This design comes from an exercise in tuning for a short achievable clock period on the open sky130 flow, not from production work.
Where RTL was checked, it was by simulation tests only, not by an equivalence proof against the original.
Not every run is shown, and edits may drop behaviour that the tests do not exercise.
Only the layout flow was run in runs 2 to 4; the RTL was not checked for function there.
Power figures rest on the tool's default switching activity, not on a simulated workload.

`design/flow/design.v`:
```
module Mux4to1_8bits(selector, in0, in1,in2,outData);
input[1:0] selector;
input[7:0] in0,in1,in2;
output reg[7:0] outData;
always @ (*)
	if( selector == 2'b00)
		outData = in0;
	else if( selector == 2'b01)
		outData = in1;
	else if( selector == 2'b10)
		outData = in2;
	else
		outData = 8'b00000000;
endmodule
module Register_8bits(load, register_input, out,clear,clock);
input load, clock,clear;
input [7:0] register_input;
output reg[7:0] out;
always @ (posedge clock)
	if(clear == 1 )
		out <= 8'b00000000;
	else
	begin
      if(load == 1)
        out <= register_input;
      else
        out <= out;
	end
endmodule
module Register_5bits(register_in, load, out ,clear,clock);
input[4:0] register_in;
input load, clear, clock;
output reg[4:0] out;
always @ (posedge clock)
	if(clear == 1 )
		out <= 5'b00000;
	else
	begin
      if(load == 1)
        out <= register_in;
      else
        out <= out;
	end
endmodule
module RAM_8bits(address, WE,dataIn, dataOut, clock);
input [7:0] dataIn;
input [4:0] address;
input WE, clock;
output reg[7:0] dataOut;
reg [7:0] RAM[0:31];
always @ (posedge clock)
	if( WE == 1)
		RAM[address] <= dataIn;
	else
		dataOut <= RAM[address];
endmodule
module datapath(PCload,JMPmux,IRload,Meminst,MemWr,Aload,Reset,Clock,Sub,Asel,Aeq0,Apos,IR,data_in,dataOut);
input PCload, JMPmux, IRload, Meminst, MemWr,Aload,Reset,Clock,Sub;
input[7:0] data_in;
wire[7:0] data_out;
output[7:0] dataOut;
input[1:0] Asel;
output Apos,Aeq0;
output[2:0] IR;
wire[7:0] RAM_out, IR_out;
wire[7:0] mux4to1_out;
wire[4:0] increment_out, PC_out, RAM_address;
reg[4:0] JMPmux_out, Meminst_out;
reg[7:0] subadd_out;
Mux4to1_8bits mux4to1(Asel, subadd_out, data_in , RAM_out ,mux4to1_out);
Register_8bits ARegister(Aload, mux4to1_out, data_out, Reset, Clock);
assign dataOut = data_out;
assign Aeq0 = data_out == 0 ? 1:0;
assign Apos = ~data_out[7];
RAM_8bits RAM(Meminst_out, MemWr , data_out, RAM_out, Clock);
always @ (Sub, data_out, RAM_out)
	if(Sub == 1)
		subadd_out = data_out - RAM_out;
	else
		subadd_out = data_out + RAM_out;
Register_8bits IRRegister(IRload, RAM_out, IR_out, Reset, Clock);
assign IR = IR_out[7:5];
always @ (*)
    if(JMPmux == 1)
        JMPmux_out = IR_out[4:0];
    else
        JMPmux_out = increment_out;
Register_5bits registerPC(JMPmux_out, PCload, PC_out , Reset, Clock);
always @ (Meminst , IR_out[4:0] , PC_out)
    if(Meminst == 1)
        Meminst_out = IR_out[4:0];
    else
        Meminst_out = PC_out;
assign increment_out = PC_out + 1'b1;
endmodule
```
`design/flow/constraint.sdc`:
```
create_clock -name core_clock -period 4.0 [get_ports {Clock}]
set_input_delay 0.8000 -clock core_clock [delete_from_list [all_inputs] [get_ports {Clock}]]
set_output_delay 0.8000 -clock core_clock [all_outputs]
set_load 0.01 [all_outputs]
```
`design/flow/run.sh`:
```
#!/bin/bash
# synth_recipe.tcl (not shown) runs the flow's synth.tcl, then flattens the netlist and writes it again
# the make line also repeats each setting of config.mk as NAME=value (left out here)
make -C /OpenROAD-flow-scripts/flow DESIGN_CONFIG=/design/flow/config.mk WORK_HOME=/design/flow/orfs CLKGATE_MAP_FILE= SYNTH_SCRIPT=/design/flow/synth_recipe.tcl finish
```
`design/flow/config.mk`:
```
export PLATFORM = sky130hd
export DESIGN_NAME = datapath
export DESIGN_NICKNAME = datapath
export VERILOG_FILES = /design/flow/design.v
export SDC_FILE = /design/flow/constraint.sdc
export NUM_CORES = 4
export LEC_CHECK = 0
export CAP_MARGIN = 20
export CORE_MARGIN = 2
export CORE_UTILIZATION = 40
export SETUP_SLACK_MARGIN = 3.0
export SLEW_MARGIN = 20
```
Run 1, supply network:
Scale bar: 50 um. Pins as bars on the die edge.
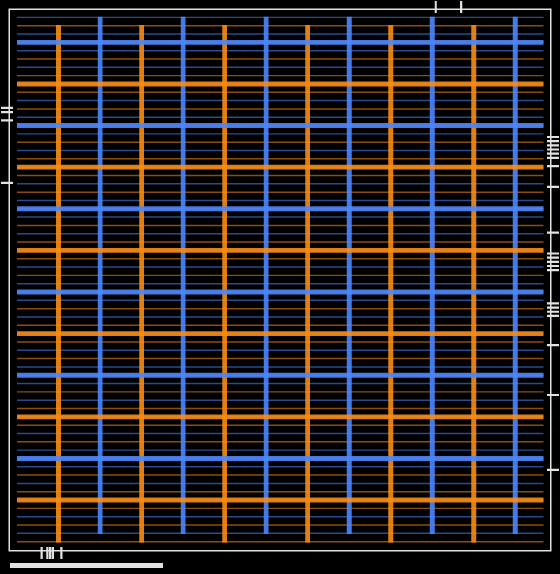
Key: VSS = orange; VDD = blue
64 met1 rails follow the rows. 12 straps on met4. 12 straps on met5.
Die Width: 176 um
Die H: 176 um
core area: 29,500 um2
VDD IR-drop max: 0.000312 V

Run 1, placed cells, one color a class:
Scale bar: 50 um.
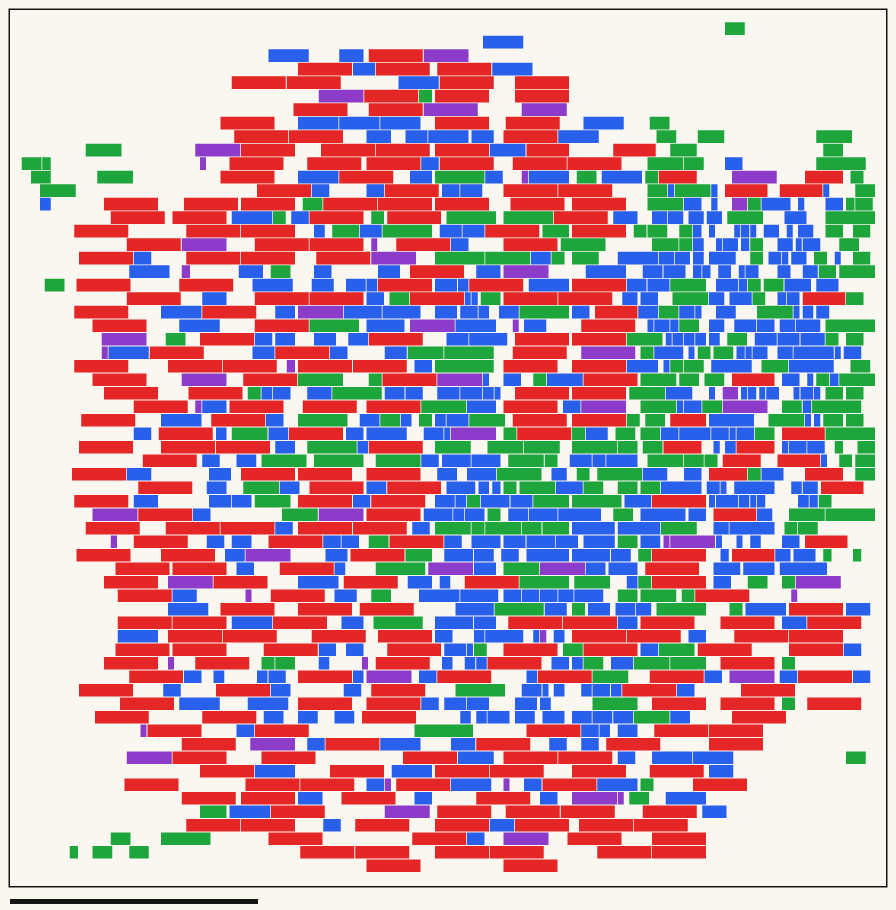
Key: flops = red [cells 285, share of their area 48%]; clock drivers and dummy loads = purple [cells 54, share of their area 5.3%]; other buffers and delay cells = green [cells 216, share of their area 18%]; combinational and other logic = blue [cells 444, share of their area 29%]
Rows: 63
sequential portion of the cell area: 46.4%

==> summary.txt, run 1 <==
Post-Layout Cell Count: 1,390
Vias in the first global route: 7,866
Global-route wire length before repair: 55,100 um
GR Util met2: 37.4%
Final instance area: 18,100 um2
Worst r2r src: RAM.dataOut[0]$_DFFE_PN_
LEAKAGE: 0.00606 uW
Wire length per cell: 29.6 um
Post-CTS Setup Inserts: 101
Worst Setup End Kind: output pin
Placed Cells: 1,157
CTS tree: done
Final period util: 65.0%
Critical path class: register to output pin
Finish-stage setup viols: 0
Critical path's slowest cell: or4_4
Setup ws final: 1400 ps
Total gr overflow: 0
Synth Register Bits: 285
Met3 global-route usage: 3.12%
Syn_nets: 790
WHS Path Cells: 2
Most used flip-flop cell after synthesis: edfxtp_1
RSZ-0062 raised after global routing: true
Insertion delay to the later sink of the worst-skew pair: 550 ps
Largest net degree at the start of global routing: 23
Fin. Hold Viols: 0
Pwr/cell area: 427 nW/um2
Post-Route WL: 41,100 um
Placer Congestion: 0.857
Final HPWL DP: 18,800 um
Cells after Synth: 761
DP Worst Slack: 246 ps
Top cell type's share of synthesized area: 66.6%
IO buf count: 31
CP Data Arrival Time: 1800 ps
Finished Core Util: 61.5%
Leading cell type in the layout, fill and taps excluded: edfxtp_1
Initial antenna violation count: 2
Status: finished clean
Largest Pwr Group: registers
WL met2: 18,300 um
Fin. max-slew vios: 0
Achievable Freq: 0.385 GHz
Slowest cell delay on critical path: 540 ps
DR vias/cell: 5.96
YS warnings: 5
Nets@finish: 1,006
Seq power: 3440 uW
Most flop-heavy register: RAM.RAM
Reg2reg end: ARegister.out[6]$_SDFFE_PP0P_
Via count: 8,279
Gr usage total: 24.7%
Worst slew pin tran: 543 ps
Post-synth top cells: edfxtp_1, mux2i_1, nor2_1
Comb pwr share: 21.6%
CP top delay family: simple AND/OR/NAND/NOR gates
CP max FO: 2
Area leader, netlist: edfxtp_1
Root Driver: clkbuf_16
Most frequent cells in the layout: edfxtp_1, mux2i_1, buf_6
Sequential cell fraction of total power: 44.4%
PostCTS Resize Cnt: 354
I/O pin total: 32
Worst R2R Path Depth: 10
Internal reg-to-reg setup slack: 1540 ps
Clock H-tree levels: 1
Comb group: 1670 uW
Hold buffers post-CTS: 0
Worst hold path class: register to register
Setup TNS: 0 ps
CTS sink count: 285
Synthesized area: 11,900 um2
Slew headroom: 63.7%
Mean Syn Cell Area: 15.6 um2
Startpoint types: register
Detailed-route DRC error count: 0
DRT iter0 DRCs: 929
GRT busiest layer: met2
Worst Path Buf+Inv: 1
Psw: 1990 uW
Clk buf depth: 3
Switching share of total power: 25.6%
Max reg flops: 256
Internal power: 5760 uW
Die area: 31,100 um2
Post-synth cell types: 54
CTS Buf Count: 30
M1 GR Usage: 37.1%
WHS Endpoint: IRRegister.out[7]$_SDFFE_PP0P_
Hold Path Origin: IRRegister.out[7]$_SDFFE_PP0P_
Seq/Total Area, Yosys: 70.1%
Hold slack: 502 ps
Count leader, synth: edfxtp_1
Area after DPL: 13,100 um2
Run 1, clock distribution:
Scale bar: 50 um.
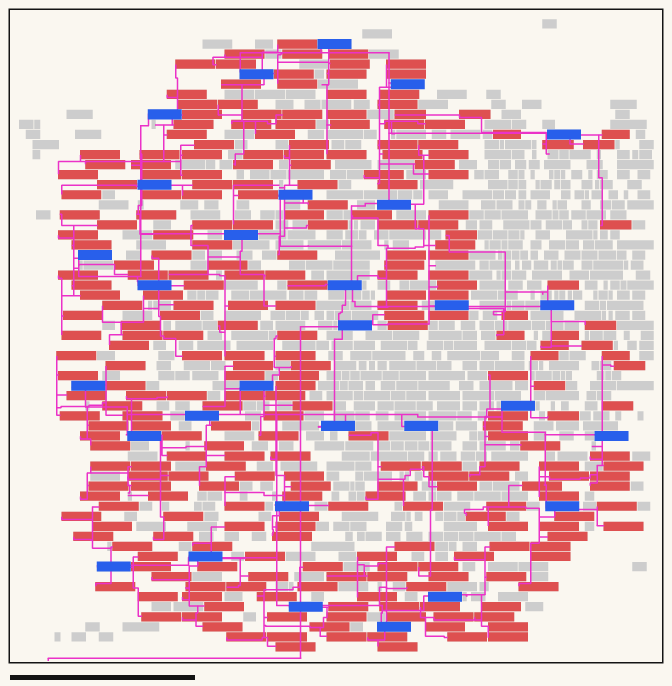
Key: flip-flops = red [count 285]; clock drivers = blue [count 30]; clock wires = magenta [length 3,250 um]
Position of the flops: widely spread. There are 31 routed clock nets.
Clock Power Share: 34.1%
Clk. pwr: 2640 uW
Fin Clk Skew: 15.8 ps

## run 1: tightest hold or removal path, cell delays in order (launching register included)
cell and delay (ps):
dfxtp_2 330, mux2i_1 60, nor2_1 70
## run 1: worst max path at each step
stage,startpoint,endpoint,slack (ps),cells after the start
floorplan,Meminst,RAM.dataOut[1]$_DFFE_PN_,1690,8
global placement,Meminst,RAM.dataOut[2]$_DFFE_PN_,240,7
detailed placement,Meminst,RAM.dataOut[2]$_DFFE_PN_,250,7
CTS,ARegister.out[3]$_SDFFE_PP0P_,Aeq0,1410,3
global route,ARegister.out[6]$_SDFFE_PP0P_,Aeq0,1400,3
finish,ARegister.out[6]$_SDFFE_PP0P_,Aeq0,1400,3
## run 1: layout make-up
class,count,area (um2)
flip-flops and latches,285,8410
clock inverters,15,121
clock buffers,39,806
multi-input cells,433,5050
inverters,11,50.0
fillers,2049,11300
repair buffers,216,3210
well taps,390,488
diodes,1,2.50
## run 1: cells by family after synthesis
| group | synth area share, % |
|---|---|
| multiplexers | 12.4 |
| XOR/XNOR | 0.809 |
| AO/OA/AOI/OAI | 6.98 |
| AND/OR/NAND/NOR | 6.31 |
| adder cells (fa/ha/maj) | 1.11 |
| flip-flops | 70.1 |
| buffers and inverters | 2.26 |
Run 1, signal wires by layer:
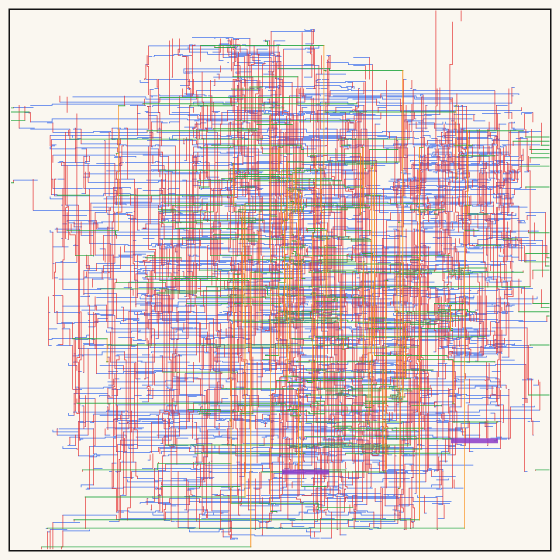

--- run 2 (diff from run 1) ---
==> design/flow/design.v (replaced) <==
module datapath(PCload,JMPmux,IRload,Meminst,MemWr,Aload,Reset,Clock,Sub,Asel,Aeq0,Apos,IR,data_in,dataOut);
input PCload, JMPmux, IRload, Meminst, MemWr, Aload, Reset, Clock, Sub;
input [7:0] data_in;
input [1:0] Asel;
output [7:0] dataOut;
output Apos, Aeq0;
output [2:0] IR;
reg [7:0] A, IR_reg, R;
reg [4:0] PC;
reg       Aeq0_r, Apos_r;
reg [7:0] M [0:31];
reg       pend_v;
reg [4:0] pend_a;
reg [7:0] pend_d;
assign dataOut = A;
assign Aeq0 = Aeq0_r;
assign Apos = Apos_r;
assign IR = IR_reg[7:5];
wire [4:0] ia = IR_reg[4:0];
wire [7:0] rdP = (pend_v && pend_a == PC) ? pend_d : M[PC];
wire [7:0] rdI = (pend_v && pend_a == ia) ? pend_d : M[ia];
wire [7:0] sum = A + R;
wire [7:0] dif = A - R;
wire [7:0] axr = A ^ R;
wire [7:0] aor = A | R;
wire zsum = (axr == {aor[6:0], 1'b0});
wire zdif = (axr == 8'd0);
reg [7:0] A_n;
reg       z_n;
always @(*) begin
  case (Asel)
    2'd0: begin A_n = Sub ? dif : sum; z_n = Sub ? zdif : zsum; end
    2'd1: begin A_n = data_in;         z_n = (data_in == 8'd0); end
    2'd2: begin A_n = R;               z_n = (R == 8'd0); end
    default: begin A_n = 8'd0;         z_n = 1'b1; end
  endcase
end
always @(posedge Clock) begin
  if (Reset) begin
    A <= 8'd0; Aeq0_r <= 1'b1; Apos_r <= 1'b1;
  end else if (Aload) begin
    A <= A_n; Aeq0_r <= z_n; Apos_r <= ~A_n[7];
  end
  if (Reset) IR_reg <= 8'd0;
  else if (IRload) IR_reg <= R;
  if (Reset) PC <= 5'd0;
  else if (PCload) PC <= JMPmux ? ia : PC + 5'd1;
  if (!MemWr) R <= Meminst ? rdI : rdP;
  pend_v <= MemWr;
  pend_a <= Meminst ? ia : PC;
  pend_d <= A;
  if (pend_v) M[pend_a] <= pend_d;
end
endmodule
Run 2, signal wires by layer:
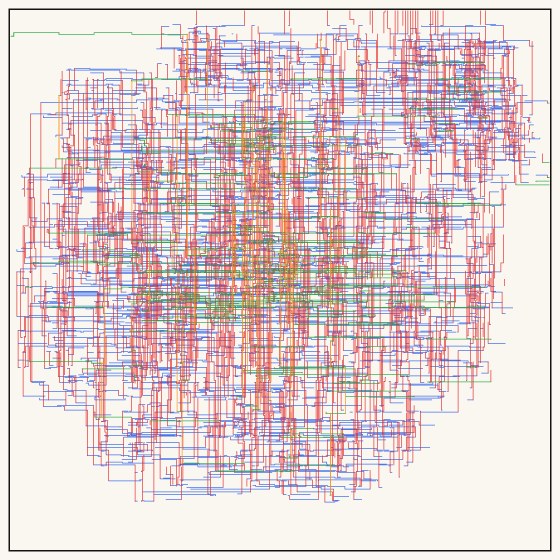
Key: metal 1 = blue [wire length 17,700 um]; metal 4 = orange [wire length 1,830 um]; metal 2 = red [wire length 20.8 mm]; metal 3 = green [wire length 3,960 um]
Post-Route WL: 44,300 um
gr usage total: 22.6%
wire length per cell: 27.8 um
via count: 9,776

Run 2, routing view:
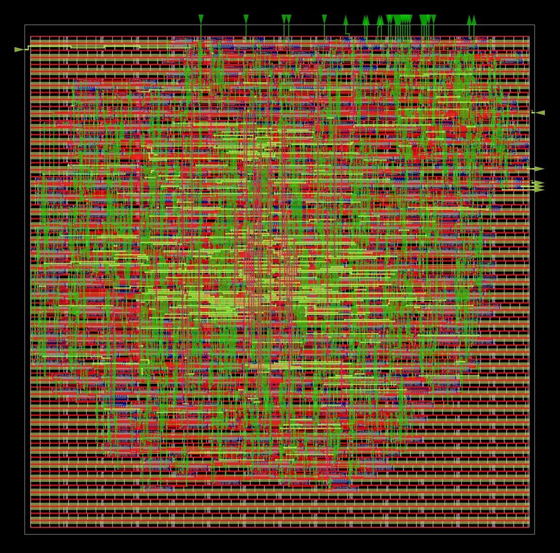
met1 WL: 17,700 um
Highest Signal Layer: met4

==> run 2 against run 1 <==
  * Still clean on timing, DRC and antenna
  * Total power rose by 11%
  * Via count is 18% higher
  * Sequential share of layout area fell by 1.1 points
  * Core utilization decreased by 7.6 points
  * Non-clock buffer count shrank 14
  * Register-to-register slack got worse by 30 ps
  * Design area grew 9.3%
  * Fmax increased by 4.5%
  * Largest cell class unchanged
  * Largest power group unchanged
  * Highest routed layer is now met4
==> summary.txt, run 2 <==
Status: finished clean
Post-synth EDFFs: 264
Synth Register Bits: 311
Most flop-heavy register: M
Most frequent cells in the layout: edfxtp_1, mux4_2, buf_4
IO buf count: 31
Clock Power Share: 37.0%
Root Driver: clkbuf_16
Final HPWL DP: 27,200 um
WL met2: 20,800 um
Count leader, synth: edfxtp_1
CP Data Arrival Time: 2890 ps
Fin. Hold Viols: 0
Main combinational cell family by area after synthesis: multiplexers
Clock period minus worst slack: 2490 ps
Max reg flops: 256
CTS sink count: 311
Synthesized area: 15,000 um2
Insertion delay to the later sink of the worst-skew pair: 520 ps
Total gr overflow: 0
Mux cell area share after synthesis: 21.7%
Initial core utilization: 40.8%
Post-Synth Simple-Gate Area: 6.15%
Post-synth cell types: 66
Switching share of total power: 26.1%
Worst hold path class: input pin to register
Hold buffers post-CTS: 0
Clk. pwr: 3190 uW
DRT iter0 DRCs: 1,087
Worst Setup End Kind: register
Nets@finish: 1,136
Area of the multi-input gates: 6590 um2
Die area: 39,100 um2
Area leader, netlist: edfxtp_1
Seq/Total Area, Yosys: 59.1%
Max-cap violations: 0
Fin Clk Skew: 21.0 ps
Most area-consuming cells after synthesis: edfxtp_1, mux4_2, dfxtp_1, mux2i_1, nor2_1
Slew headroom: 48.3%
Comb group: 1650 uW
Startpoint types: register
Fraction of registers with async set/reset: 0%
Clk buf depth: 3
Placer Congestion: 0.963
Synth Area in XOR/XNOR: 1.40%
Fin. max-slew vios: 0
Diodes inserted: 0
Initial antenna violation count: 0
Largest net degree at the start of global routing: 35
Finish-stage setup viols: 0
WHS Path Cells: 1
LEAKAGE: 0.00649 uW
Fraction of layout cells with a size suffix above 1: 48.9%
Achievable Freq: 0.402 GHz
Syn_nets: 966
Pwr/cell area: 435 nW/um2
Internal reg-to-reg setup slack: 1510 ps
Worst slew pin tran: 773 ps
Synth Area in Adders: 1.47%
Critical path class: register to register
Setup TNS: 0 ps
Most used flip-flop cell after synthesis: edfxtp_1
I/O pin total: 32
Top cell type's share of synthesized area: 52.9%
Internal power: 6390 uW
Register area: 8980 um2
FILL cells: 2,864
Post-synth top cells: edfxtp_1, mux4_2, nor2_1
YS warnings: 1
Comb pwr share: 19.1%
Wire length on met3: 3960 um
Global-route wire length before repair: 64,200 um
Worst R2R Path Depth: 11
Synth Area in Compound Gates: 7.02%
Worst setup endpoint: A[5]$_SDFFE_PP0P_
Reg2reg end: A[5]$_SDFFE_PP0P_
Largest Pwr Group: registers
Worst r2r src: R[0]$_DFFE_PN_
PostCTS Resize Cnt: 228
WHS Endpoint: pend_v$_DFF_P_
Cells after Synth: 930
DR vias/cell: 6.13
Seq power: 3790 uW
Final period util: 62.2%
Clock H-tree levels: 2
Clk slew on worst S/H paths: 60 ps
Final ANT Viol Nets: 0
CTS Buf Count: 35
Sequential cell fraction of total power: 43.9%
Vias in the first global route: 9,806
Layout area overhead: 32.2%
Hold Path Origin: MemWr
CP max FO: 4
CTS tree: done
Detailed-route DRC error count: 0
RSZ-0062 raised after global routing: true
Leading cell type in the layout, fill and taps excluded: edfxtp_1
Post-CTS Setup Inserts: 104
Placed Cells: 1,396
Psw: 2250 uW
Total iterations of the first detailed-routing run: 6
Finished Core Util: 53.9%
CP startpoint: R[0]$_DFFE_PN_
Rows: 70
Post-Layout Cell Count: 1,594
Mean Syn Cell Area: 16.1 um2
CP required: 4400 ps
Run 2, supply network:
Scale bar: 50 um. Pins as bars on the die edge.
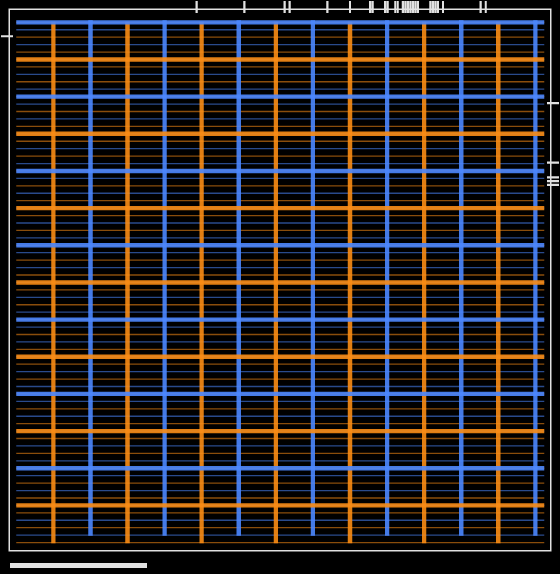
Key: VSS = orange; VDD = blue
14 straps on met4. The core has 70 rows. 32 signal pins sit on the boundary. 71 met1 rails follow the rows. 14 straps on met5.
core area: 36,800 um2
Die Width: 198 um
VDD IR-drop max: 0.000366 V

==> run 2: changes by cell type after synthesis, sizes merged, moves of 11 or more <==
cell    delta
mux4     +128
mux2i    -114
o22ai     -51
dfxtp     +26
a22oi     +20
buf       +18
clkbuf    +16
nor2b     +14
nand2b    +11
nor4      -11
==> run 2: metal layers <==
metal	vias up	track usage (%)
met5	-	0
met3	110	4.29
li1	4162	-
met4	0	7.80
met2	480	36.2
met1	5024	31.2
==> run 2: worst max-delay path: stages (launching register included) <==
cell and delay, ps:
edfxtp_1 490, inv_2 130, ha_4 200, mux2_4 290
inv_4 60, ha_4 190, nor2b_4 120, o21a_1 180
o21a_1 220, o21a_1 190, o311ai_1 230, o2bb2ai_1 80
==> run 2: final cells by class <==
type,instances,area share (%)
repair buffers,202,12.4
well taps,468,2.95
flip-flops and latches,311,45.3
multi-input cells,532,33.2
clock inverters,19,0.814
inverters,18,0.372
clock buffers,44,4.95
==> run 2: metrics by stage <==
stage	setup slack [ps]	hold WS [ps]	cell area, um2	power [uW]
after floorplan	1470	385	15700	4700
after global placement	773	389	16200	5050
after detailed placement	749	382	16200	5060
after CTS	1540	502	19100	8480
after global routing	1430	440	19800	8910
final	1510	449	19800	8640
--- run 3 (diff from run 2) ---
==> design/flow/design.v (replaced) <==
module datapath(PCload,JMPmux,IRload,Meminst,MemWr,Aload,Reset,Clock,Sub,Asel,Aeq0,Apos,IR,data_in,dataOut);
input PCload, JMPmux, IRload, Meminst, MemWr, Aload, Reset, Clock, Sub;
input [7:0] data_in;
input [1:0] Asel;
output [7:0] dataOut;
output Apos, Aeq0;
output [2:0] IR;
reg [7:0]  A;         
reg        Aeq0_r;    
reg        Apos_r;    
reg [2:0]  op;        
reg [31:0] ia_oh;     
reg [31:0] pc_oh;     
reg [7:0]  R;         
assign dataOut = A;
assign Aeq0 = Aeq0_r;
assign Apos = Apos_r;
assign IR = op;
wire [31:0] we;
wire [7:0]  M [0:31];
genvar gi;
generate
  for (gi = 0; gi < 32; gi = gi + 1) begin : word
    reg [7:0] w;
    assign we[gi] = MemWr & (Meminst ? ia_oh[gi] : pc_oh[gi]);
    always @(posedge Clock)
      if (we[gi]) w <= A;
    assign M[gi] = w;
  end
endgenerate
reg [7:0] rdP, rdI;
integer k;
always @(*) begin
  rdP = 8'd0;
  rdI = 8'd0;
  for (k = 0; k < 32; k = k + 1) begin
    rdP = rdP | ({8{pc_oh[k]}} & M[k]);
    rdI = rdI | ({8{ia_oh[k]}} & M[k]);
  end
end
wire selR = MemWr;
wire selI = ~MemWr & Meminst;
wire selP = ~MemWr & ~Meminst;
wire [7:0] R_n = ({8{selR}} & R) | ({8{selI}} & rdI) | ({8{selP}} & rdP);
function [7:0] padd;
  input [7:0] a, b;
  input       cin;
  reg [7:0] g, p, G, P, G2, P2, G3, P3;
  reg [8:0] c;
  integer i;
  begin
    g = a & b;
    p = a ^ b;
    g[0] = g[0] | (p[0] & cin);
    for (i = 0; i < 8; i = i + 1) begin
      if (i >= 1) begin G[i] = g[i] | (p[i] & g[i-1]); P[i] = p[i] & p[i-1]; end
      else        begin G[i] = g[i];                   P[i] = p[i]; end
    end
    for (i = 0; i < 8; i = i + 1) begin
      if (i >= 2) begin G2[i] = G[i] | (P[i] & G[i-2]); P2[i] = P[i] & P[i-2]; end
      else        begin G2[i] = G[i];                    P2[i] = P[i]; end
    end
    for (i = 0; i < 8; i = i + 1) begin
      if (i >= 4) begin G3[i] = G2[i] | (P2[i] & G2[i-4]); P3[i] = P2[i] & P2[i-4]; end
      else        begin G3[i] = G2[i];                      P3[i] = P2[i]; end
    end
    padd[0] = a[0] ^ b[0] ^ cin;
    for (i = 1; i < 8; i = i + 1)
      padd[i] = p[i] ^ G3[i-1];
  end
endfunction
wire [7:0] sum = padd(A, R, 1'b0);
wire [7:0] dif = padd(A, ~R, 1'b1);
wire [7:0] axr = A ^ R;
wire [7:0] aor = A | R;
wire zsum = (axr == {aor[6:0], 1'b0});    
wire zdif = (axr == 8'd0);                
reg [7:0] A_n;
reg       z_n;
always @(*) begin
  case (Asel)
    2'd0:    begin A_n = Sub ? dif : sum; z_n = Sub ? zdif : zsum; end
    2'd1:    begin A_n = data_in;         z_n = (data_in == 8'd0); end
    2'd2:    begin A_n = R;               z_n = (R == 8'd0); end
    default: begin A_n = 8'd0;            z_n = 1'b1; end
  endcase
end
always @(posedge Clock) begin
  R <= R_n;
  if (Reset) begin
    A <= 8'd0; Aeq0_r <= 1'b1; Apos_r <= 1'b1;
  end else if (Aload) begin
    A <= A_n; Aeq0_r <= z_n; Apos_r <= ~A_n[7];
  end
  if (Reset) begin
    op <= 3'd0; ia_oh <= 32'd1;
  end else if (IRload) begin
    op <= R[7:5]; ia_oh <= 32'd1 << R[4:0];
  end
  if (Reset) pc_oh <= 32'd1;
  else if (PCload) pc_oh <= JMPmux ? ia_oh : {pc_oh[30:0], pc_oh[31]};
end
endmodule
Run 3, routing view:
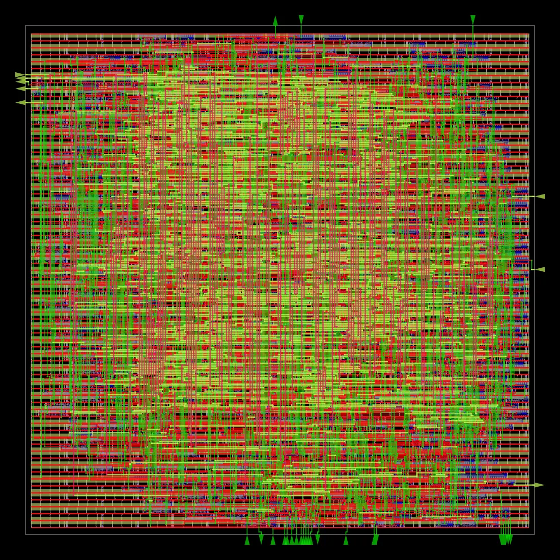
WL met2: 34,700 um
gr usage total: 43.2%
wire length per cell: 43.1 um
met1 WL: 30,600 um

Run 3, clock distribution:
Scale bar: 50 um.
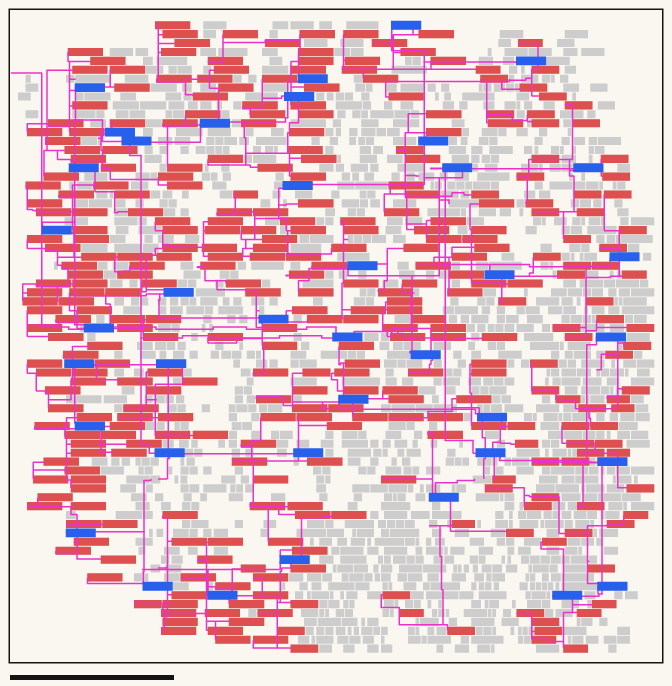
Key: flip-flops = red [count 341]; clock wires = magenta [length 4,730 um]; clock drivers = blue [count 39]
There are 40 routed clock nets.
Clock Power Share: 38.0%
Fin Clk Skew: 33.9 ps
insertion delay to the later sink of the worst-skew pair: 590 ps

Run 3, placed cells, one color a class:
Scale bar: 50 um.
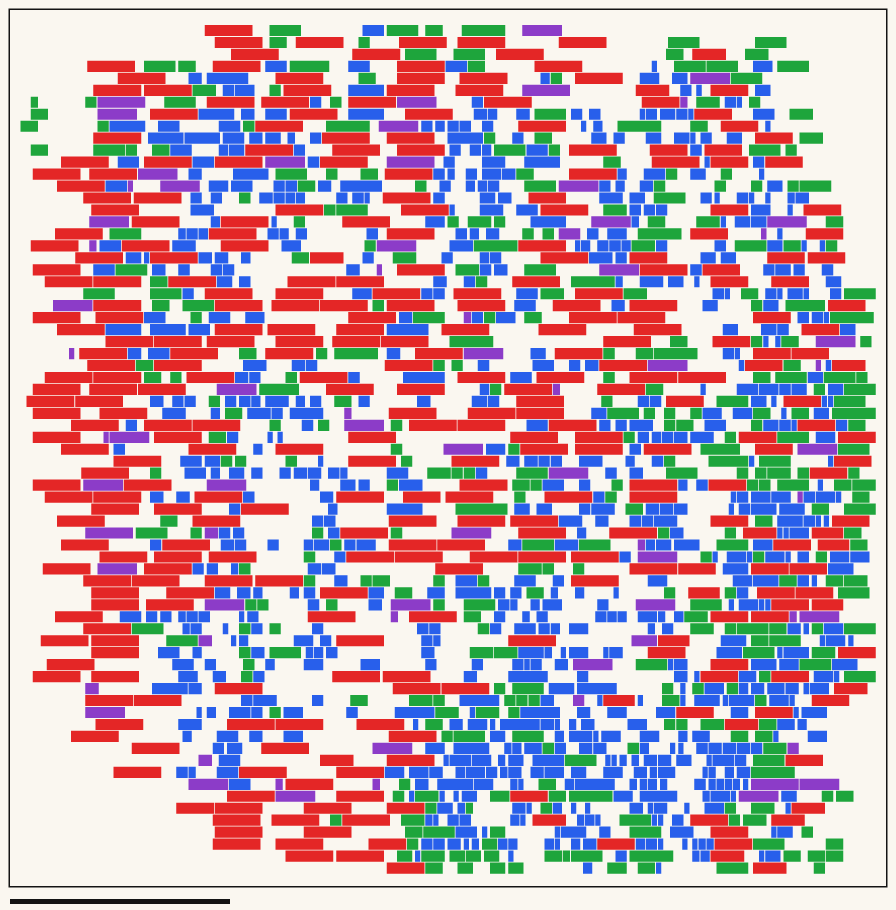
Key: clock drivers and dummy loads = purple [cells 70, share of their area 5.9%]; other buffers and delay cells = green [cells 350, share of their area 20%]; flops = red [cells 341, share of their area 43%]; combinational and other logic = blue [cells 765, share of their area 31%]
Finished Core Util: 60.9%
core area: 37,600 um2

==> run 3 against run 2 <==
  * Design area increased by 15%
  * Critical path type unchanged
  * Via count increased by 51%
  * Non-clock buffer count increased by 148
  * Sequential share of layout area decreased by 3.1 points
  * Critical endpoint is now A[6]$_SDFFE_PP0P_
  * Highest routed layer unchanged
  * Combinational power increased by 19%
  * Register-to-register slack improved by 220 ps
  * Global-route usage increased by 21 points
==> summary.txt, run 3 <==
Die Width: 199 um
Most area-consuming cells after synthesis: edfxtp_1, dfxtp_1, a22oi_1, mux2i_1, clkbuf_1
Achievable Freq: 0.441 GHz
Non-clk buf share: 19.5%
Max reg flops: 256
Total gr overflow: 0
Synthesized area: 15,200 um2
Top cell type's share of synthesized area: 50.5%
Die area: 39,700 um2
Comb pwr share: 19.9%
Fin. Hold Viols: 0
Psw: 2890 uW
Seq power: 4170 uW
Rows: 71
Status: finished clean
Clock period minus worst slack: 2270 ps
Final period util: 56.7%
CP required: 4500 ps
Post-Route WL: 88,000 um
Count leader, synth: edfxtp_1
Post-synth top cells: edfxtp_1, a22oi_1, clkbuf_1
Register area: 9650 um2
Final ANT Viol Nets: 0
Post-Synth Simple-Gate Area: 9.08%
Syn_nets: 1,255
Startpoint types: register
Worst hold path class: register to register
Max-cap violations: 0
CP max FO: 3
Synth Area in Adders: 1.99%
Nets@finish: 1,539
Fin. max-slew vios: 0
DR vias/cell: 7.23
PostCTS Resize Cnt: 478
LEAKAGE: 0.00809 uW
Most used flip-flop cell after synthesis: edfxtp_1
Area leader, netlist: edfxtp_1
Placed Cells: 1,692
Non-clk bufs: 350
VDD IR-drop max: 0.000317 V
Synth Area in XOR/XNOR: 0.747%
Die H: 199 um
Final HPWL DP: 49,700 um
Fraction of area in multi-input gates: 29.2%
Cells after Synth: 1,213
# Taps: 511
Internal power: 7010 uW
Clk. pwr: 3760 uW
Comb group: 1970 uW
#MultiIn Comb: 745
CTS Buf Count: 39
Pwr/cell area: 432 nW/um2
I/O pin total: 32
Layout clock buffers: 44
Most flop-heavy register: word.w
CTS sink count: 341
Largest net degree at the start of global routing: 77
Wire length on met3: 14,500 um
Global-route wire length before repair: 113,000 um
CTS tree: done
DRT iter0 DRCs: 3,032
Seq/Total Area, Yosys: 61.6%
FILL cells: 2,871
Seq_cells: 341
YS warnings: 1
Total iterations of the first detailed-routing run: 10
RSZ-0062 raised after global routing: true
Main combinational cell family by area after synthesis: compound AO/OA/AOI/OAI gates
Via count: 14,800
Layout area overhead: 50.3%
Worst slew pin tran: 689 ps
Synth Register Bits: 341
Initial core utilization: 40.5%
Diodes inserted: 4
IO buf count: 31
Finish-stage setup viols: 0
Sequential portion of the cell area: 42.2%
Fraction of registers with async set/reset: 0%
Synth Area in Compound Gates: 18.6%
GRT busiest layer: met2
Highest Signal Layer: met4
DP Worst Slack: 1120 ps
Post-synth EDFFs: 256
Area of the multi-input gates: 6680 um2
Setup ws final: 1730 ps
Leading cell type in the layout, fill and taps excluded: edfxtp_1
Vias in the first global route: 13,600
Root Driver: clkbuf_16
Fraction of layout cells with a size suffix above 1: 45.0%
Placer Congestion: 1.02
Met3 global-route usage: 18.0%
Worst Setup End Kind: register
Post-CTS Setup Inserts: 189
Final clock-cell share: 5.71%
Critical path class: register to register
Hold buffers post-CTS: 0
Clk buf depth: 3
Detailed-route DRC error count: 0
Invs w/o clock: 20
Post-Layout Cell Count: 2,041
GR Util met2: 58.9%
Area after DPL: 16,400 um2
Clock H-tree levels: 2
Slew headroom: 53.7%
Largest Pwr Group: registers
Mean Syn Cell Area: 12.6 um2
Sequential cell fraction of total power: 42.2%
## run 3: cell types whose count changed in the layout (fill, tap and decap cells not counted), sizes merged, moves of 16 or more
cell	change
buf	+146
a211oi	+32
nor2b	+22
mux2i	+42
mux4	-128
nand4	+41
dfxtp	+38
a22o	+33
a221oi	+34
nor2	+16
a22oi	+158
## run 3: path summary, 6_finish.rpt
kind                           start            endpoint  slack [ps]  depth (start not counted)
setup / recovery   A[0]$_SDFFE_PP0P_   A[6]$_SDFFE_PP0P_        1730                         11
hold / removal    op[2]$_SDFFE_PP0P_  op[2]$_SDFFE_PP0P_         500                          2
setup reg to reg   A[0]$_SDFFE_PP0P_   A[6]$_SDFFE_PP0P_        1730                         11
hold reg to reg   op[2]$_SDFFE_PP0P_  op[2]$_SDFFE_PP0P_         500                          2
## run 3: critical path: stages (launching register included)
cell	delay, ps
dfxtp_4	370
buf_12	130
clkinv_8	40
ha_4	130
inv_2	40
fa_2	360
nand2b_4	110
a211oi_4	60
o41a_1	310
or3_1	310
a311oi_1	230
a21o_1	110
--- run 4 (diff from run 3) ---
--- a/design/flow/config.mk
+++ b/design/flow/config.mk
@@ -5,6 +5,7 @@
 export SDC_FILE = /design/flow/constraint.sdc
 export NUM_CORES = 4
 export LEC_CHECK = 0
+export ABC_CLOCK_PERIOD_IN_PS = 1000
 export CAP_MARGIN = 20
 export CORE_MARGIN = 2
 export CORE_UTILIZATION = 40
Run 4, supply network:
Scale bar: 50 um. Pins as bars on the die edge.
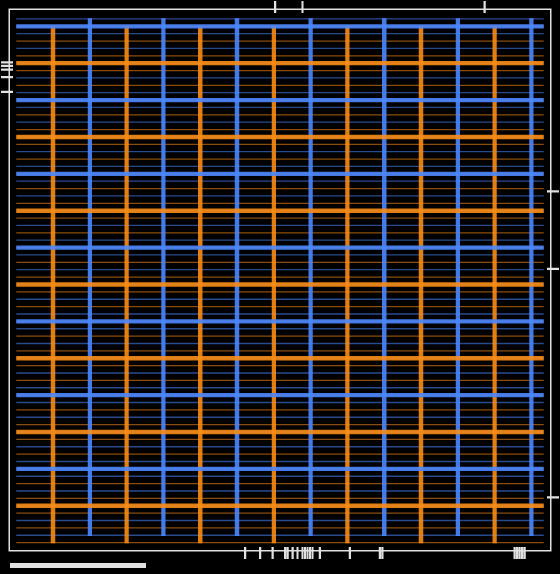
Key: VDD = blue; VSS = orange
32 signal pins sit on the boundary. The core has 71 rows. 14 straps on met5. 14 straps on met4.
Die Width: 199 um
Die H: 199 um
VDD IR-drop max: 0.000317 V

Run 4, signal wires by layer:
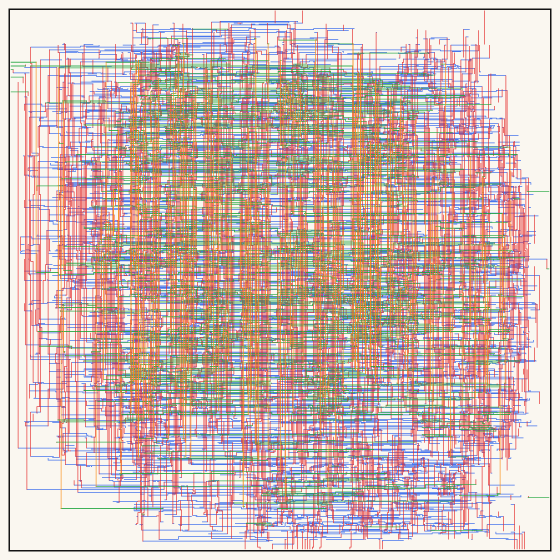
Key: metal 2 = red [wire length 34.7 mm]; metal 1 = blue [wire length 30.6 mm]; metal 4 = orange [wire length 8,240 um]; metal 3 = green [wire length 14,500 um]
Post-Route WL: 88,000 um
via count: 14,800

==> run 4 against run 3 <==
  * Total power did not move
  * Count of clock-buffer cells in the layout did not move
  * Area after synthesis did not move
  * First-iteration DRC count did not move
==> summary.txt, run 4 <==
Status: finished clean
Slew headroom: 53.7%
Layout area overhead: 50.3%
GR Util met2: 58.9%
Synth Area in Adders: 1.99%
Worst R2R Path Depth: 11
Setup TNS: 0 ps
Clock period minus worst slack: 2270 ps
Initial core utilization: 40.5%
Die area: 39,700 um2
Initial antenna violation count: 1
Clk buf depth: 3
CP startpoint: A[0]$_SDFFE_PP0P_
Worst Path Buf+Inv: 3
Comb pwr share: 19.9%
Worst Setup End Kind: register
Hold buffers post-CTS: 0
Fin. Hold Viols: 0
Critical path class: register to register
Highest Signal Layer: met4
Main combinational cell family by area after synthesis: compound AO/OA/AOI/OAI gates
Slowest cell delay on critical path: 370 ps
Total gr overflow: 0
Wire length per cell: 43.1 um
Post-synth top cells: edfxtp_1, a22oi_1, clkbuf_1
Insertion delay to the later sink of the worst-skew pair: 590 ps
Detailed-route DRC error count: 0
RSZ-0062 raised after global routing: true
Post-Synth Simple-Gate Area: 9.08%
Max reg flops: 256
Sequential cell fraction of total power: 42.2%
Worst slew pin tran: 689 ps
Pwr/cell area: 432 nW/um2
Most area-consuming cells after synthesis: edfxtp_1, dfxtp_1, a22oi_1, mux2i_1, clkbuf_1
Clock H-tree levels: 2
I/O pin total: 32
Mean Syn Cell Area: 12.6 um2
Post-synth EDFFs: 256
Seq/Total Area, Yosys: 61.6%
CP Data Arrival Time: 2770 ps
Leading cell type in the layout, fill and taps excluded: edfxtp_1
Internal reg-to-reg setup slack: 1730 ps
DRT iter0 DRCs: 3,032
DR vias/cell: 7.23
Most flop-heavy register: word.w
Most used flip-flop cell after synthesis: edfxtp_1
Post-CTS Setup Inserts: 189
Clk slew on worst S/H paths: 60 ps
DP Worst Slack: 1120 ps
Setup ws final: 1730 ps
Fin. max-slew vios: 0
Wire length on met3: 14,500 um
Worst path depth: 11
LEAKAGE: 0.00809 uW
PostCTS Resize Cnt: 478
Internal power: 7010 uW
Final ANT Viol Nets: 0
Top cell type's share of synthesized area: 50.5%
Critical path cell sequence: buf_12, clkinv_8, ha_4, inv_2, fa_2, nand2b_4, a211oi_4, o41a_1, or3_1, a311oi_1, a21o_1
Fin Clk Skew: 33.9 ps
Achievable Freq: 0.441 GHz
CP max FO: 3
Startpoint types: register
Largest registers: word.w (256), ia_oh (32), pc_oh (32)
Synthesized area: 15,200 um2
Global-route wire length before repair: 113,000 um
CTS tree: done
Fraction of registers with async set/reset: 0%
CTS sink count: 341
Root Driver: clkbuf_16
Placer Congestion: 1.02
Overall power: 9890 uW
Synth Register Bits: 341
Post-synth cell types: 54
CTS Buf Count: 39
Met3 global-route usage: 18.0%
Synth Area in Compound Gates: 18.6%
Count leader, synth: edfxtp_1
Clock Power Share: 38.0%
Final period util: 56.7%
Final HPWL DP: 49,700 um
Met1 WL: 30,600 um
Mux cell area share after synthesis: 4.67%
Finish-stage setup viols: 0
Hold slack: 498 ps
Gr usage total: 43.2%
Max-cap violations: 0
Cells after Synth: 1,213
Syn_nets: 1,255
Worst setup endpoint: A[6]$_SDFFE_PP0P_
WL met2: 34,700 um
Rows: 71
Synth Area in XOR/XNOR: 0.747%
Critical path's slowest cell: dfxtp_4
Total iterations of the first detailed-routing run: 10
Area leader, netlist: edfxtp_1
FILL cells: 2,871
M1 GR Usage: 53.9%
GRT busiest layer: met2
Nets@finish: 1,539
CP required: 4500 ps
Switching share of total power: 29.2%
WHS Endpoint: op[2]$_SDFFE_PP0P_
Worst hold path class: register to register
Hold Path Origin: op[2]$_SDFFE_PP0P_
WHS Path Cells: 2
Core area: 37,600 um2
Fraction of layout cells with a size suffix above 1: 45.0%
CP top delay family: compound AO/OA/AOI/OAI gates
IO buf count: 31
YS warnings: 1
Largest net degree at the start of global routing: 77
Reg2reg end: A[6]$_SDFFE_PP0P_
Most frequent cells in the layout: edfxtp_1, a22oi_1, buf_4
Worst r2r src: A[0]$_SDFFE_PP0P_
Psw: 2890 uW
Vias in the first global route: 13,600
[run 4: cell counts after synthesis]
Identical to the previous run, type by type.
[run 4: power by group through the flow]
stage	clock, uW	combinational [uW]	sequential (uW)
final	3760	1970	4170
after CTS	3750	1650	4160
after global routing	3900	2000	4160
after detailed placement	0	976	4370
after global placement	0	981	4380
after floorplan	0	715	4150
[run 4: layout make-up]
type / count / area, um2 / share of cell area (%)
antenna: 4 / 10.0 / 0.0437
timing repair buffer: 350 / 4460 / 19.5
sequential: 341 / 9650 / 42.2
multi-input combinational: 745 / 6680 / 29.2
clock inverter: 26 / 282 / 1.23
timing repair inverter: 1 / 8.76 / 0.0383
inverter: 19 / 130 / 0.568
tap: 511 / 639 / 2.79
clock buffer: 44 / 1030 / 4.48
[run 4: per-stage QoR]
| step | cell area, um2 | instances | util, % |
|---|---|---|---|
| CTS | 21500 | 1961 | 57.3 |
| finish | 22900 | 2041 | 60.9 |
| floorplan | 15900 | 1213 | - |
| global route | 22900 | 2037 | 60.9 |
| global placement | 16400 | 1692 | 43.7 |
| detailed placement | 16400 | 1692 | 43.7 |
--- run 5 (diff from run 4) ---
==> design/flow/design.v (replaced) <==
module datapath(PCload,JMPmux,IRload,Meminst,MemWr,Aload,Reset,Clock,Sub,Asel,Aeq0,Apos,IR,data_in,dataOut);
input PCload, JMPmux, IRload, Meminst, MemWr, Aload, Reset, Clock, Sub;
input [7:0] data_in;
input [1:0] Asel;
output [7:0] dataOut;
output Apos, Aeq0;
output [2:0] IR;
reg [7:0]  A;         
reg        Aeq0_r;    
reg        Apos_r;    
reg [2:0]  op;        
reg [31:0] ia_oh;     
reg [31:0] pc_oh;     
reg [7:0]  R;         
assign dataOut = A;
assign Aeq0 = Aeq0_r;
assign Apos = Apos_r;
assign IR = op;
wire [31:0] we;
wire [7:0]  M [0:31];
genvar gi;
generate
  for (gi = 0; gi < 32; gi = gi + 1) begin : word
    reg [7:0] w;
    assign we[gi] = MemWr & (Meminst ? ia_oh[gi] : pc_oh[gi]);
    always @(posedge Clock)
      if (we[gi]) w <= A;
    assign M[gi] = w;
  end
endgenerate
reg [7:0] rdP, rdI;
integer k;
always @(*) begin
  rdP = 8'd0;
  rdI = 8'd0;
  for (k = 0; k < 32; k = k + 1) begin
    rdP = rdP | ({8{pc_oh[k]}} & M[k]);
    rdI = rdI | ({8{ia_oh[k]}} & M[k]);
  end
end
wire selR = MemWr;
wire selI = ~MemWr & Meminst;
wire selP = ~MemWr & ~Meminst;
wire [7:0] R_n = ({8{selR}} & R) | ({8{selI}} & rdI) | ({8{selP}} & rdP);
wire [7:0] a = A;
wire [7:0] b = R ^ {8{Sub}};
wire [7:0] g = a & b;
wire [7:0] t = a | b;
wire [7:0] G1, T1, G2, T2, G4, c, sum;
assign G1[0] = (a[0] & (R[0] | Sub)) | (Sub & ~R[0]);
assign T1[0] = t[0];
genvar gi2;
generate
  for (gi2 = 1; gi2 < 8; gi2 = gi2 + 1) begin : pfx1
    if (gi2 == 1)
      assign G1[1] = g[1] | (t[1] & a[0] & (R[0] | Sub)) | (t[1] & Sub & ~R[0]);
    else
      assign G1[gi2] = g[gi2] | (t[gi2] & g[gi2-1]);
    assign T1[gi2] = t[gi2] & t[gi2-1];
  end
  for (gi2 = 0; gi2 < 8; gi2 = gi2 + 1) begin : pfx2
    if (gi2 >= 2) begin
      assign G2[gi2] = G1[gi2] | (T1[gi2] & G1[gi2-2]);
      assign T2[gi2] = T1[gi2] & T1[gi2-2];
    end else begin
      assign G2[gi2] = G1[gi2];
      assign T2[gi2] = T1[gi2];
    end
  end
  for (gi2 = 0; gi2 < 8; gi2 = gi2 + 1) begin : pfx4
    if (gi2 >= 4) assign G4[gi2] = G2[gi2] | (T2[gi2] & G2[gi2-4]);
    else          assign G4[gi2] = G2[gi2];
  end
endgenerate
assign c = {G4[6:0], Sub};
assign sum = (a ^ c) ^ b;
wire [7:0] zbit;
assign zbit[0] = ~((a[0] ^ Sub) ^ b[0]);
generate
  for (gi2 = 1; gi2 < 8; gi2 = gi2 + 1) begin : zs
    assign zbit[gi2] = ~((a[gi2] ^ t[gi2-1]) ^ b[gi2]);
  end
endgenerate
wire zsum = &zbit;
wire       aS = ~Reset & Aload & (Asel == 2'd0);    
wire       aD = ~Reset & Aload & (Asel == 2'd1);    
wire       aR = ~Reset & Aload & (Asel == 2'd2);    
wire       aH = ~Reset & ~Aload;                    
wire [7:0] oth = ({8{aD}} & data_in) | ({8{aR}} & R) | ({8{aH}} & A);
wire [7:0] A_n = ({8{aS}} & sum) | oth;
wire zoth = (aD & (data_in == 8'd0)) | (aR & (R == 8'd0)) | (aH & Aeq0_r) | Reset | (Aload & (Asel == 2'd3));
wire z_n  = (aS & zsum) | zoth;
always @(posedge Clock) begin
  R <= R_n;
  A <= A_n;
  Aeq0_r <= z_n;
  Apos_r <= ~A_n[7];
  if (Reset) begin
    op <= 3'd0; ia_oh <= 32'd1;
  end else if (IRload) begin
    op <= R[7:5]; ia_oh <= 32'd1 << R[4:0];
  end
  if (Reset) pc_oh <= 32'd1;
  else if (PCload) pc_oh <= JMPmux ? ia_oh : {pc_oh[30:0], pc_oh[31]};
end
endmodule
--- a/design/flow/config.mk
+++ b/design/flow/config.mk
@@ -5,7 +5,6 @@
 export SDC_FILE = /design/flow/constraint.sdc
 export NUM_CORES = 4
 export LEC_CHECK = 0
-export ABC_CLOCK_PERIOD_IN_PS = 1000
 export CAP_MARGIN = 20
 export CORE_MARGIN = 2
 export CORE_UTILIZATION = 40
Run 5, clock distribution:
Scale bar: 50 um.
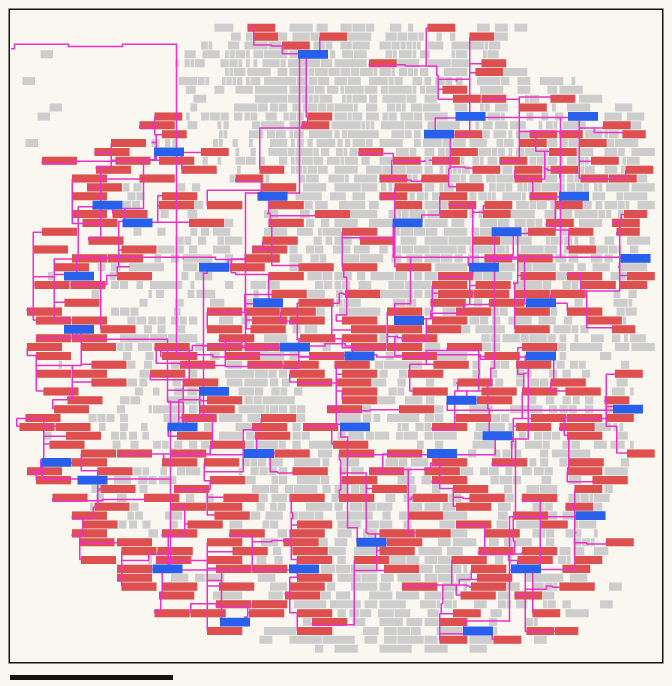
Key: flip-flops = red [count 341]; clock drivers = blue [count 39]; clock wires = magenta [length 4,510 um]
There are 40 routed clock nets.
Clk. pwr: 3520 uW
Clock Power Share: 36.7%
Fin Clk Skew: 18.4 ps
insertion delay to the later sink of the worst-skew pair: 560 ps

Run 5, placed cells, one color a class:
Scale bar: 50 um.
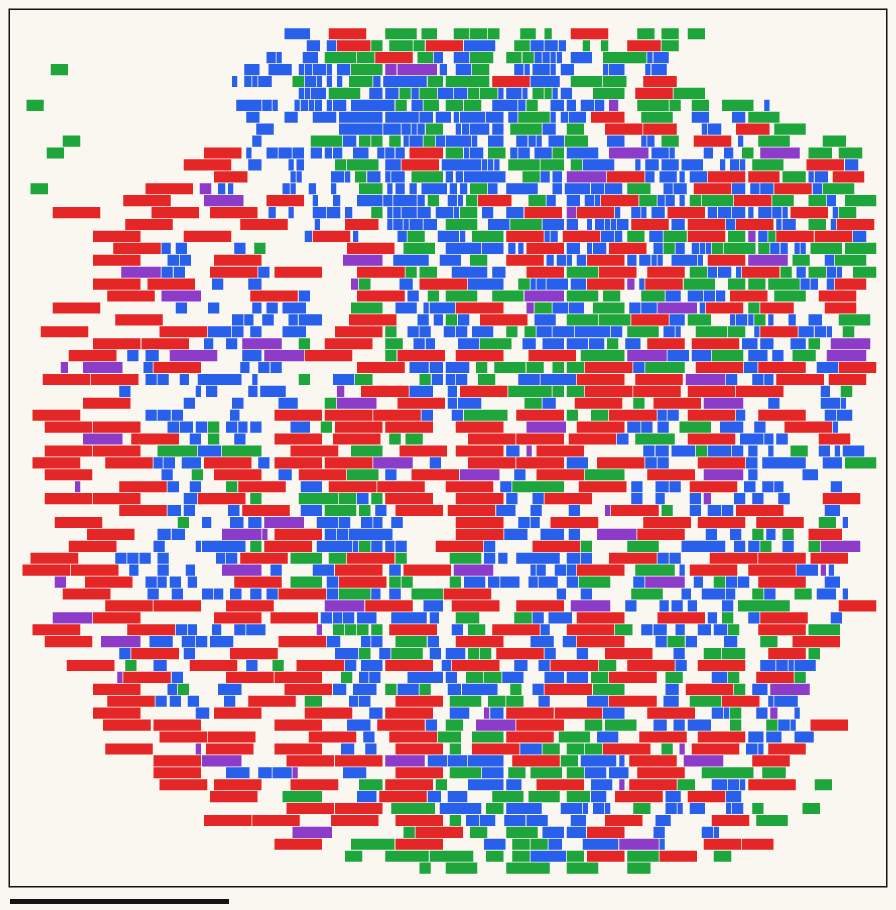
Key: other buffers and delay cells = green [cells 338, share of their area 20%]; clock drivers and dummy loads = purple [cells 69, share of their area 5.5%]; flops = red [cells 341, share of their area 43%]; combinational and other logic = blue [cells 805, share of their area 31%]
core area: 37,800 um2
Finished Core Util: 60.7%
final instance area: 22,900 um2

==> run 5 against run 4 <==
  * Critical endpoint is now dataOut[2]
  * Critical path type is now register to output pin
  * Routed wire length fell by 6.1%
  * Highest routed layer is now met5
  * Die area is 0.78% higher
  * Area after synthesis rose by 0.80%
  * Largest cell class unchanged
  * Sequential power is 1% higher
  * Still clean on timing, DRC and antenna
  * Core utilization decreased by 0.18 points
==> summary.txt, run 5 <==
Worst hold path class: register to register
RSZ-0062 raised after global routing: true
Initial core utilization: 40.7%
Rows: 71
Largest registers: word.w (256), ia_oh (32), pc_oh (32)
Status: finished clean
Startpoint types: register
Most frequent cells in the layout: edfxtp_1, a22oi_1, buf_4
CP required: 3200 ps
Initial antenna violation count: 4
Post-synth top cells: edfxtp_1, a22oi_1, clkbuf_1
Final HPWL DP: 42,400 um
Sequential cell fraction of total power: 43.8%
Layout area overhead: 49.4%
Count leader, synth: edfxtp_1
Switching share of total power: 28.8%
Total gr overflow: 0
Leading cell type in the layout, fill and taps excluded: edfxtp_1
Most area-consuming cells after synthesis: edfxtp_1, dfxtp_1, a22oi_1, mux2i_1, nor2b_1
CTS sink count: 341
Area of the multi-input gates: 6870 um2
DRT iter0 DRCs: 2,644
Post-Synth Simple-Gate Area: 9.99%
Post-synth EDFFs: 256
Detailed-route DRC error count: 0
Area after DPL: 16,600 um2
CP top delay family: flip-flops
Vias in the first global route: 13,700
I/O pin total: 32
CTS tree: done
Synth Area in XOR/XNOR: 1.34%
Wire length per cell: 40.0 um
Nets@finish: 1,545
DP Worst Slack: 852 ps
Worst path depth: 2
Syn_nets: 1,283
Pwr/cell area: 419 nW/um2
Worst Setup End Kind: output pin
Sequential portion of the cell area: 42.1%
Clk slew on worst S/H paths: 60 ps
Fraction of area in multi-input gates: 30.0%
Fraction of registers with async set/reset: 0%
PostCTS Resize Cnt: 477
Synth Area in Compound Gates: 19.4%
Via count: 14,800
Post-Route WL: 82,600 um
Total iterations of the first detailed-routing run: 10
Synth Area in Adders: 0.0815%
Top cell type's share of synthesized area: 50.1%
Clk buf depth: 3
LEAKAGE: 0.00809 uW
Post-synth cell types: 55
Most flop-heavy register: word.w
Seq_cells: 341
Achievable Freq: 0.508 GHz
Worst R2R Path Depth: 5
Largest net degree at the start of global routing: 70
Synthesized area: 15,400 um2
Critical path cell sequence: buf_12, buf_6
Hold buffers post-CTS: 0
# Taps: 511
Gr usage total: 39.6%
Diodes inserted: 3
Most used flip-flop cell after synthesis: edfxtp_1
IO buf count: 31
WHS Path Cells: 2
Worst Path Buf+Inv: 2
Seq power: 4210 uW
Max-cap violations: 0
Seq/Total Area, Yosys: 61.2%
FILL cells: 2,764
Final ANT Viol Nets: 0
Max reg flops: 256
Setup TNS: 0 ps
Fraction of layout cells with a size suffix above 1: 43.8%
Fin. Hold Viols: 0
#MultiIn Comb: 795
YS warnings: 1
Fin. max-slew vios: 0
Clock period minus worst slack: 1970 ps
DR vias/cell: 7.18
Non-clk buf share: 19.5%
Cells after Synth: 1,263
Global-route wire length before repair: 106,000 um
Non-clk bufs: 338
Psw: 2770 uW
Final clock-cell share: 5.35%
Post-CTS Setup Inserts: 188
Final period util: 49.2%
Comb group: 1870 uW
Invs w/o clock: 10
Internal power: 6840 uW
Clock H-tree levels: 2
Hold Path Origin: op[2]$_SDFFE_PP0P_
Synth Register Bits: 341
Mux cell area share after synthesis: 4.63%
Layout clock buffers: 52
Run 5, supply network:
Scale bar: 50 um. Pins as bars on the die edge.
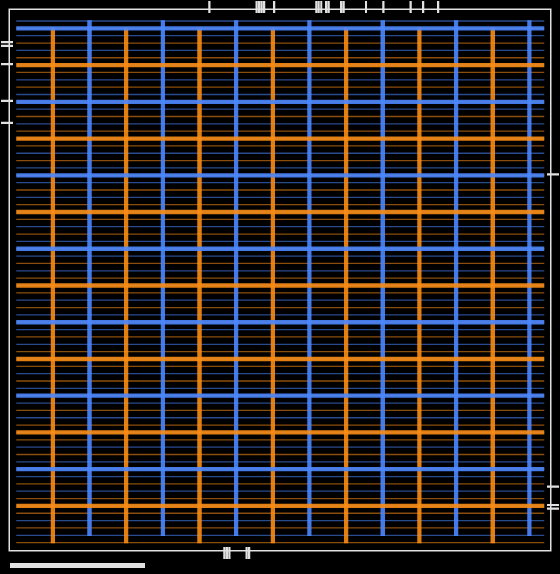
Key: VDD = blue; VSS = orange
14 straps on met4. 14 straps on met5.
VDD IR-drop max: 0.000303 V
Die Width: 200 um

-- run 5: changes by cell type in the layout (fill, tap and decap cells not counted), moves of 13 or more --
cell	before	now
a21oi_2	2	29
a22oi_2	29	14
nand3_1	19	3
a22oi_1	152	178
buf_4	138	108
buf_6	74	92
a21oi_1	6	19
nor2b_1	6	32
nand2_1	24	40
ha_1	13	0
-- run 5: per-stage QoR --
step	util (%)	std cells	total power, uW
6_report	60.7	2067	9610
5_1_grt	60.7	2064	9760
4_1_cts	56.8	1989	9210
3_5_place_dp	44.0	1726	5280
3_3_place_gp	44.0	1726	5280
2_1_floorplan	-	1263	4900
-- run 5: layer usage --
metal | global-route usage (%) | up-vias | share of wire [%]
li1 | - | 5556 | -
met1 | 48.8 | 7175 | 33
met2 | 56.0 | 1537 | 40
met3 | 16.2 | 562 | 16
met4 | 28.4 | 10 | 9.9
met5 | 0.864 | - | 0.17
-- run 5: final timing paths --
kind | to | slack, ps
setup / recovery | dataOut[2] | 2030
hold / removal | op[2]$_SDFFE_PP0P_ | 500
hold reg to reg | op[2]$_SDFFE_PP0P_ | 500
setup reg to reg | R[2]$_DFF_P_ | 2060
## Run 6: files that changed since run 5, shown whole
==> design/flow/design.v <==
module dp_inv(input a, output y);                  assign y = ~a;                        endmodule
module dp_nand2(input a, b, output y);             assign y = ~(a & b);                  endmodule
module dp_nor2(input a, b, output y);              assign y = ~(a | b);                  endmodule
module dp_xor2(input a, b, output y);              assign y = a ^ b;                     endmodule
module dp_nand4(input a, b, c, d, output y);       assign y = ~(a & b & c & d);          endmodule
module dp_o21ai(input a1, a2, b1, output y);       assign y = ~((a1 | a2) & b1);         endmodule
module dp_a21oi(input a1, a2, b1, output y);       assign y = ~((a1 & a2) | b1);         endmodule
module dp_a22oi(input a1, a2, b1, b2, output y);   assign y = ~((a1 & a2) | (b1 & b2));  endmodule
module dp_mux2i(input a0, a1, s, output y);        assign y = ~(s ? a1 : a0);            endmodule
module dp_and2(input a, b, output y);              assign y = a & b;                     endmodule
module datapath(PCload,JMPmux,IRload,Meminst,MemWr,Aload,Reset,Clock,Sub,Asel,Aeq0,Apos,IR,data_in,dataOut);
input PCload, JMPmux, IRload, Meminst, MemWr, Aload, Reset, Clock, Sub;
input [7:0] data_in;
input [1:0] Asel;
output [7:0] dataOut;
output Apos, Aeq0;
output [2:0] IR;
reg [7:0]  A;         
reg [7:0]  An;        
reg        Aeq0_r;    
reg        Apos_r;    
reg [2:0]  op;        
reg [31:0] ia_oh;     
reg [31:0] pc_oh;     
reg [7:0]  R;         
reg [7:0]  Rn;        
assign dataOut = A;
assign Aeq0 = Aeq0_r;
assign Apos = Apos_r;
assign IR = op;
genvar i, j;
wire [7:0] M [0:31];
generate
  for (i = 0; i < 32; i = i + 1) begin : word
    reg [7:0] w;
    wire we = MemWr & (Meminst ? ia_oh[i] : pc_oh[i]);
    always @(posedge Clock)
      if (we) w <= A;
    assign M[i] = w;
  end
endgenerate
wire [7:0] rdP, rdI;
generate
  for (j = 0; j < 8; j = j + 1) begin : rbit
    wire [15:0] yP, yI;
    wire [3:0]  zP, zI;
    wire [1:0]  vP, vI;
    for (i = 0; i < 16; i = i + 1) begin : l1
      dp_a22oi gP (.a1(pc_oh[2*i]), .a2(M[2*i][j]), .b1(pc_oh[2*i+1]), .b2(M[2*i+1][j]), .y(yP[i]));
      dp_a22oi gI (.a1(ia_oh[2*i]), .a2(M[2*i][j]), .b1(ia_oh[2*i+1]), .b2(M[2*i+1][j]), .y(yI[i]));
    end
    for (i = 0; i < 4; i = i + 1) begin : l2
      dp_nand4 gP (.a(yP[4*i]), .b(yP[4*i+1]), .c(yP[4*i+2]), .d(yP[4*i+3]), .y(zP[i]));
      dp_nand4 gI (.a(yI[4*i]), .b(yI[4*i+1]), .c(yI[4*i+2]), .d(yI[4*i+3]), .y(zI[i]));
    end
    for (i = 0; i < 2; i = i + 1) begin : l3
      dp_nor2 gP (.a(zP[2*i]), .b(zP[2*i+1]), .y(vP[i]));
      dp_nor2 gI (.a(zI[2*i]), .b(zI[2*i+1]), .y(vI[i]));
    end
    dp_nand2 l4P (.a(vP[0]), .b(vP[1]), .y(rdP[j]));
    dp_nand2 l4I (.a(vI[0]), .b(vI[1]), .y(rdI[j]));
  end
endgenerate
wire mR = MemWr;
wire mI = ~MemWr & Meminst;
wire mP = ~MemWr & ~Meminst;
wire [7:0] R_n, Rn_n;
generate
  for (j = 0; j < 8; j = j + 1) begin : rsel
    wire u, v;
    dp_a22oi gu (.a1(mP), .a2(rdP[j]), .b1(mI), .b2(rdI[j]), .y(u));
    dp_nand2 gv (.a(mR), .b(R[j]), .y(v));
    dp_nand2 gr (.a(u), .b(v), .y(R_n[j]));
    dp_and2  gn (.a(u), .b(v), .y(Rn_n[j]));
  end
endgenerate
wire [7:0] bn, x, g, t;
generate
  for (j = 0; j < 8; j = j + 1) begin : l0
    dp_xor2 gb (.a(R[j]), .b(~Sub), .y(bn[j]));        
    dp_xor2 gx (.a(An[j]), .b(bn[j]), .y(x[j]));      
    dp_nor2 gg (.a(An[j]), .b(bn[j]), .y(g[j]));      
    dp_nand2 gt (.a(An[j]), .b(bn[j]), .y(t[j]));     
  end
endgenerate
wire c1, G1n0;
dp_mux2i gc0  (.a0(An[0] | ~R[0]), .a1(An[0] & R[0]), .s(Sub), .y(c1));
dp_mux2i gc0n (.a0(~An[0] & R[0]), .a1(~An[0] | ~R[0]), .s(Sub), .y(G1n0));
wire [7:0] G1n, T1n, G2, T2, G4n;
assign G1n[0] = G1n0;
generate
  for (j = 1; j < 7; j = j + 1) begin : p1
    dp_a21oi gg (.a1(t[j]), .a2(j == 1 ? c1 : g[j-1]), .b1(g[j]), .y(G1n[j]));
    if (j >= 2) dp_nand2 gt (.a(t[j]), .b(t[j-1]), .y(T1n[j]));
  end
  for (j = 2; j < 7; j = j + 1) begin : p2
    dp_o21ai gg (.a1(T1n[j]), .a2(G1n[j-2]), .b1(G1n[j]), .y(G2[j]));
    if (j >= 4) dp_nor2 gt (.a(T1n[j]), .b(T1n[j-2]), .y(T2[j]));
  end
  for (j = 4; j < 7; j = j + 1) begin : p4
    dp_a21oi gg (.a1(T2[j]), .a2(G2[j-4]), .b1(G2[j]), .y(G4n[j]));
  end
endgenerate
assign G2[0] = c1;
dp_inv gi21 (.a(G1n[1]), .y(G2[1]));
wire [7:0] csel = {G4n[6], G4n[5], G4n[4], G2[3], G2[2], G1n[1], c1, Sub};
localparam [7:0] CINV = 8'b1110_0100;
wire aS = ~Reset & Aload & (Asel == 2'd0);    
wire aD = ~Reset & Aload & (Asel == 2'd1);    
wire aR = ~Reset & Aload & (Asel == 2'd2);    
wire aH = ~Reset & ~Aload;                    
wire [7:0] oth = ({8{aD}} & data_in) | ({8{aR}} & ~Rn) | ({8{aH}} & ~An);
wire [7:0] W0  = ({8{aS}} &  x) | oth;       
wire [7:0] W1  = ({8{aS}} & ~x) | oth;       
wire [7:0] A_n, An_n;
wire Apos_n;
generate
  for (j = 0; j < 8; j = j + 1) begin : fin
    if (CINV[j]) begin
      dp_mux2i gm  (.a0(~W1[j]), .a1(~W0[j]), .s(csel[j]), .y(A_n[j]));
      dp_mux2i gmn (.a0(W1[j]),  .a1(W0[j]),  .s(csel[j]), .y(An_n[j]));
    end else begin
      dp_mux2i gm  (.a0(~W0[j]), .a1(~W1[j]), .s(csel[j]), .y(A_n[j]));
      dp_mux2i gmn (.a0(W0[j]),  .a1(W1[j]),  .s(csel[j]), .y(An_n[j]));
    end
  end
endgenerate
dp_mux2i gpos (.a0(W1[7]), .a1(W0[7]), .s(G4n[6]), .y(Apos_n));
wire [7:0] zbit = ~(x ^ {t[6:0], Sub});
wire zsum = &zbit;
wire zoth = (aD & (data_in == 8'd0)) | (aR & (Rn == 8'hff)) | (aH & Aeq0_r) | Reset | (Aload & (Asel == 2'd3));
wire z_n  = (aS & zsum) | zoth;
always @(posedge Clock) begin
  R  <= R_n;
  Rn <= Rn_n;
  A  <= A_n;
  An <= An_n;
  Aeq0_r <= z_n;
  Apos_r <= Apos_n;
  if (Reset) begin
    op <= 3'd0; ia_oh <= 32'd1;
  end else if (IRload) begin
    op <= ~Rn[7:5]; ia_oh <= 32'd1 << ~Rn[4:0];
  end
  if (Reset) pc_oh <= 32'd1;
  else if (PCload) pc_oh <= JMPmux ? ia_oh : {pc_oh[30:0], pc_oh[31]};
end
endmodule
==> design/flow/config.mk <==
export PLATFORM = sky130hd
export DESIGN_NAME = datapath
export DESIGN_NICKNAME = datapath
export VERILOG_FILES = /design/flow/design.v
export SDC_FILE = /design/flow/constraint.sdc
export NUM_CORES = 4
export LEC_CHECK = 0
export CAP_MARGIN = 20
export CORE_MARGIN = 2
export CORE_UTILIZATION = 40
export SETUP_SLACK_MARGIN = 3.0
export SLEW_MARGIN = 20
export SYNTH_HIERARCHICAL = 1
Run 6, routing view:
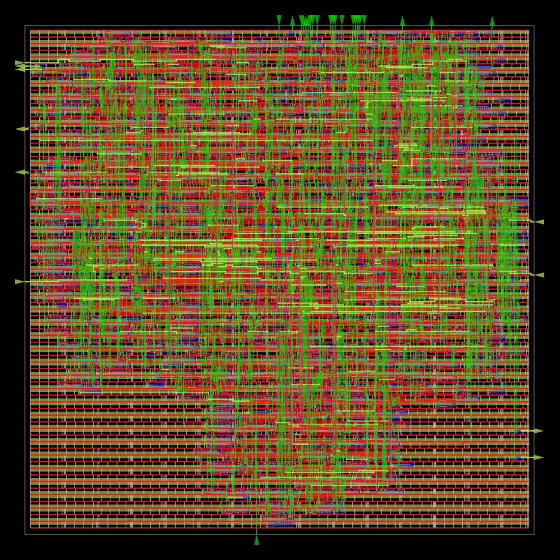
gr usage total: 24.3%
wire length on met3: 3400 um
Post-Route WL: 54,300 um
wire length per cell: 27.4 um
via count: 11,800

Run 6, placed cells, one color a class:
Scale bar: 50 um.
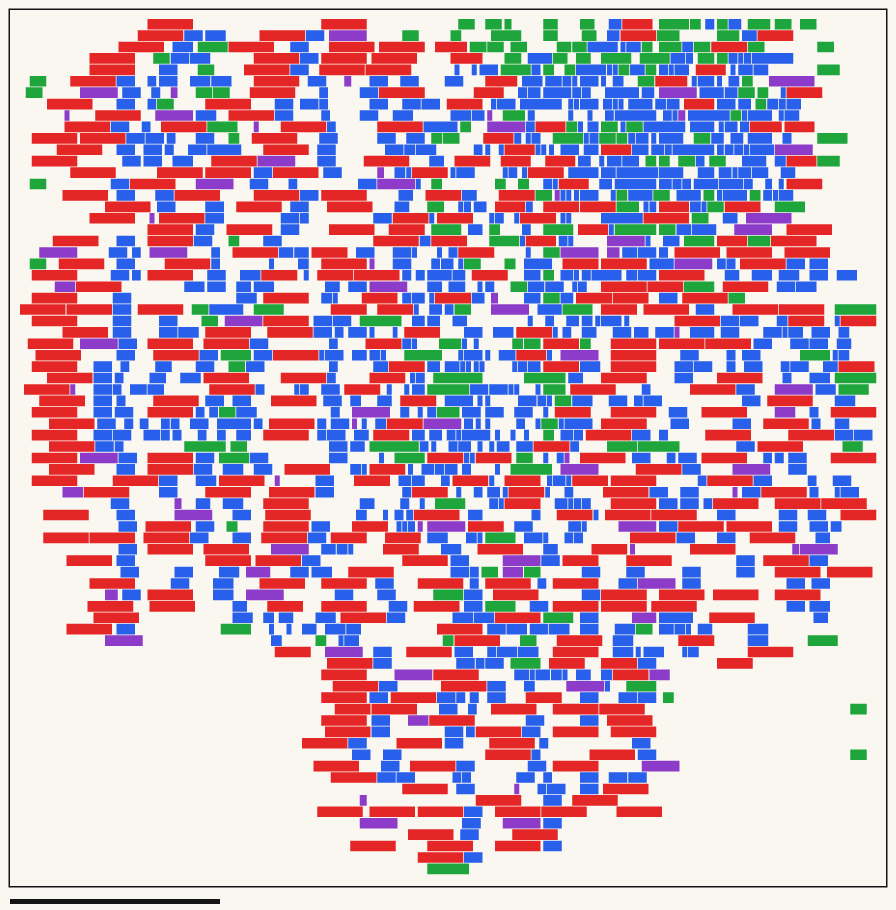
Rows: 75
sequential portion of the cell area: 44.8%

==> run 6 against run 5 <==
  * Count of clock-buffer cells in the layout rose by 7
  * Area after synthesis grew 9.2%
  * Setup slack better by 54 ps
  * Register-to-register slack better by 140 ps
  * Total power is 4.4% higher
  * Sequential power rose by 7.4%
  * Routed wire length fell by 34%
  * Critical endpoint is now dataOut[3]
  * Largest cell class unchanged
==> summary.txt, run 6 <==
Clk buf depth: 3
Clock H-tree levels: 2
CP top delay family: flip-flops
Largest net degree at the start of global routing: 68
Fraction of layout cells with a size suffix above 1: 52.6%
CTS Buf Count: 41
Most used flip-flop cell after synthesis: edfxtp_1
Setup TNS: 0 ps
Cells after Synth: 1,242
Mux cell area share after synthesis: 4.95%
Syn_nets: 1,261
Finish-stage setup viols: 0
Final period util: 47.9%
Hold slack: 511 ps
Finished Core Util: 53.6%
Largest registers: word.w (256), ia_oh (32), pc_oh (32)
WHS Endpoint: op[0]$_SDFFE_PP0P_
Most frequent cells in the layout: a22oi_2, edfxtp_1, nor2_1
Worst setup endpoint: dataOut[3]
Final HPWL DP: 30,700 um
Layout area overhead: 33.2%
Detailed-route DRC error count: 0
Synth Area in Adders: 0%
Total gr overflow: 0
Synth Register Bits: 357
Main combinational cell family by area after synthesis: compound AO/OA/AOI/OAI gates
Synth Area in XOR/XNOR: 1.25%
Critical path's slowest cell: dfxtp_4
Area after DPL: 17,900 um2
WHS Path Cells: 1
Die Width: 209 um
Area of the multi-input gates: 8100 um2
Worst Setup End Kind: output pin
CTS sink count: 357
Vias in the first global route: 11,700
Nets@finish: 1,427
Hold buffers post-CTS: 0
Internal reg-to-reg setup slack: 2200 ps
Worst Path Buf+Inv: 1
Area leader, netlist: edfxtp_1
Max-cap violations: 0
Slowest cell delay on critical path: 420 ps
Root Driver: clkbuf_16
Fraction of registers with async set/reset: 0%
Hold Path Origin: Rn[5]$_DFF_P_
Worst hold path class: register to register
LEAKAGE: 0.00729 uW
Clk slew on worst S/H paths: 70 ps
Fin. Hold Viols: 0
Post-synth EDFFs: 256
Post-Synth Simple-Gate Area: 10.9%
Seq/Total Area, Yosys: 57.9%
Worst slew pin tran: 417 ps
Final ANT Viol Nets: 0
Count leader, synth: a22oi_2
CP Data Arrival Time: 1120 ps
Placer Congestion: 0.846
Die area: 43,600 um2
Setup ws final: 2080 ps
Critical path class: register to output pin
Final instance area: 22,300 um2
Most flop-heavy register: word.w
Top cell type's share of synthesized area: 45.8%
Worst path depth: 1
Pwr/cell area: 449 nW/um2
DRT iter0 DRCs: 1,160
Placed Cells: 1,779
Global-route wire length before repair: 77,700 um
Worst r2r src: pc_oh[2]$_SDFFE_PP0P_
Mean Syn Cell Area: 13.5 um2
Critical path cell sequence: buf_6
Achievable Freq: 0.522 GHz
Clock period minus worst slack: 1920 ps
Synth Area in Compound Gates: 23.9%
RSZ-0062 raised after global routing: true
Fin Clk Skew: 21.9 ps
Post-synth top cells: a22oi_2, edfxtp_1, nor2_1
Post-Layout Cell Count: 1,981
Fin. max-slew vios: 0
Synthesized area: 16,800 um2
Total iterations of the first detailed-routing run: 7
Initial antenna violation count: 0
Initial core utilization: 40.2%
I/O pin total: 32
Startpoint types: register
IO buf count: 31
Status: finished clean
Die H: 209 um
Register area: 10,000 um2
CP startpoint: A[3]$_DFF_P_
YS warnings: 7
CTS tree: done
Leading cell type in the layout, fill and taps excluded: a22oi_2
Max reg flops: 256
Insertion delay to the later sink of the worst-skew pair: 580 ps
CP max FO: 2
Reg2reg end: Rn[1]$_DFF_P_
FILL cells: 3,355
Worst R2R Path Depth: 7
Overall power: 10,000 uW
Slew headroom: 72.2%
Post-synth cell types: 36
DR vias/cell: 5.98
Most area-consuming cells after synthesis: edfxtp_1, a22oi_2, dfxtp_1, mux2i_1, nor2_1
DP Worst Slack: 678 ps
CP required: 3200 ps
Run 6, supply network:
Scale bar: 50 um. Pins as bars on the die edge.
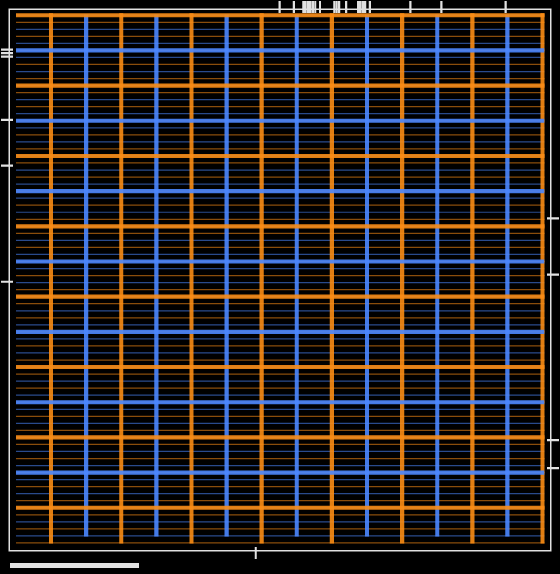
Key: VSS = orange; VDD = blue
32 signal pins sit on the boundary. 76 met1 rails follow the rows. The core has 75 rows. 15 straps on met5.
VDD IR-drop max: 0.000372 V
core area: 41,700 um2

run 6: layer usage:
layer	vias up	track usage [%]	routed length [um]
li1	5278	-	-
met1	6093	33.7	23800
met2	398	38.3	25600
met3	79	4.58	3400
met4	0	8.45	1550
met5	-	0	0
run 6: cell families (layout without fill, tap and decap cells):
| kind of cell | after synthesis | after routing |
|---|---|---|
| muxes | 83 | 83 |
| other | 0 | 1 |
| DFF | 357 | 357 |
| xor gates and xnor gates | 24 | 24 |
| AOI/OAI and AO/OA | 372 | 372 |
| and+or+nand+nor | 363 | 363 |
| buffers and inverters | 43 | 242 |
run 6: final cells by class:
type	instances	area share (%)
Timing Repair Buffer	162	9.92
Clock inverter	17	0.723
Antenna cell	1	0.0112
Tap cell	539	3.02
Inverter	4	0.0840
Clock buffer	59	5.16
Multi-Input combinational cell	842	36.3
Sequential cell	357	44.8
run 6: power by group:
group / switching (uW) / leakage (uW) / internal (uW)
Clock: 1540 / 0.000649 / 2150
Sequential: 307 / 0.00327 / 4210
Combinational: 1010 / 0.00337 / 821
run 6: timing repair:
item	in CTS	in global routing
pin swaps	74	71
setup buffers	85	31
hold endpoints to repair	0	0
resized for setup	440	102
gates cloned	8	1
endpoints found under the setup margin	370	490
==> run 7: a larger rewrite; changed files in full <==
==> design/flow/design.v <==
module dp_inv(input a, output y);                  assign y = ~a;                        endmodule
module dp_nand2(input a, b, output y);             assign y = ~(a & b);                  endmodule
module dp_nor2(input a, b, output y);              assign y = ~(a | b);                  endmodule
module dp_xor2(input a, b, output y);              assign y = a ^ b;                     endmodule
module dp_nand4(input a, b, c, d, output y);       assign y = ~(a & b & c & d);          endmodule
module dp_o21ai(input a1, a2, b1, output y);       assign y = ~((a1 | a2) & b1);         endmodule
module dp_a21oi(input a1, a2, b1, output y);       assign y = ~((a1 & a2) | b1);         endmodule
module dp_a22oi(input a1, a2, b1, b2, output y);   assign y = ~((a1 & a2) | (b1 & b2));  endmodule
module dp_mux2i(input a0, a1, s, output y);        assign y = ~(s ? a1 : a0);            endmodule
module dp_and2(input a, b, output y);              assign y = a & b;                     endmodule
module datapath(PCload,JMPmux,IRload,Meminst,MemWr,Aload,Reset,Clock,Sub,Asel,Aeq0,Apos,IR,data_in,dataOut);
input PCload, JMPmux, IRload, Meminst, MemWr, Aload, Reset, Clock, Sub;
input [7:0] data_in;
input [1:0] Asel;
output [7:0] dataOut;
output Apos, Aeq0;
output [2:0] IR;
reg [7:0]  A;         
reg [7:0]  Am;        
reg [7:0]  An;        
reg        Aeq0_r;    
reg        Apos_r;    
reg [2:0]  op;        
reg [31:0] ia_oh;     
reg [31:0] pc_oh;     
reg [7:0]  R;         
reg [7:0]  Rn;        
assign dataOut = A;
assign Aeq0 = Aeq0_r;
assign Apos = Apos_r;
assign IR = op;
genvar i, j;
wire [7:0] M [0:31];
generate
  for (i = 0; i < 32; i = i + 1) begin : word
    reg [7:0] w;
    wire we = MemWr & (Meminst ? ia_oh[i] : pc_oh[i]);
    always @(posedge Clock)
      if (we) w <= Am;
    assign M[i] = w;
  end
endgenerate
wire [7:0] rdP, rdI;
generate
  for (j = 0; j < 8; j = j + 1) begin : rbit
    wire [15:0] yP, yI;
    wire [3:0]  zP, zI;
    wire [1:0]  vP, vI;
    for (i = 0; i < 16; i = i + 1) begin : l1
      dp_a22oi gP (.a1(pc_oh[2*i]), .a2(M[2*i][j]), .b1(pc_oh[2*i+1]), .b2(M[2*i+1][j]), .y(yP[i]));
      dp_a22oi gI (.a1(ia_oh[2*i]), .a2(M[2*i][j]), .b1(ia_oh[2*i+1]), .b2(M[2*i+1][j]), .y(yI[i]));
    end
    for (i = 0; i < 4; i = i + 1) begin : l2
      dp_nand4 gP (.a(yP[4*i]), .b(yP[4*i+1]), .c(yP[4*i+2]), .d(yP[4*i+3]), .y(zP[i]));
      dp_nand4 gI (.a(yI[4*i]), .b(yI[4*i+1]), .c(yI[4*i+2]), .d(yI[4*i+3]), .y(zI[i]));
    end
    for (i = 0; i < 2; i = i + 1) begin : l3
      dp_nor2 gP (.a(zP[2*i]), .b(zP[2*i+1]), .y(vP[i]));
      dp_nor2 gI (.a(zI[2*i]), .b(zI[2*i+1]), .y(vI[i]));
    end
    dp_nand2 l4P (.a(vP[0]), .b(vP[1]), .y(rdP[j]));
    dp_nand2 l4I (.a(vI[0]), .b(vI[1]), .y(rdI[j]));
  end
endgenerate
wire mR = MemWr;
wire mI = ~MemWr & Meminst;
wire mP = ~MemWr & ~Meminst;
wire [7:0] R_n, Rn_n;
generate
  for (j = 0; j < 8; j = j + 1) begin : rsel
    wire u, v;
    dp_a22oi gu (.a1(mP), .a2(rdP[j]), .b1(mI), .b2(rdI[j]), .y(u));
    dp_nand2 gv (.a(mR), .b(R[j]), .y(v));
    dp_nand2 gr (.a(u), .b(v), .y(R_n[j]));
    dp_and2  gn (.a(u), .b(v), .y(Rn_n[j]));
  end
endgenerate
wire [7:0] cs, cd;    
generate
  for (i = 0; i < 2; i = i + 1) begin : tree
    wire [7:0] bn = (i == 0) ? Rn : R;        
    wire [7:0] g, t;
    wire [7:0] G1n, T1n, G2, T2, G4n;
    wire c1;
    for (j = 0; j < 8; j = j + 1) begin : l0
      dp_nor2  gg (.a(An[j]), .b(bn[j]), .y(g[j]));      
      dp_nand2 gt (.a(An[j]), .b(bn[j]), .y(t[j]));      
    end
    assign c1 = (i == 0) ? g[0] : t[0];
    dp_inv gi0 (.a(c1), .y(G1n[0]));
    for (j = 1; j < 7; j = j + 1) begin : p1
      dp_a21oi gg (.a1(t[j]), .a2(j == 1 ? c1 : g[j-1]), .b1(g[j]), .y(G1n[j]));
      if (j >= 2) dp_nand2 gt (.a(t[j]), .b(t[j-1]), .y(T1n[j]));
    end
    for (j = 2; j < 7; j = j + 1) begin : p2
      dp_o21ai gg (.a1(T1n[j]), .a2(G1n[j-2]), .b1(G1n[j]), .y(G2[j]));
      if (j >= 4) dp_nor2 gt (.a(T1n[j]), .b(T1n[j-2]), .y(T2[j]));
    end
    assign G2[0] = c1;
    dp_inv gi1 (.a(G1n[1]), .y(G2[1]));
    for (j = 4; j < 7; j = j + 1) begin : p4
      dp_a21oi gg (.a1(T2[j]), .a2(G2[j-4]), .b1(G2[j]), .y(G4n[j]));
    end
    if (i == 0) begin : s
      assign cs = {G4n[6], G4n[5], G4n[4], G2[3], G2[2], G1n[1], c1, 1'b0};
    end else begin : d
      assign cd = {G4n[6], G4n[5], G4n[4], G2[3], G2[2], G1n[1], c1, 1'b1};
    end
  end
endgenerate
localparam [7:0] POL = 8'b1110_0100;    
wire [7:0] esel;
assign esel[0] = Sub;
generate
  for (j = 1; j < 8; j = j + 1) begin : cm
    dp_mux2i g (.a0(cs[j]), .a1(cd[j]), .s(Sub), .y(esel[j]));
  end
endgenerate
localparam [7:0] EINV = ~POL & 8'b1111_1110;   
wire [7:0] x  = An ^ Rn;
wire [7:0] xs = x ^ {8{Sub}};
wire aS = ~Reset & Aload & (Asel == 2'd0);    
wire aD = ~Reset & Aload & (Asel == 2'd1);    
wire aR = ~Reset & Aload & (Asel == 2'd2);    
wire aH = ~Reset & ~Aload;                    
wire [7:0] oth = ({8{aD}} & data_in) | ({8{aR}} & R) | ({8{aH}} & ~An);
wire [7:0] W0  = ({8{aS}} &  xs) | oth;      
wire [7:0] W1  = ({8{aS}} & ~xs) | oth;      
wire [7:0] A_n, Am_n, An_n;
wire Apos_n;
generate
  for (j = 0; j < 8; j = j + 1) begin : fin
    if (EINV[j]) begin
      dp_mux2i gm  (.a0(~W1[j]), .a1(~W0[j]), .s(esel[j]), .y(A_n[j]));
      dp_mux2i gmm (.a0(~W1[j]), .a1(~W0[j]), .s(esel[j]), .y(Am_n[j]));
      dp_mux2i gmn (.a0(W1[j]),  .a1(W0[j]),  .s(esel[j]), .y(An_n[j]));
    end else begin
      dp_mux2i gm  (.a0(~W0[j]), .a1(~W1[j]), .s(esel[j]), .y(A_n[j]));
      dp_mux2i gmm (.a0(~W0[j]), .a1(~W1[j]), .s(esel[j]), .y(Am_n[j]));
      dp_mux2i gmn (.a0(W0[j]),  .a1(W1[j]),  .s(esel[j]), .y(An_n[j]));
    end
  end
endgenerate
dp_mux2i gpos (.a0(W0[7]), .a1(W1[7]), .s(esel[7]), .y(Apos_n));
wire [7:0] tsum = ~(An & Rn);                
wire zsum = &(~(x ^ {tsum[6:0], 1'b0}));
wire zdif = &(~x);
wire zoth = (aD & (data_in == 8'd0)) | (aR & (R == 8'd0)) | (aH & Aeq0_r) | Reset | (Aload & (Asel == 2'd3));
wire z_n  = (aS & (Sub ? zdif : zsum)) | zoth;
always @(posedge Clock) begin
  R  <= R_n;
  Rn <= Rn_n;
  A  <= A_n;
  Am <= Am_n;
  An <= An_n;
  Aeq0_r <= z_n;
  Apos_r <= Apos_n;
  if (Reset) begin
    op <= 3'd0; ia_oh <= 32'd1;
  end else if (IRload) begin
    op <= R[7:5]; ia_oh <= 32'd1 << R[4:0];
  end
  if (Reset) pc_oh <= 32'd1;
  else if (PCload) pc_oh <= JMPmux ? ia_oh : {pc_oh[30:0], pc_oh[31]};
end
endmodule
==> run 7 against run 6 <==
  * Synthesized cell count increased by 6.4%
  * Area after synthesis increased by 4.0%
  * Combinational power increased by 8%
  * Design area increased by 6.6%
  * Die area increased by 3.9%
  * Clock power increased by 11%
  * Non-clock buffer count increased by 57
  * Global-route usage increased by 0.33 points
  * Sequential power increased by 2%
  * Critical path type unchanged
  * Critical endpoint is now IR[0]
  * Highest routed layer unchanged
==> summary.txt, run 7 <==
Status: finished clean
Hold slack: 497 ps
Gr usage total: 24.6%
Max-cap violations: 0
Synthesized area: 17,400 um2
Syn_nets: 1,347
FILL cells: 3,401
Worst hold path class: register to register
Synth Register Bits: 365
CP top delay family: flip-flops
RSZ-0062 raised after global routing: true
Slew headroom: 72.2%
Seq/Total Area, Yosys: 56.6%
Startpoint types: register
CTS tree: done
Most flop-heavy register: word.w
Fraction of registers with async set/reset: 0%
Overall power: 10,700 uW
Leading cell type in the layout, fill and taps excluded: a22oi_2
Fin. Hold Viols: 0
Fin. max-slew vios: 0
Worst Setup End Kind: output pin
Achievable Freq: 0.555 GHz
Post-Layout Cell Count: 2,159
Slowest cell delay on critical path: 320 ps
Critical path's slowest cell: dfxtp_2
CP max FO: 2
CP required: 3200 ps
I/O pin total: 32
Highest Signal Layer: met4
Wire length per cell: 26.2 um
Clk slew on worst S/H paths: 60 ps
Internal reg-to-reg setup slack: 2330 ps
Post-synth top cells: a22oi_2, edfxtp_1, nor2_1
Vias in the first global route: 12,600
VDD IR-drop max: 0.000333 V
Post-Synth Simple-Gate Area: 10.4%
Post-synth cell types: 39
DRT iter0 DRCs: 974
Final period util: 45.1%
CP startpoint: op[0]$_SDFFE_PP0P_
Final HPWL DP: 32,300 um
Worst slew pin tran: 406 ps
IO buf count: 31
Critical path cell sequence: buf_6
Critical path class: register to output pin
Clk buf depth: 3
Worst r2r src: ia_oh[0]$_SDFFE_PP1P_
Count leader, synth: a22oi_2
GR Util met2: 40.8%
LEAKAGE: 0.00795 uW
CTS sink count: 365
Die H: 213 um
Max reg flops: 256
Placed Cells: 1,909
Final ANT Viol Nets: 0
Synth Area in XOR/XNOR: 1.21%
Root Driver: clkbuf_16
Clock period minus worst slack: 1800 ps
Area after DPL: 18,600 um2
GRT busiest layer: met2
Most frequent cells in the layout: a22oi_2, edfxtp_1, nor2_1
Synth Area in Compound Gates: 24.3%
Placer Congestion: 0.877
Setup ws final: 2200 ps
Global-route wire length before repair: 81,200 um
Initial core utilization: 40.5%
M1 GR Usage: 32.8%
Detailed-route DRC error count: 0
Setup TNS: 0 ps
Post-synth EDFFs: 256
Synth Area in Adders: 0.502%
Reg2reg end: Rn[7]$_DFF_P_
Mean Syn Cell Area: 13.2 um2
CP Data Arrival Time: 1000 ps
WHS Path Cells: 2
Total iterations of the first detailed-routing run: 5
WHS Endpoint: op[1]$_SDFFE_PP0P_
Fraction of layout cells with a size suffix above 1: 55.4%
Register area: 10,200 um2
Main combinational cell family by area after synthesis: compound AO/OA/AOI/OAI gates
Most area-consuming cells after synthesis: edfxtp_1, a22oi_2, dfxtp_1, mux2i_1, nor2_1
DP Worst Slack: 1030 ps
Cells after Synth: 1,321
Area of the multi-input gates: 8680 um2
Worst Path Buf+Inv: 1
Met3 global-route usage: 4.44%
CTS Buf Count: 41
Worst setup endpoint: IR[0]
Hold Path Origin: op[1]$_SDFFE_PP0P_
Mux cell area share after synthesis: 5.69%
Largest net degree at the start of global routing: 43
Die Width: 213 um
Worst path depth: 1
Layout area overhead: 36.6%
Pwr/cell area: 449 nW/um2
Area leader, netlist: edfxtp_1
Finish-stage setup viols: 0
Nets@finish: 1,566
Clock H-tree levels: 2
Top cell type's share of synthesized area: 44.1%
Most used flip-flop cell after synthesis: edfxtp_1
YS warnings: 7
Largest registers: word.w (256), ia_oh (32), pc_oh (32)
Initial antenna violation count: 0
Total gr overflow: 0
Hold buffers post-CTS: 0
Die area: 45,300 um2
DR vias/cell: 5.91
Worst R2R Path Depth: 7
run 7: report_power, final:
part / internal (uW) / leakage, uW / switching, uW
registers: 4310 / 0.00332 / 322
logic: 913 / 0.00392 / 1060
clock network: 2520 / 0.000712 / 1560
run 7: layout make-up:
class / instances / share of cell area [%]
flip-flops and latches: 365 / 42.8
multi-input cells: 908 / 36.5
repair buffers: 219 / 11.4
clock buffers: 48 / 4.72
well taps: 585 / 3.07
clock inverters: 28 / 1.39
inverters: 5 / 0.110
diodes: 1 / 0.0105
run 7: modules after synthesis (local to each module, per instance):
| module | cells | flops+latches |
|---|---|---|
| datapath | 815 | 365 |
| dp_a21oi | 1 | 0 |
| dp_a22oi | 1 | 0 |
| dp_and2 | 1 | 0 |
| dp_inv | 1 | 0 |
| dp_mux2i | 1 | 0 |
| dp_nand2 | 1 | 0 |
| dp_nand4 | 1 | 0 |
| dp_nor2 | 1 | 0 |
| dp_o21ai | 1 | 0 |
run 7: timing repair:
| item | CTS | global route |
|---|---|---|
| pin swaps | 78 | 98 |
| gates resized for setup | 537 | 136 |
| cloned | 14 | 1 |
| endpoints found under the setup margin | 442 | 489 |
| buffers inserted | 102 | 56 |
Run 7, placed cells, one color a class:
Scale bar: 50 um.
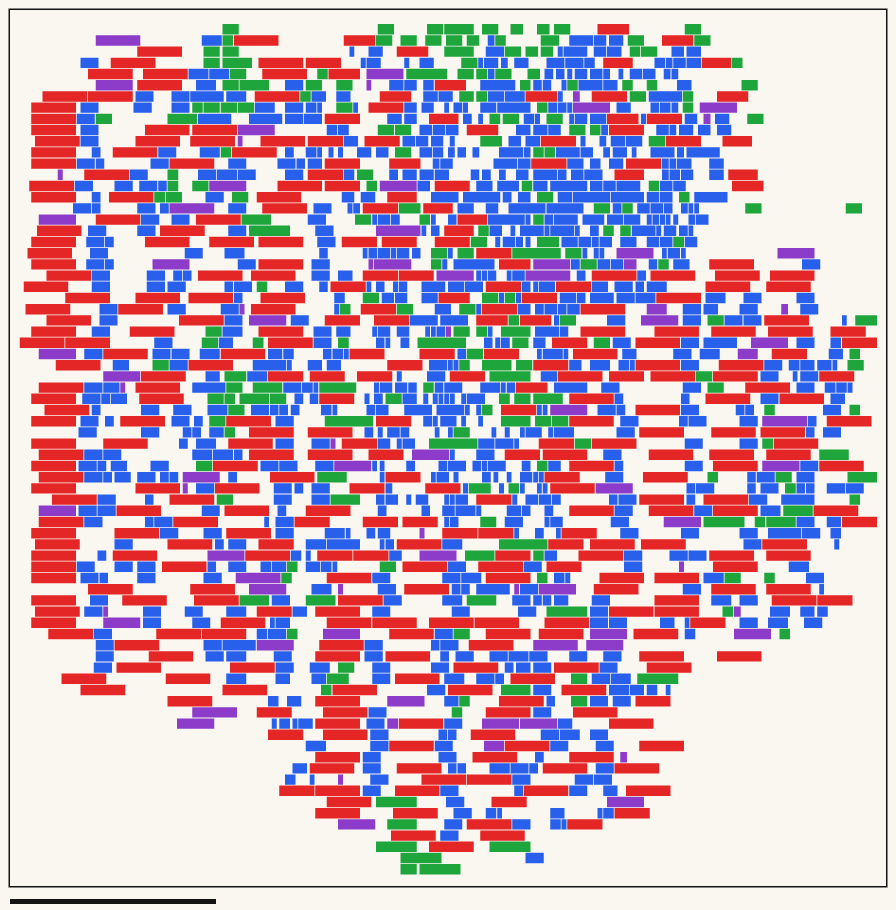
Key: other buffers and delay cells = green [cells 219, share of their area 12%]; combinational and other logic = blue [cells 913, share of their area 38%]; flops = red [cells 365, share of their area 44%]; clock drivers and dummy loads = purple [cells 76, share of their area 6.3%]
core area: 43,100 um2
Finished Core Util: 55.3%
Rows: 76
final instance area: 23,800 um2
sequential portion of the cell area: 42.8%

Run 7, clock distribution:
Scale bar: 50 um.
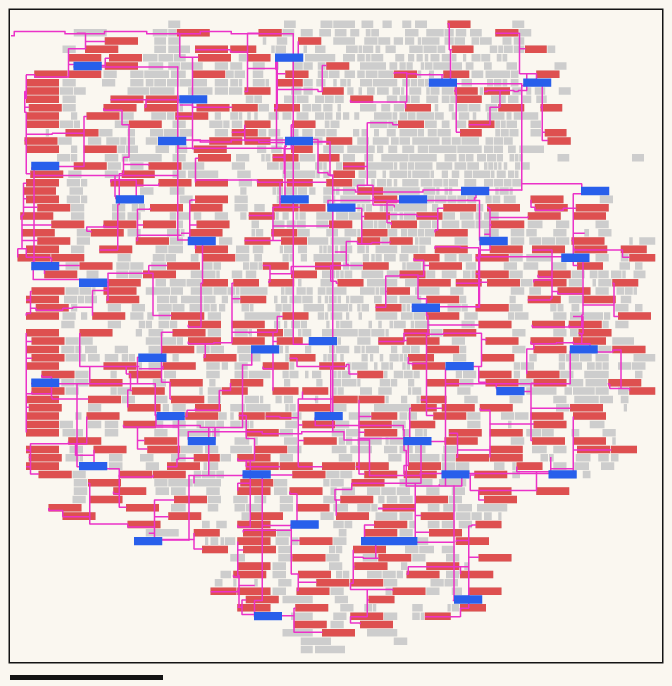
Key: flip-flops = red [count 365]; clock wires = magenta [length 4,830 um]; clock drivers = blue [count 41]
There are 42 routed clock nets. Position of the flops: widely spread.
Clk. pwr: 4080 uW
Fin Clk Skew: 20.8 ps
insertion delay to the later sink of the worst-skew pair: 570 ps
Clock Power Share: 38.2%

Run 7, routing view:
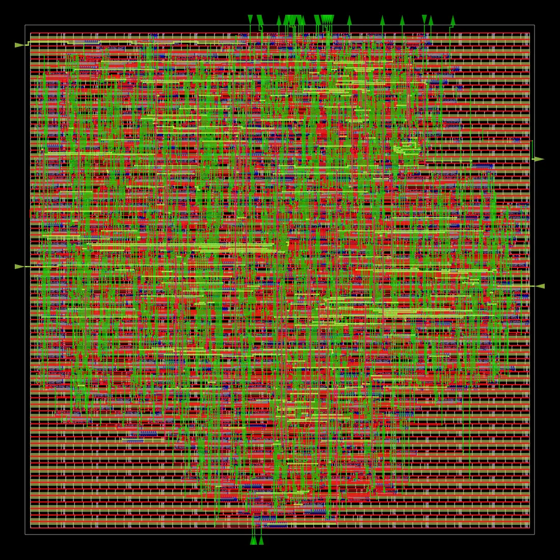
via count: 12,800
Post-Route WL: 56,600 um
wire length on met3: 3130 um
met1 WL: 24,000 um
WL met2: 27,700 um


==> layout pictures side by side <==
Signal wires by layer.
panel A
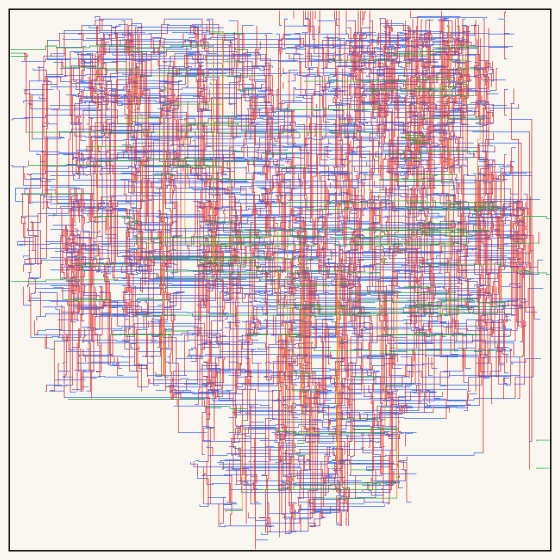
panel B
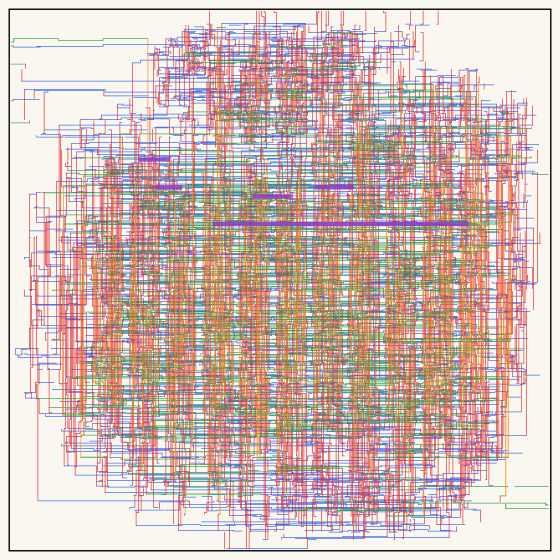
panel C
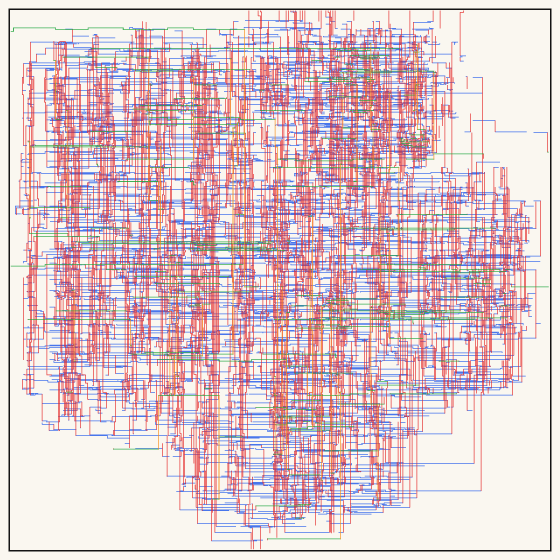
Run 6 is panel A.
Run 5 is panel B.
Run 7 is panel C.

## port drivers added, routing unchanged
How much do the figures lean on ideal ports? The routed layouts below were timed once more, with nothing changed but the port constraints.
Step 1 (the two cells are an assumption about what drives the block):
set clk [get_ports {Clock}]
set_driving_cell -lib_cell sky130_fd_sc_hd__clkbuf_16 $clk
set_driving_cell -lib_cell sky130_fd_sc_hd__buf_2 [delete_from_list [all_inputs] $clk]
Step 2, shift: input delay + t, output delay - t, t = (earliest + latest rising clock arrival at the registers) / 2. This alone moves slack from input paths to output paths.
Three values: no drivers, after step 1, after step 2; two values: the first two.
| run | shift t [ns] | slack for setup (ns) | hold WS [ns] | slew at the worst register clock pin (ns) |
|---|---|---|---|---|
| run 1 | 0.591 | 1.402 / 1.355 / 1.057 | 0.502 / 0.502 / 0.502 | 0.07 / 0.07 |
| run 2 | 0.558 | 1.514 / 1.514 / 1.000 | 0.449 / 0.420 / 0.495 | 0.06 / 0.06 |
| run 3 | 0.633 | 1.733 / 1.733 / 1.198 | 0.498 / 0.498 / 0.498 | 0.07 / 0.07 |
| run 4 | 0.633 | 1.733 / 1.733 / 1.198 | 0.498 / 0.498 / 0.498 | 0.07 / 0.07 |
| run 5 | 0.607 | 2.031 / 1.974 / 1.507 | 0.496 / 0.496 / 0.496 | 0.07 / 0.07 |
| run 6 | 0.620 | 2.085 / 2.028 / 1.462 | 0.511 / 0.511 / 0.511 | 0.07 / 0.07 |
| run 7 | 0.612 | 2.197 / 2.142 / 1.828 | 0.497 / 0.497 / 0.497 | 0.06 / 0.06 |
After both steps setup and hold are still met in every run listed. For run 6, which loses most, drivers alone change the setup slack by -0.057 ns; drivers and shift together by -0.623 ns.
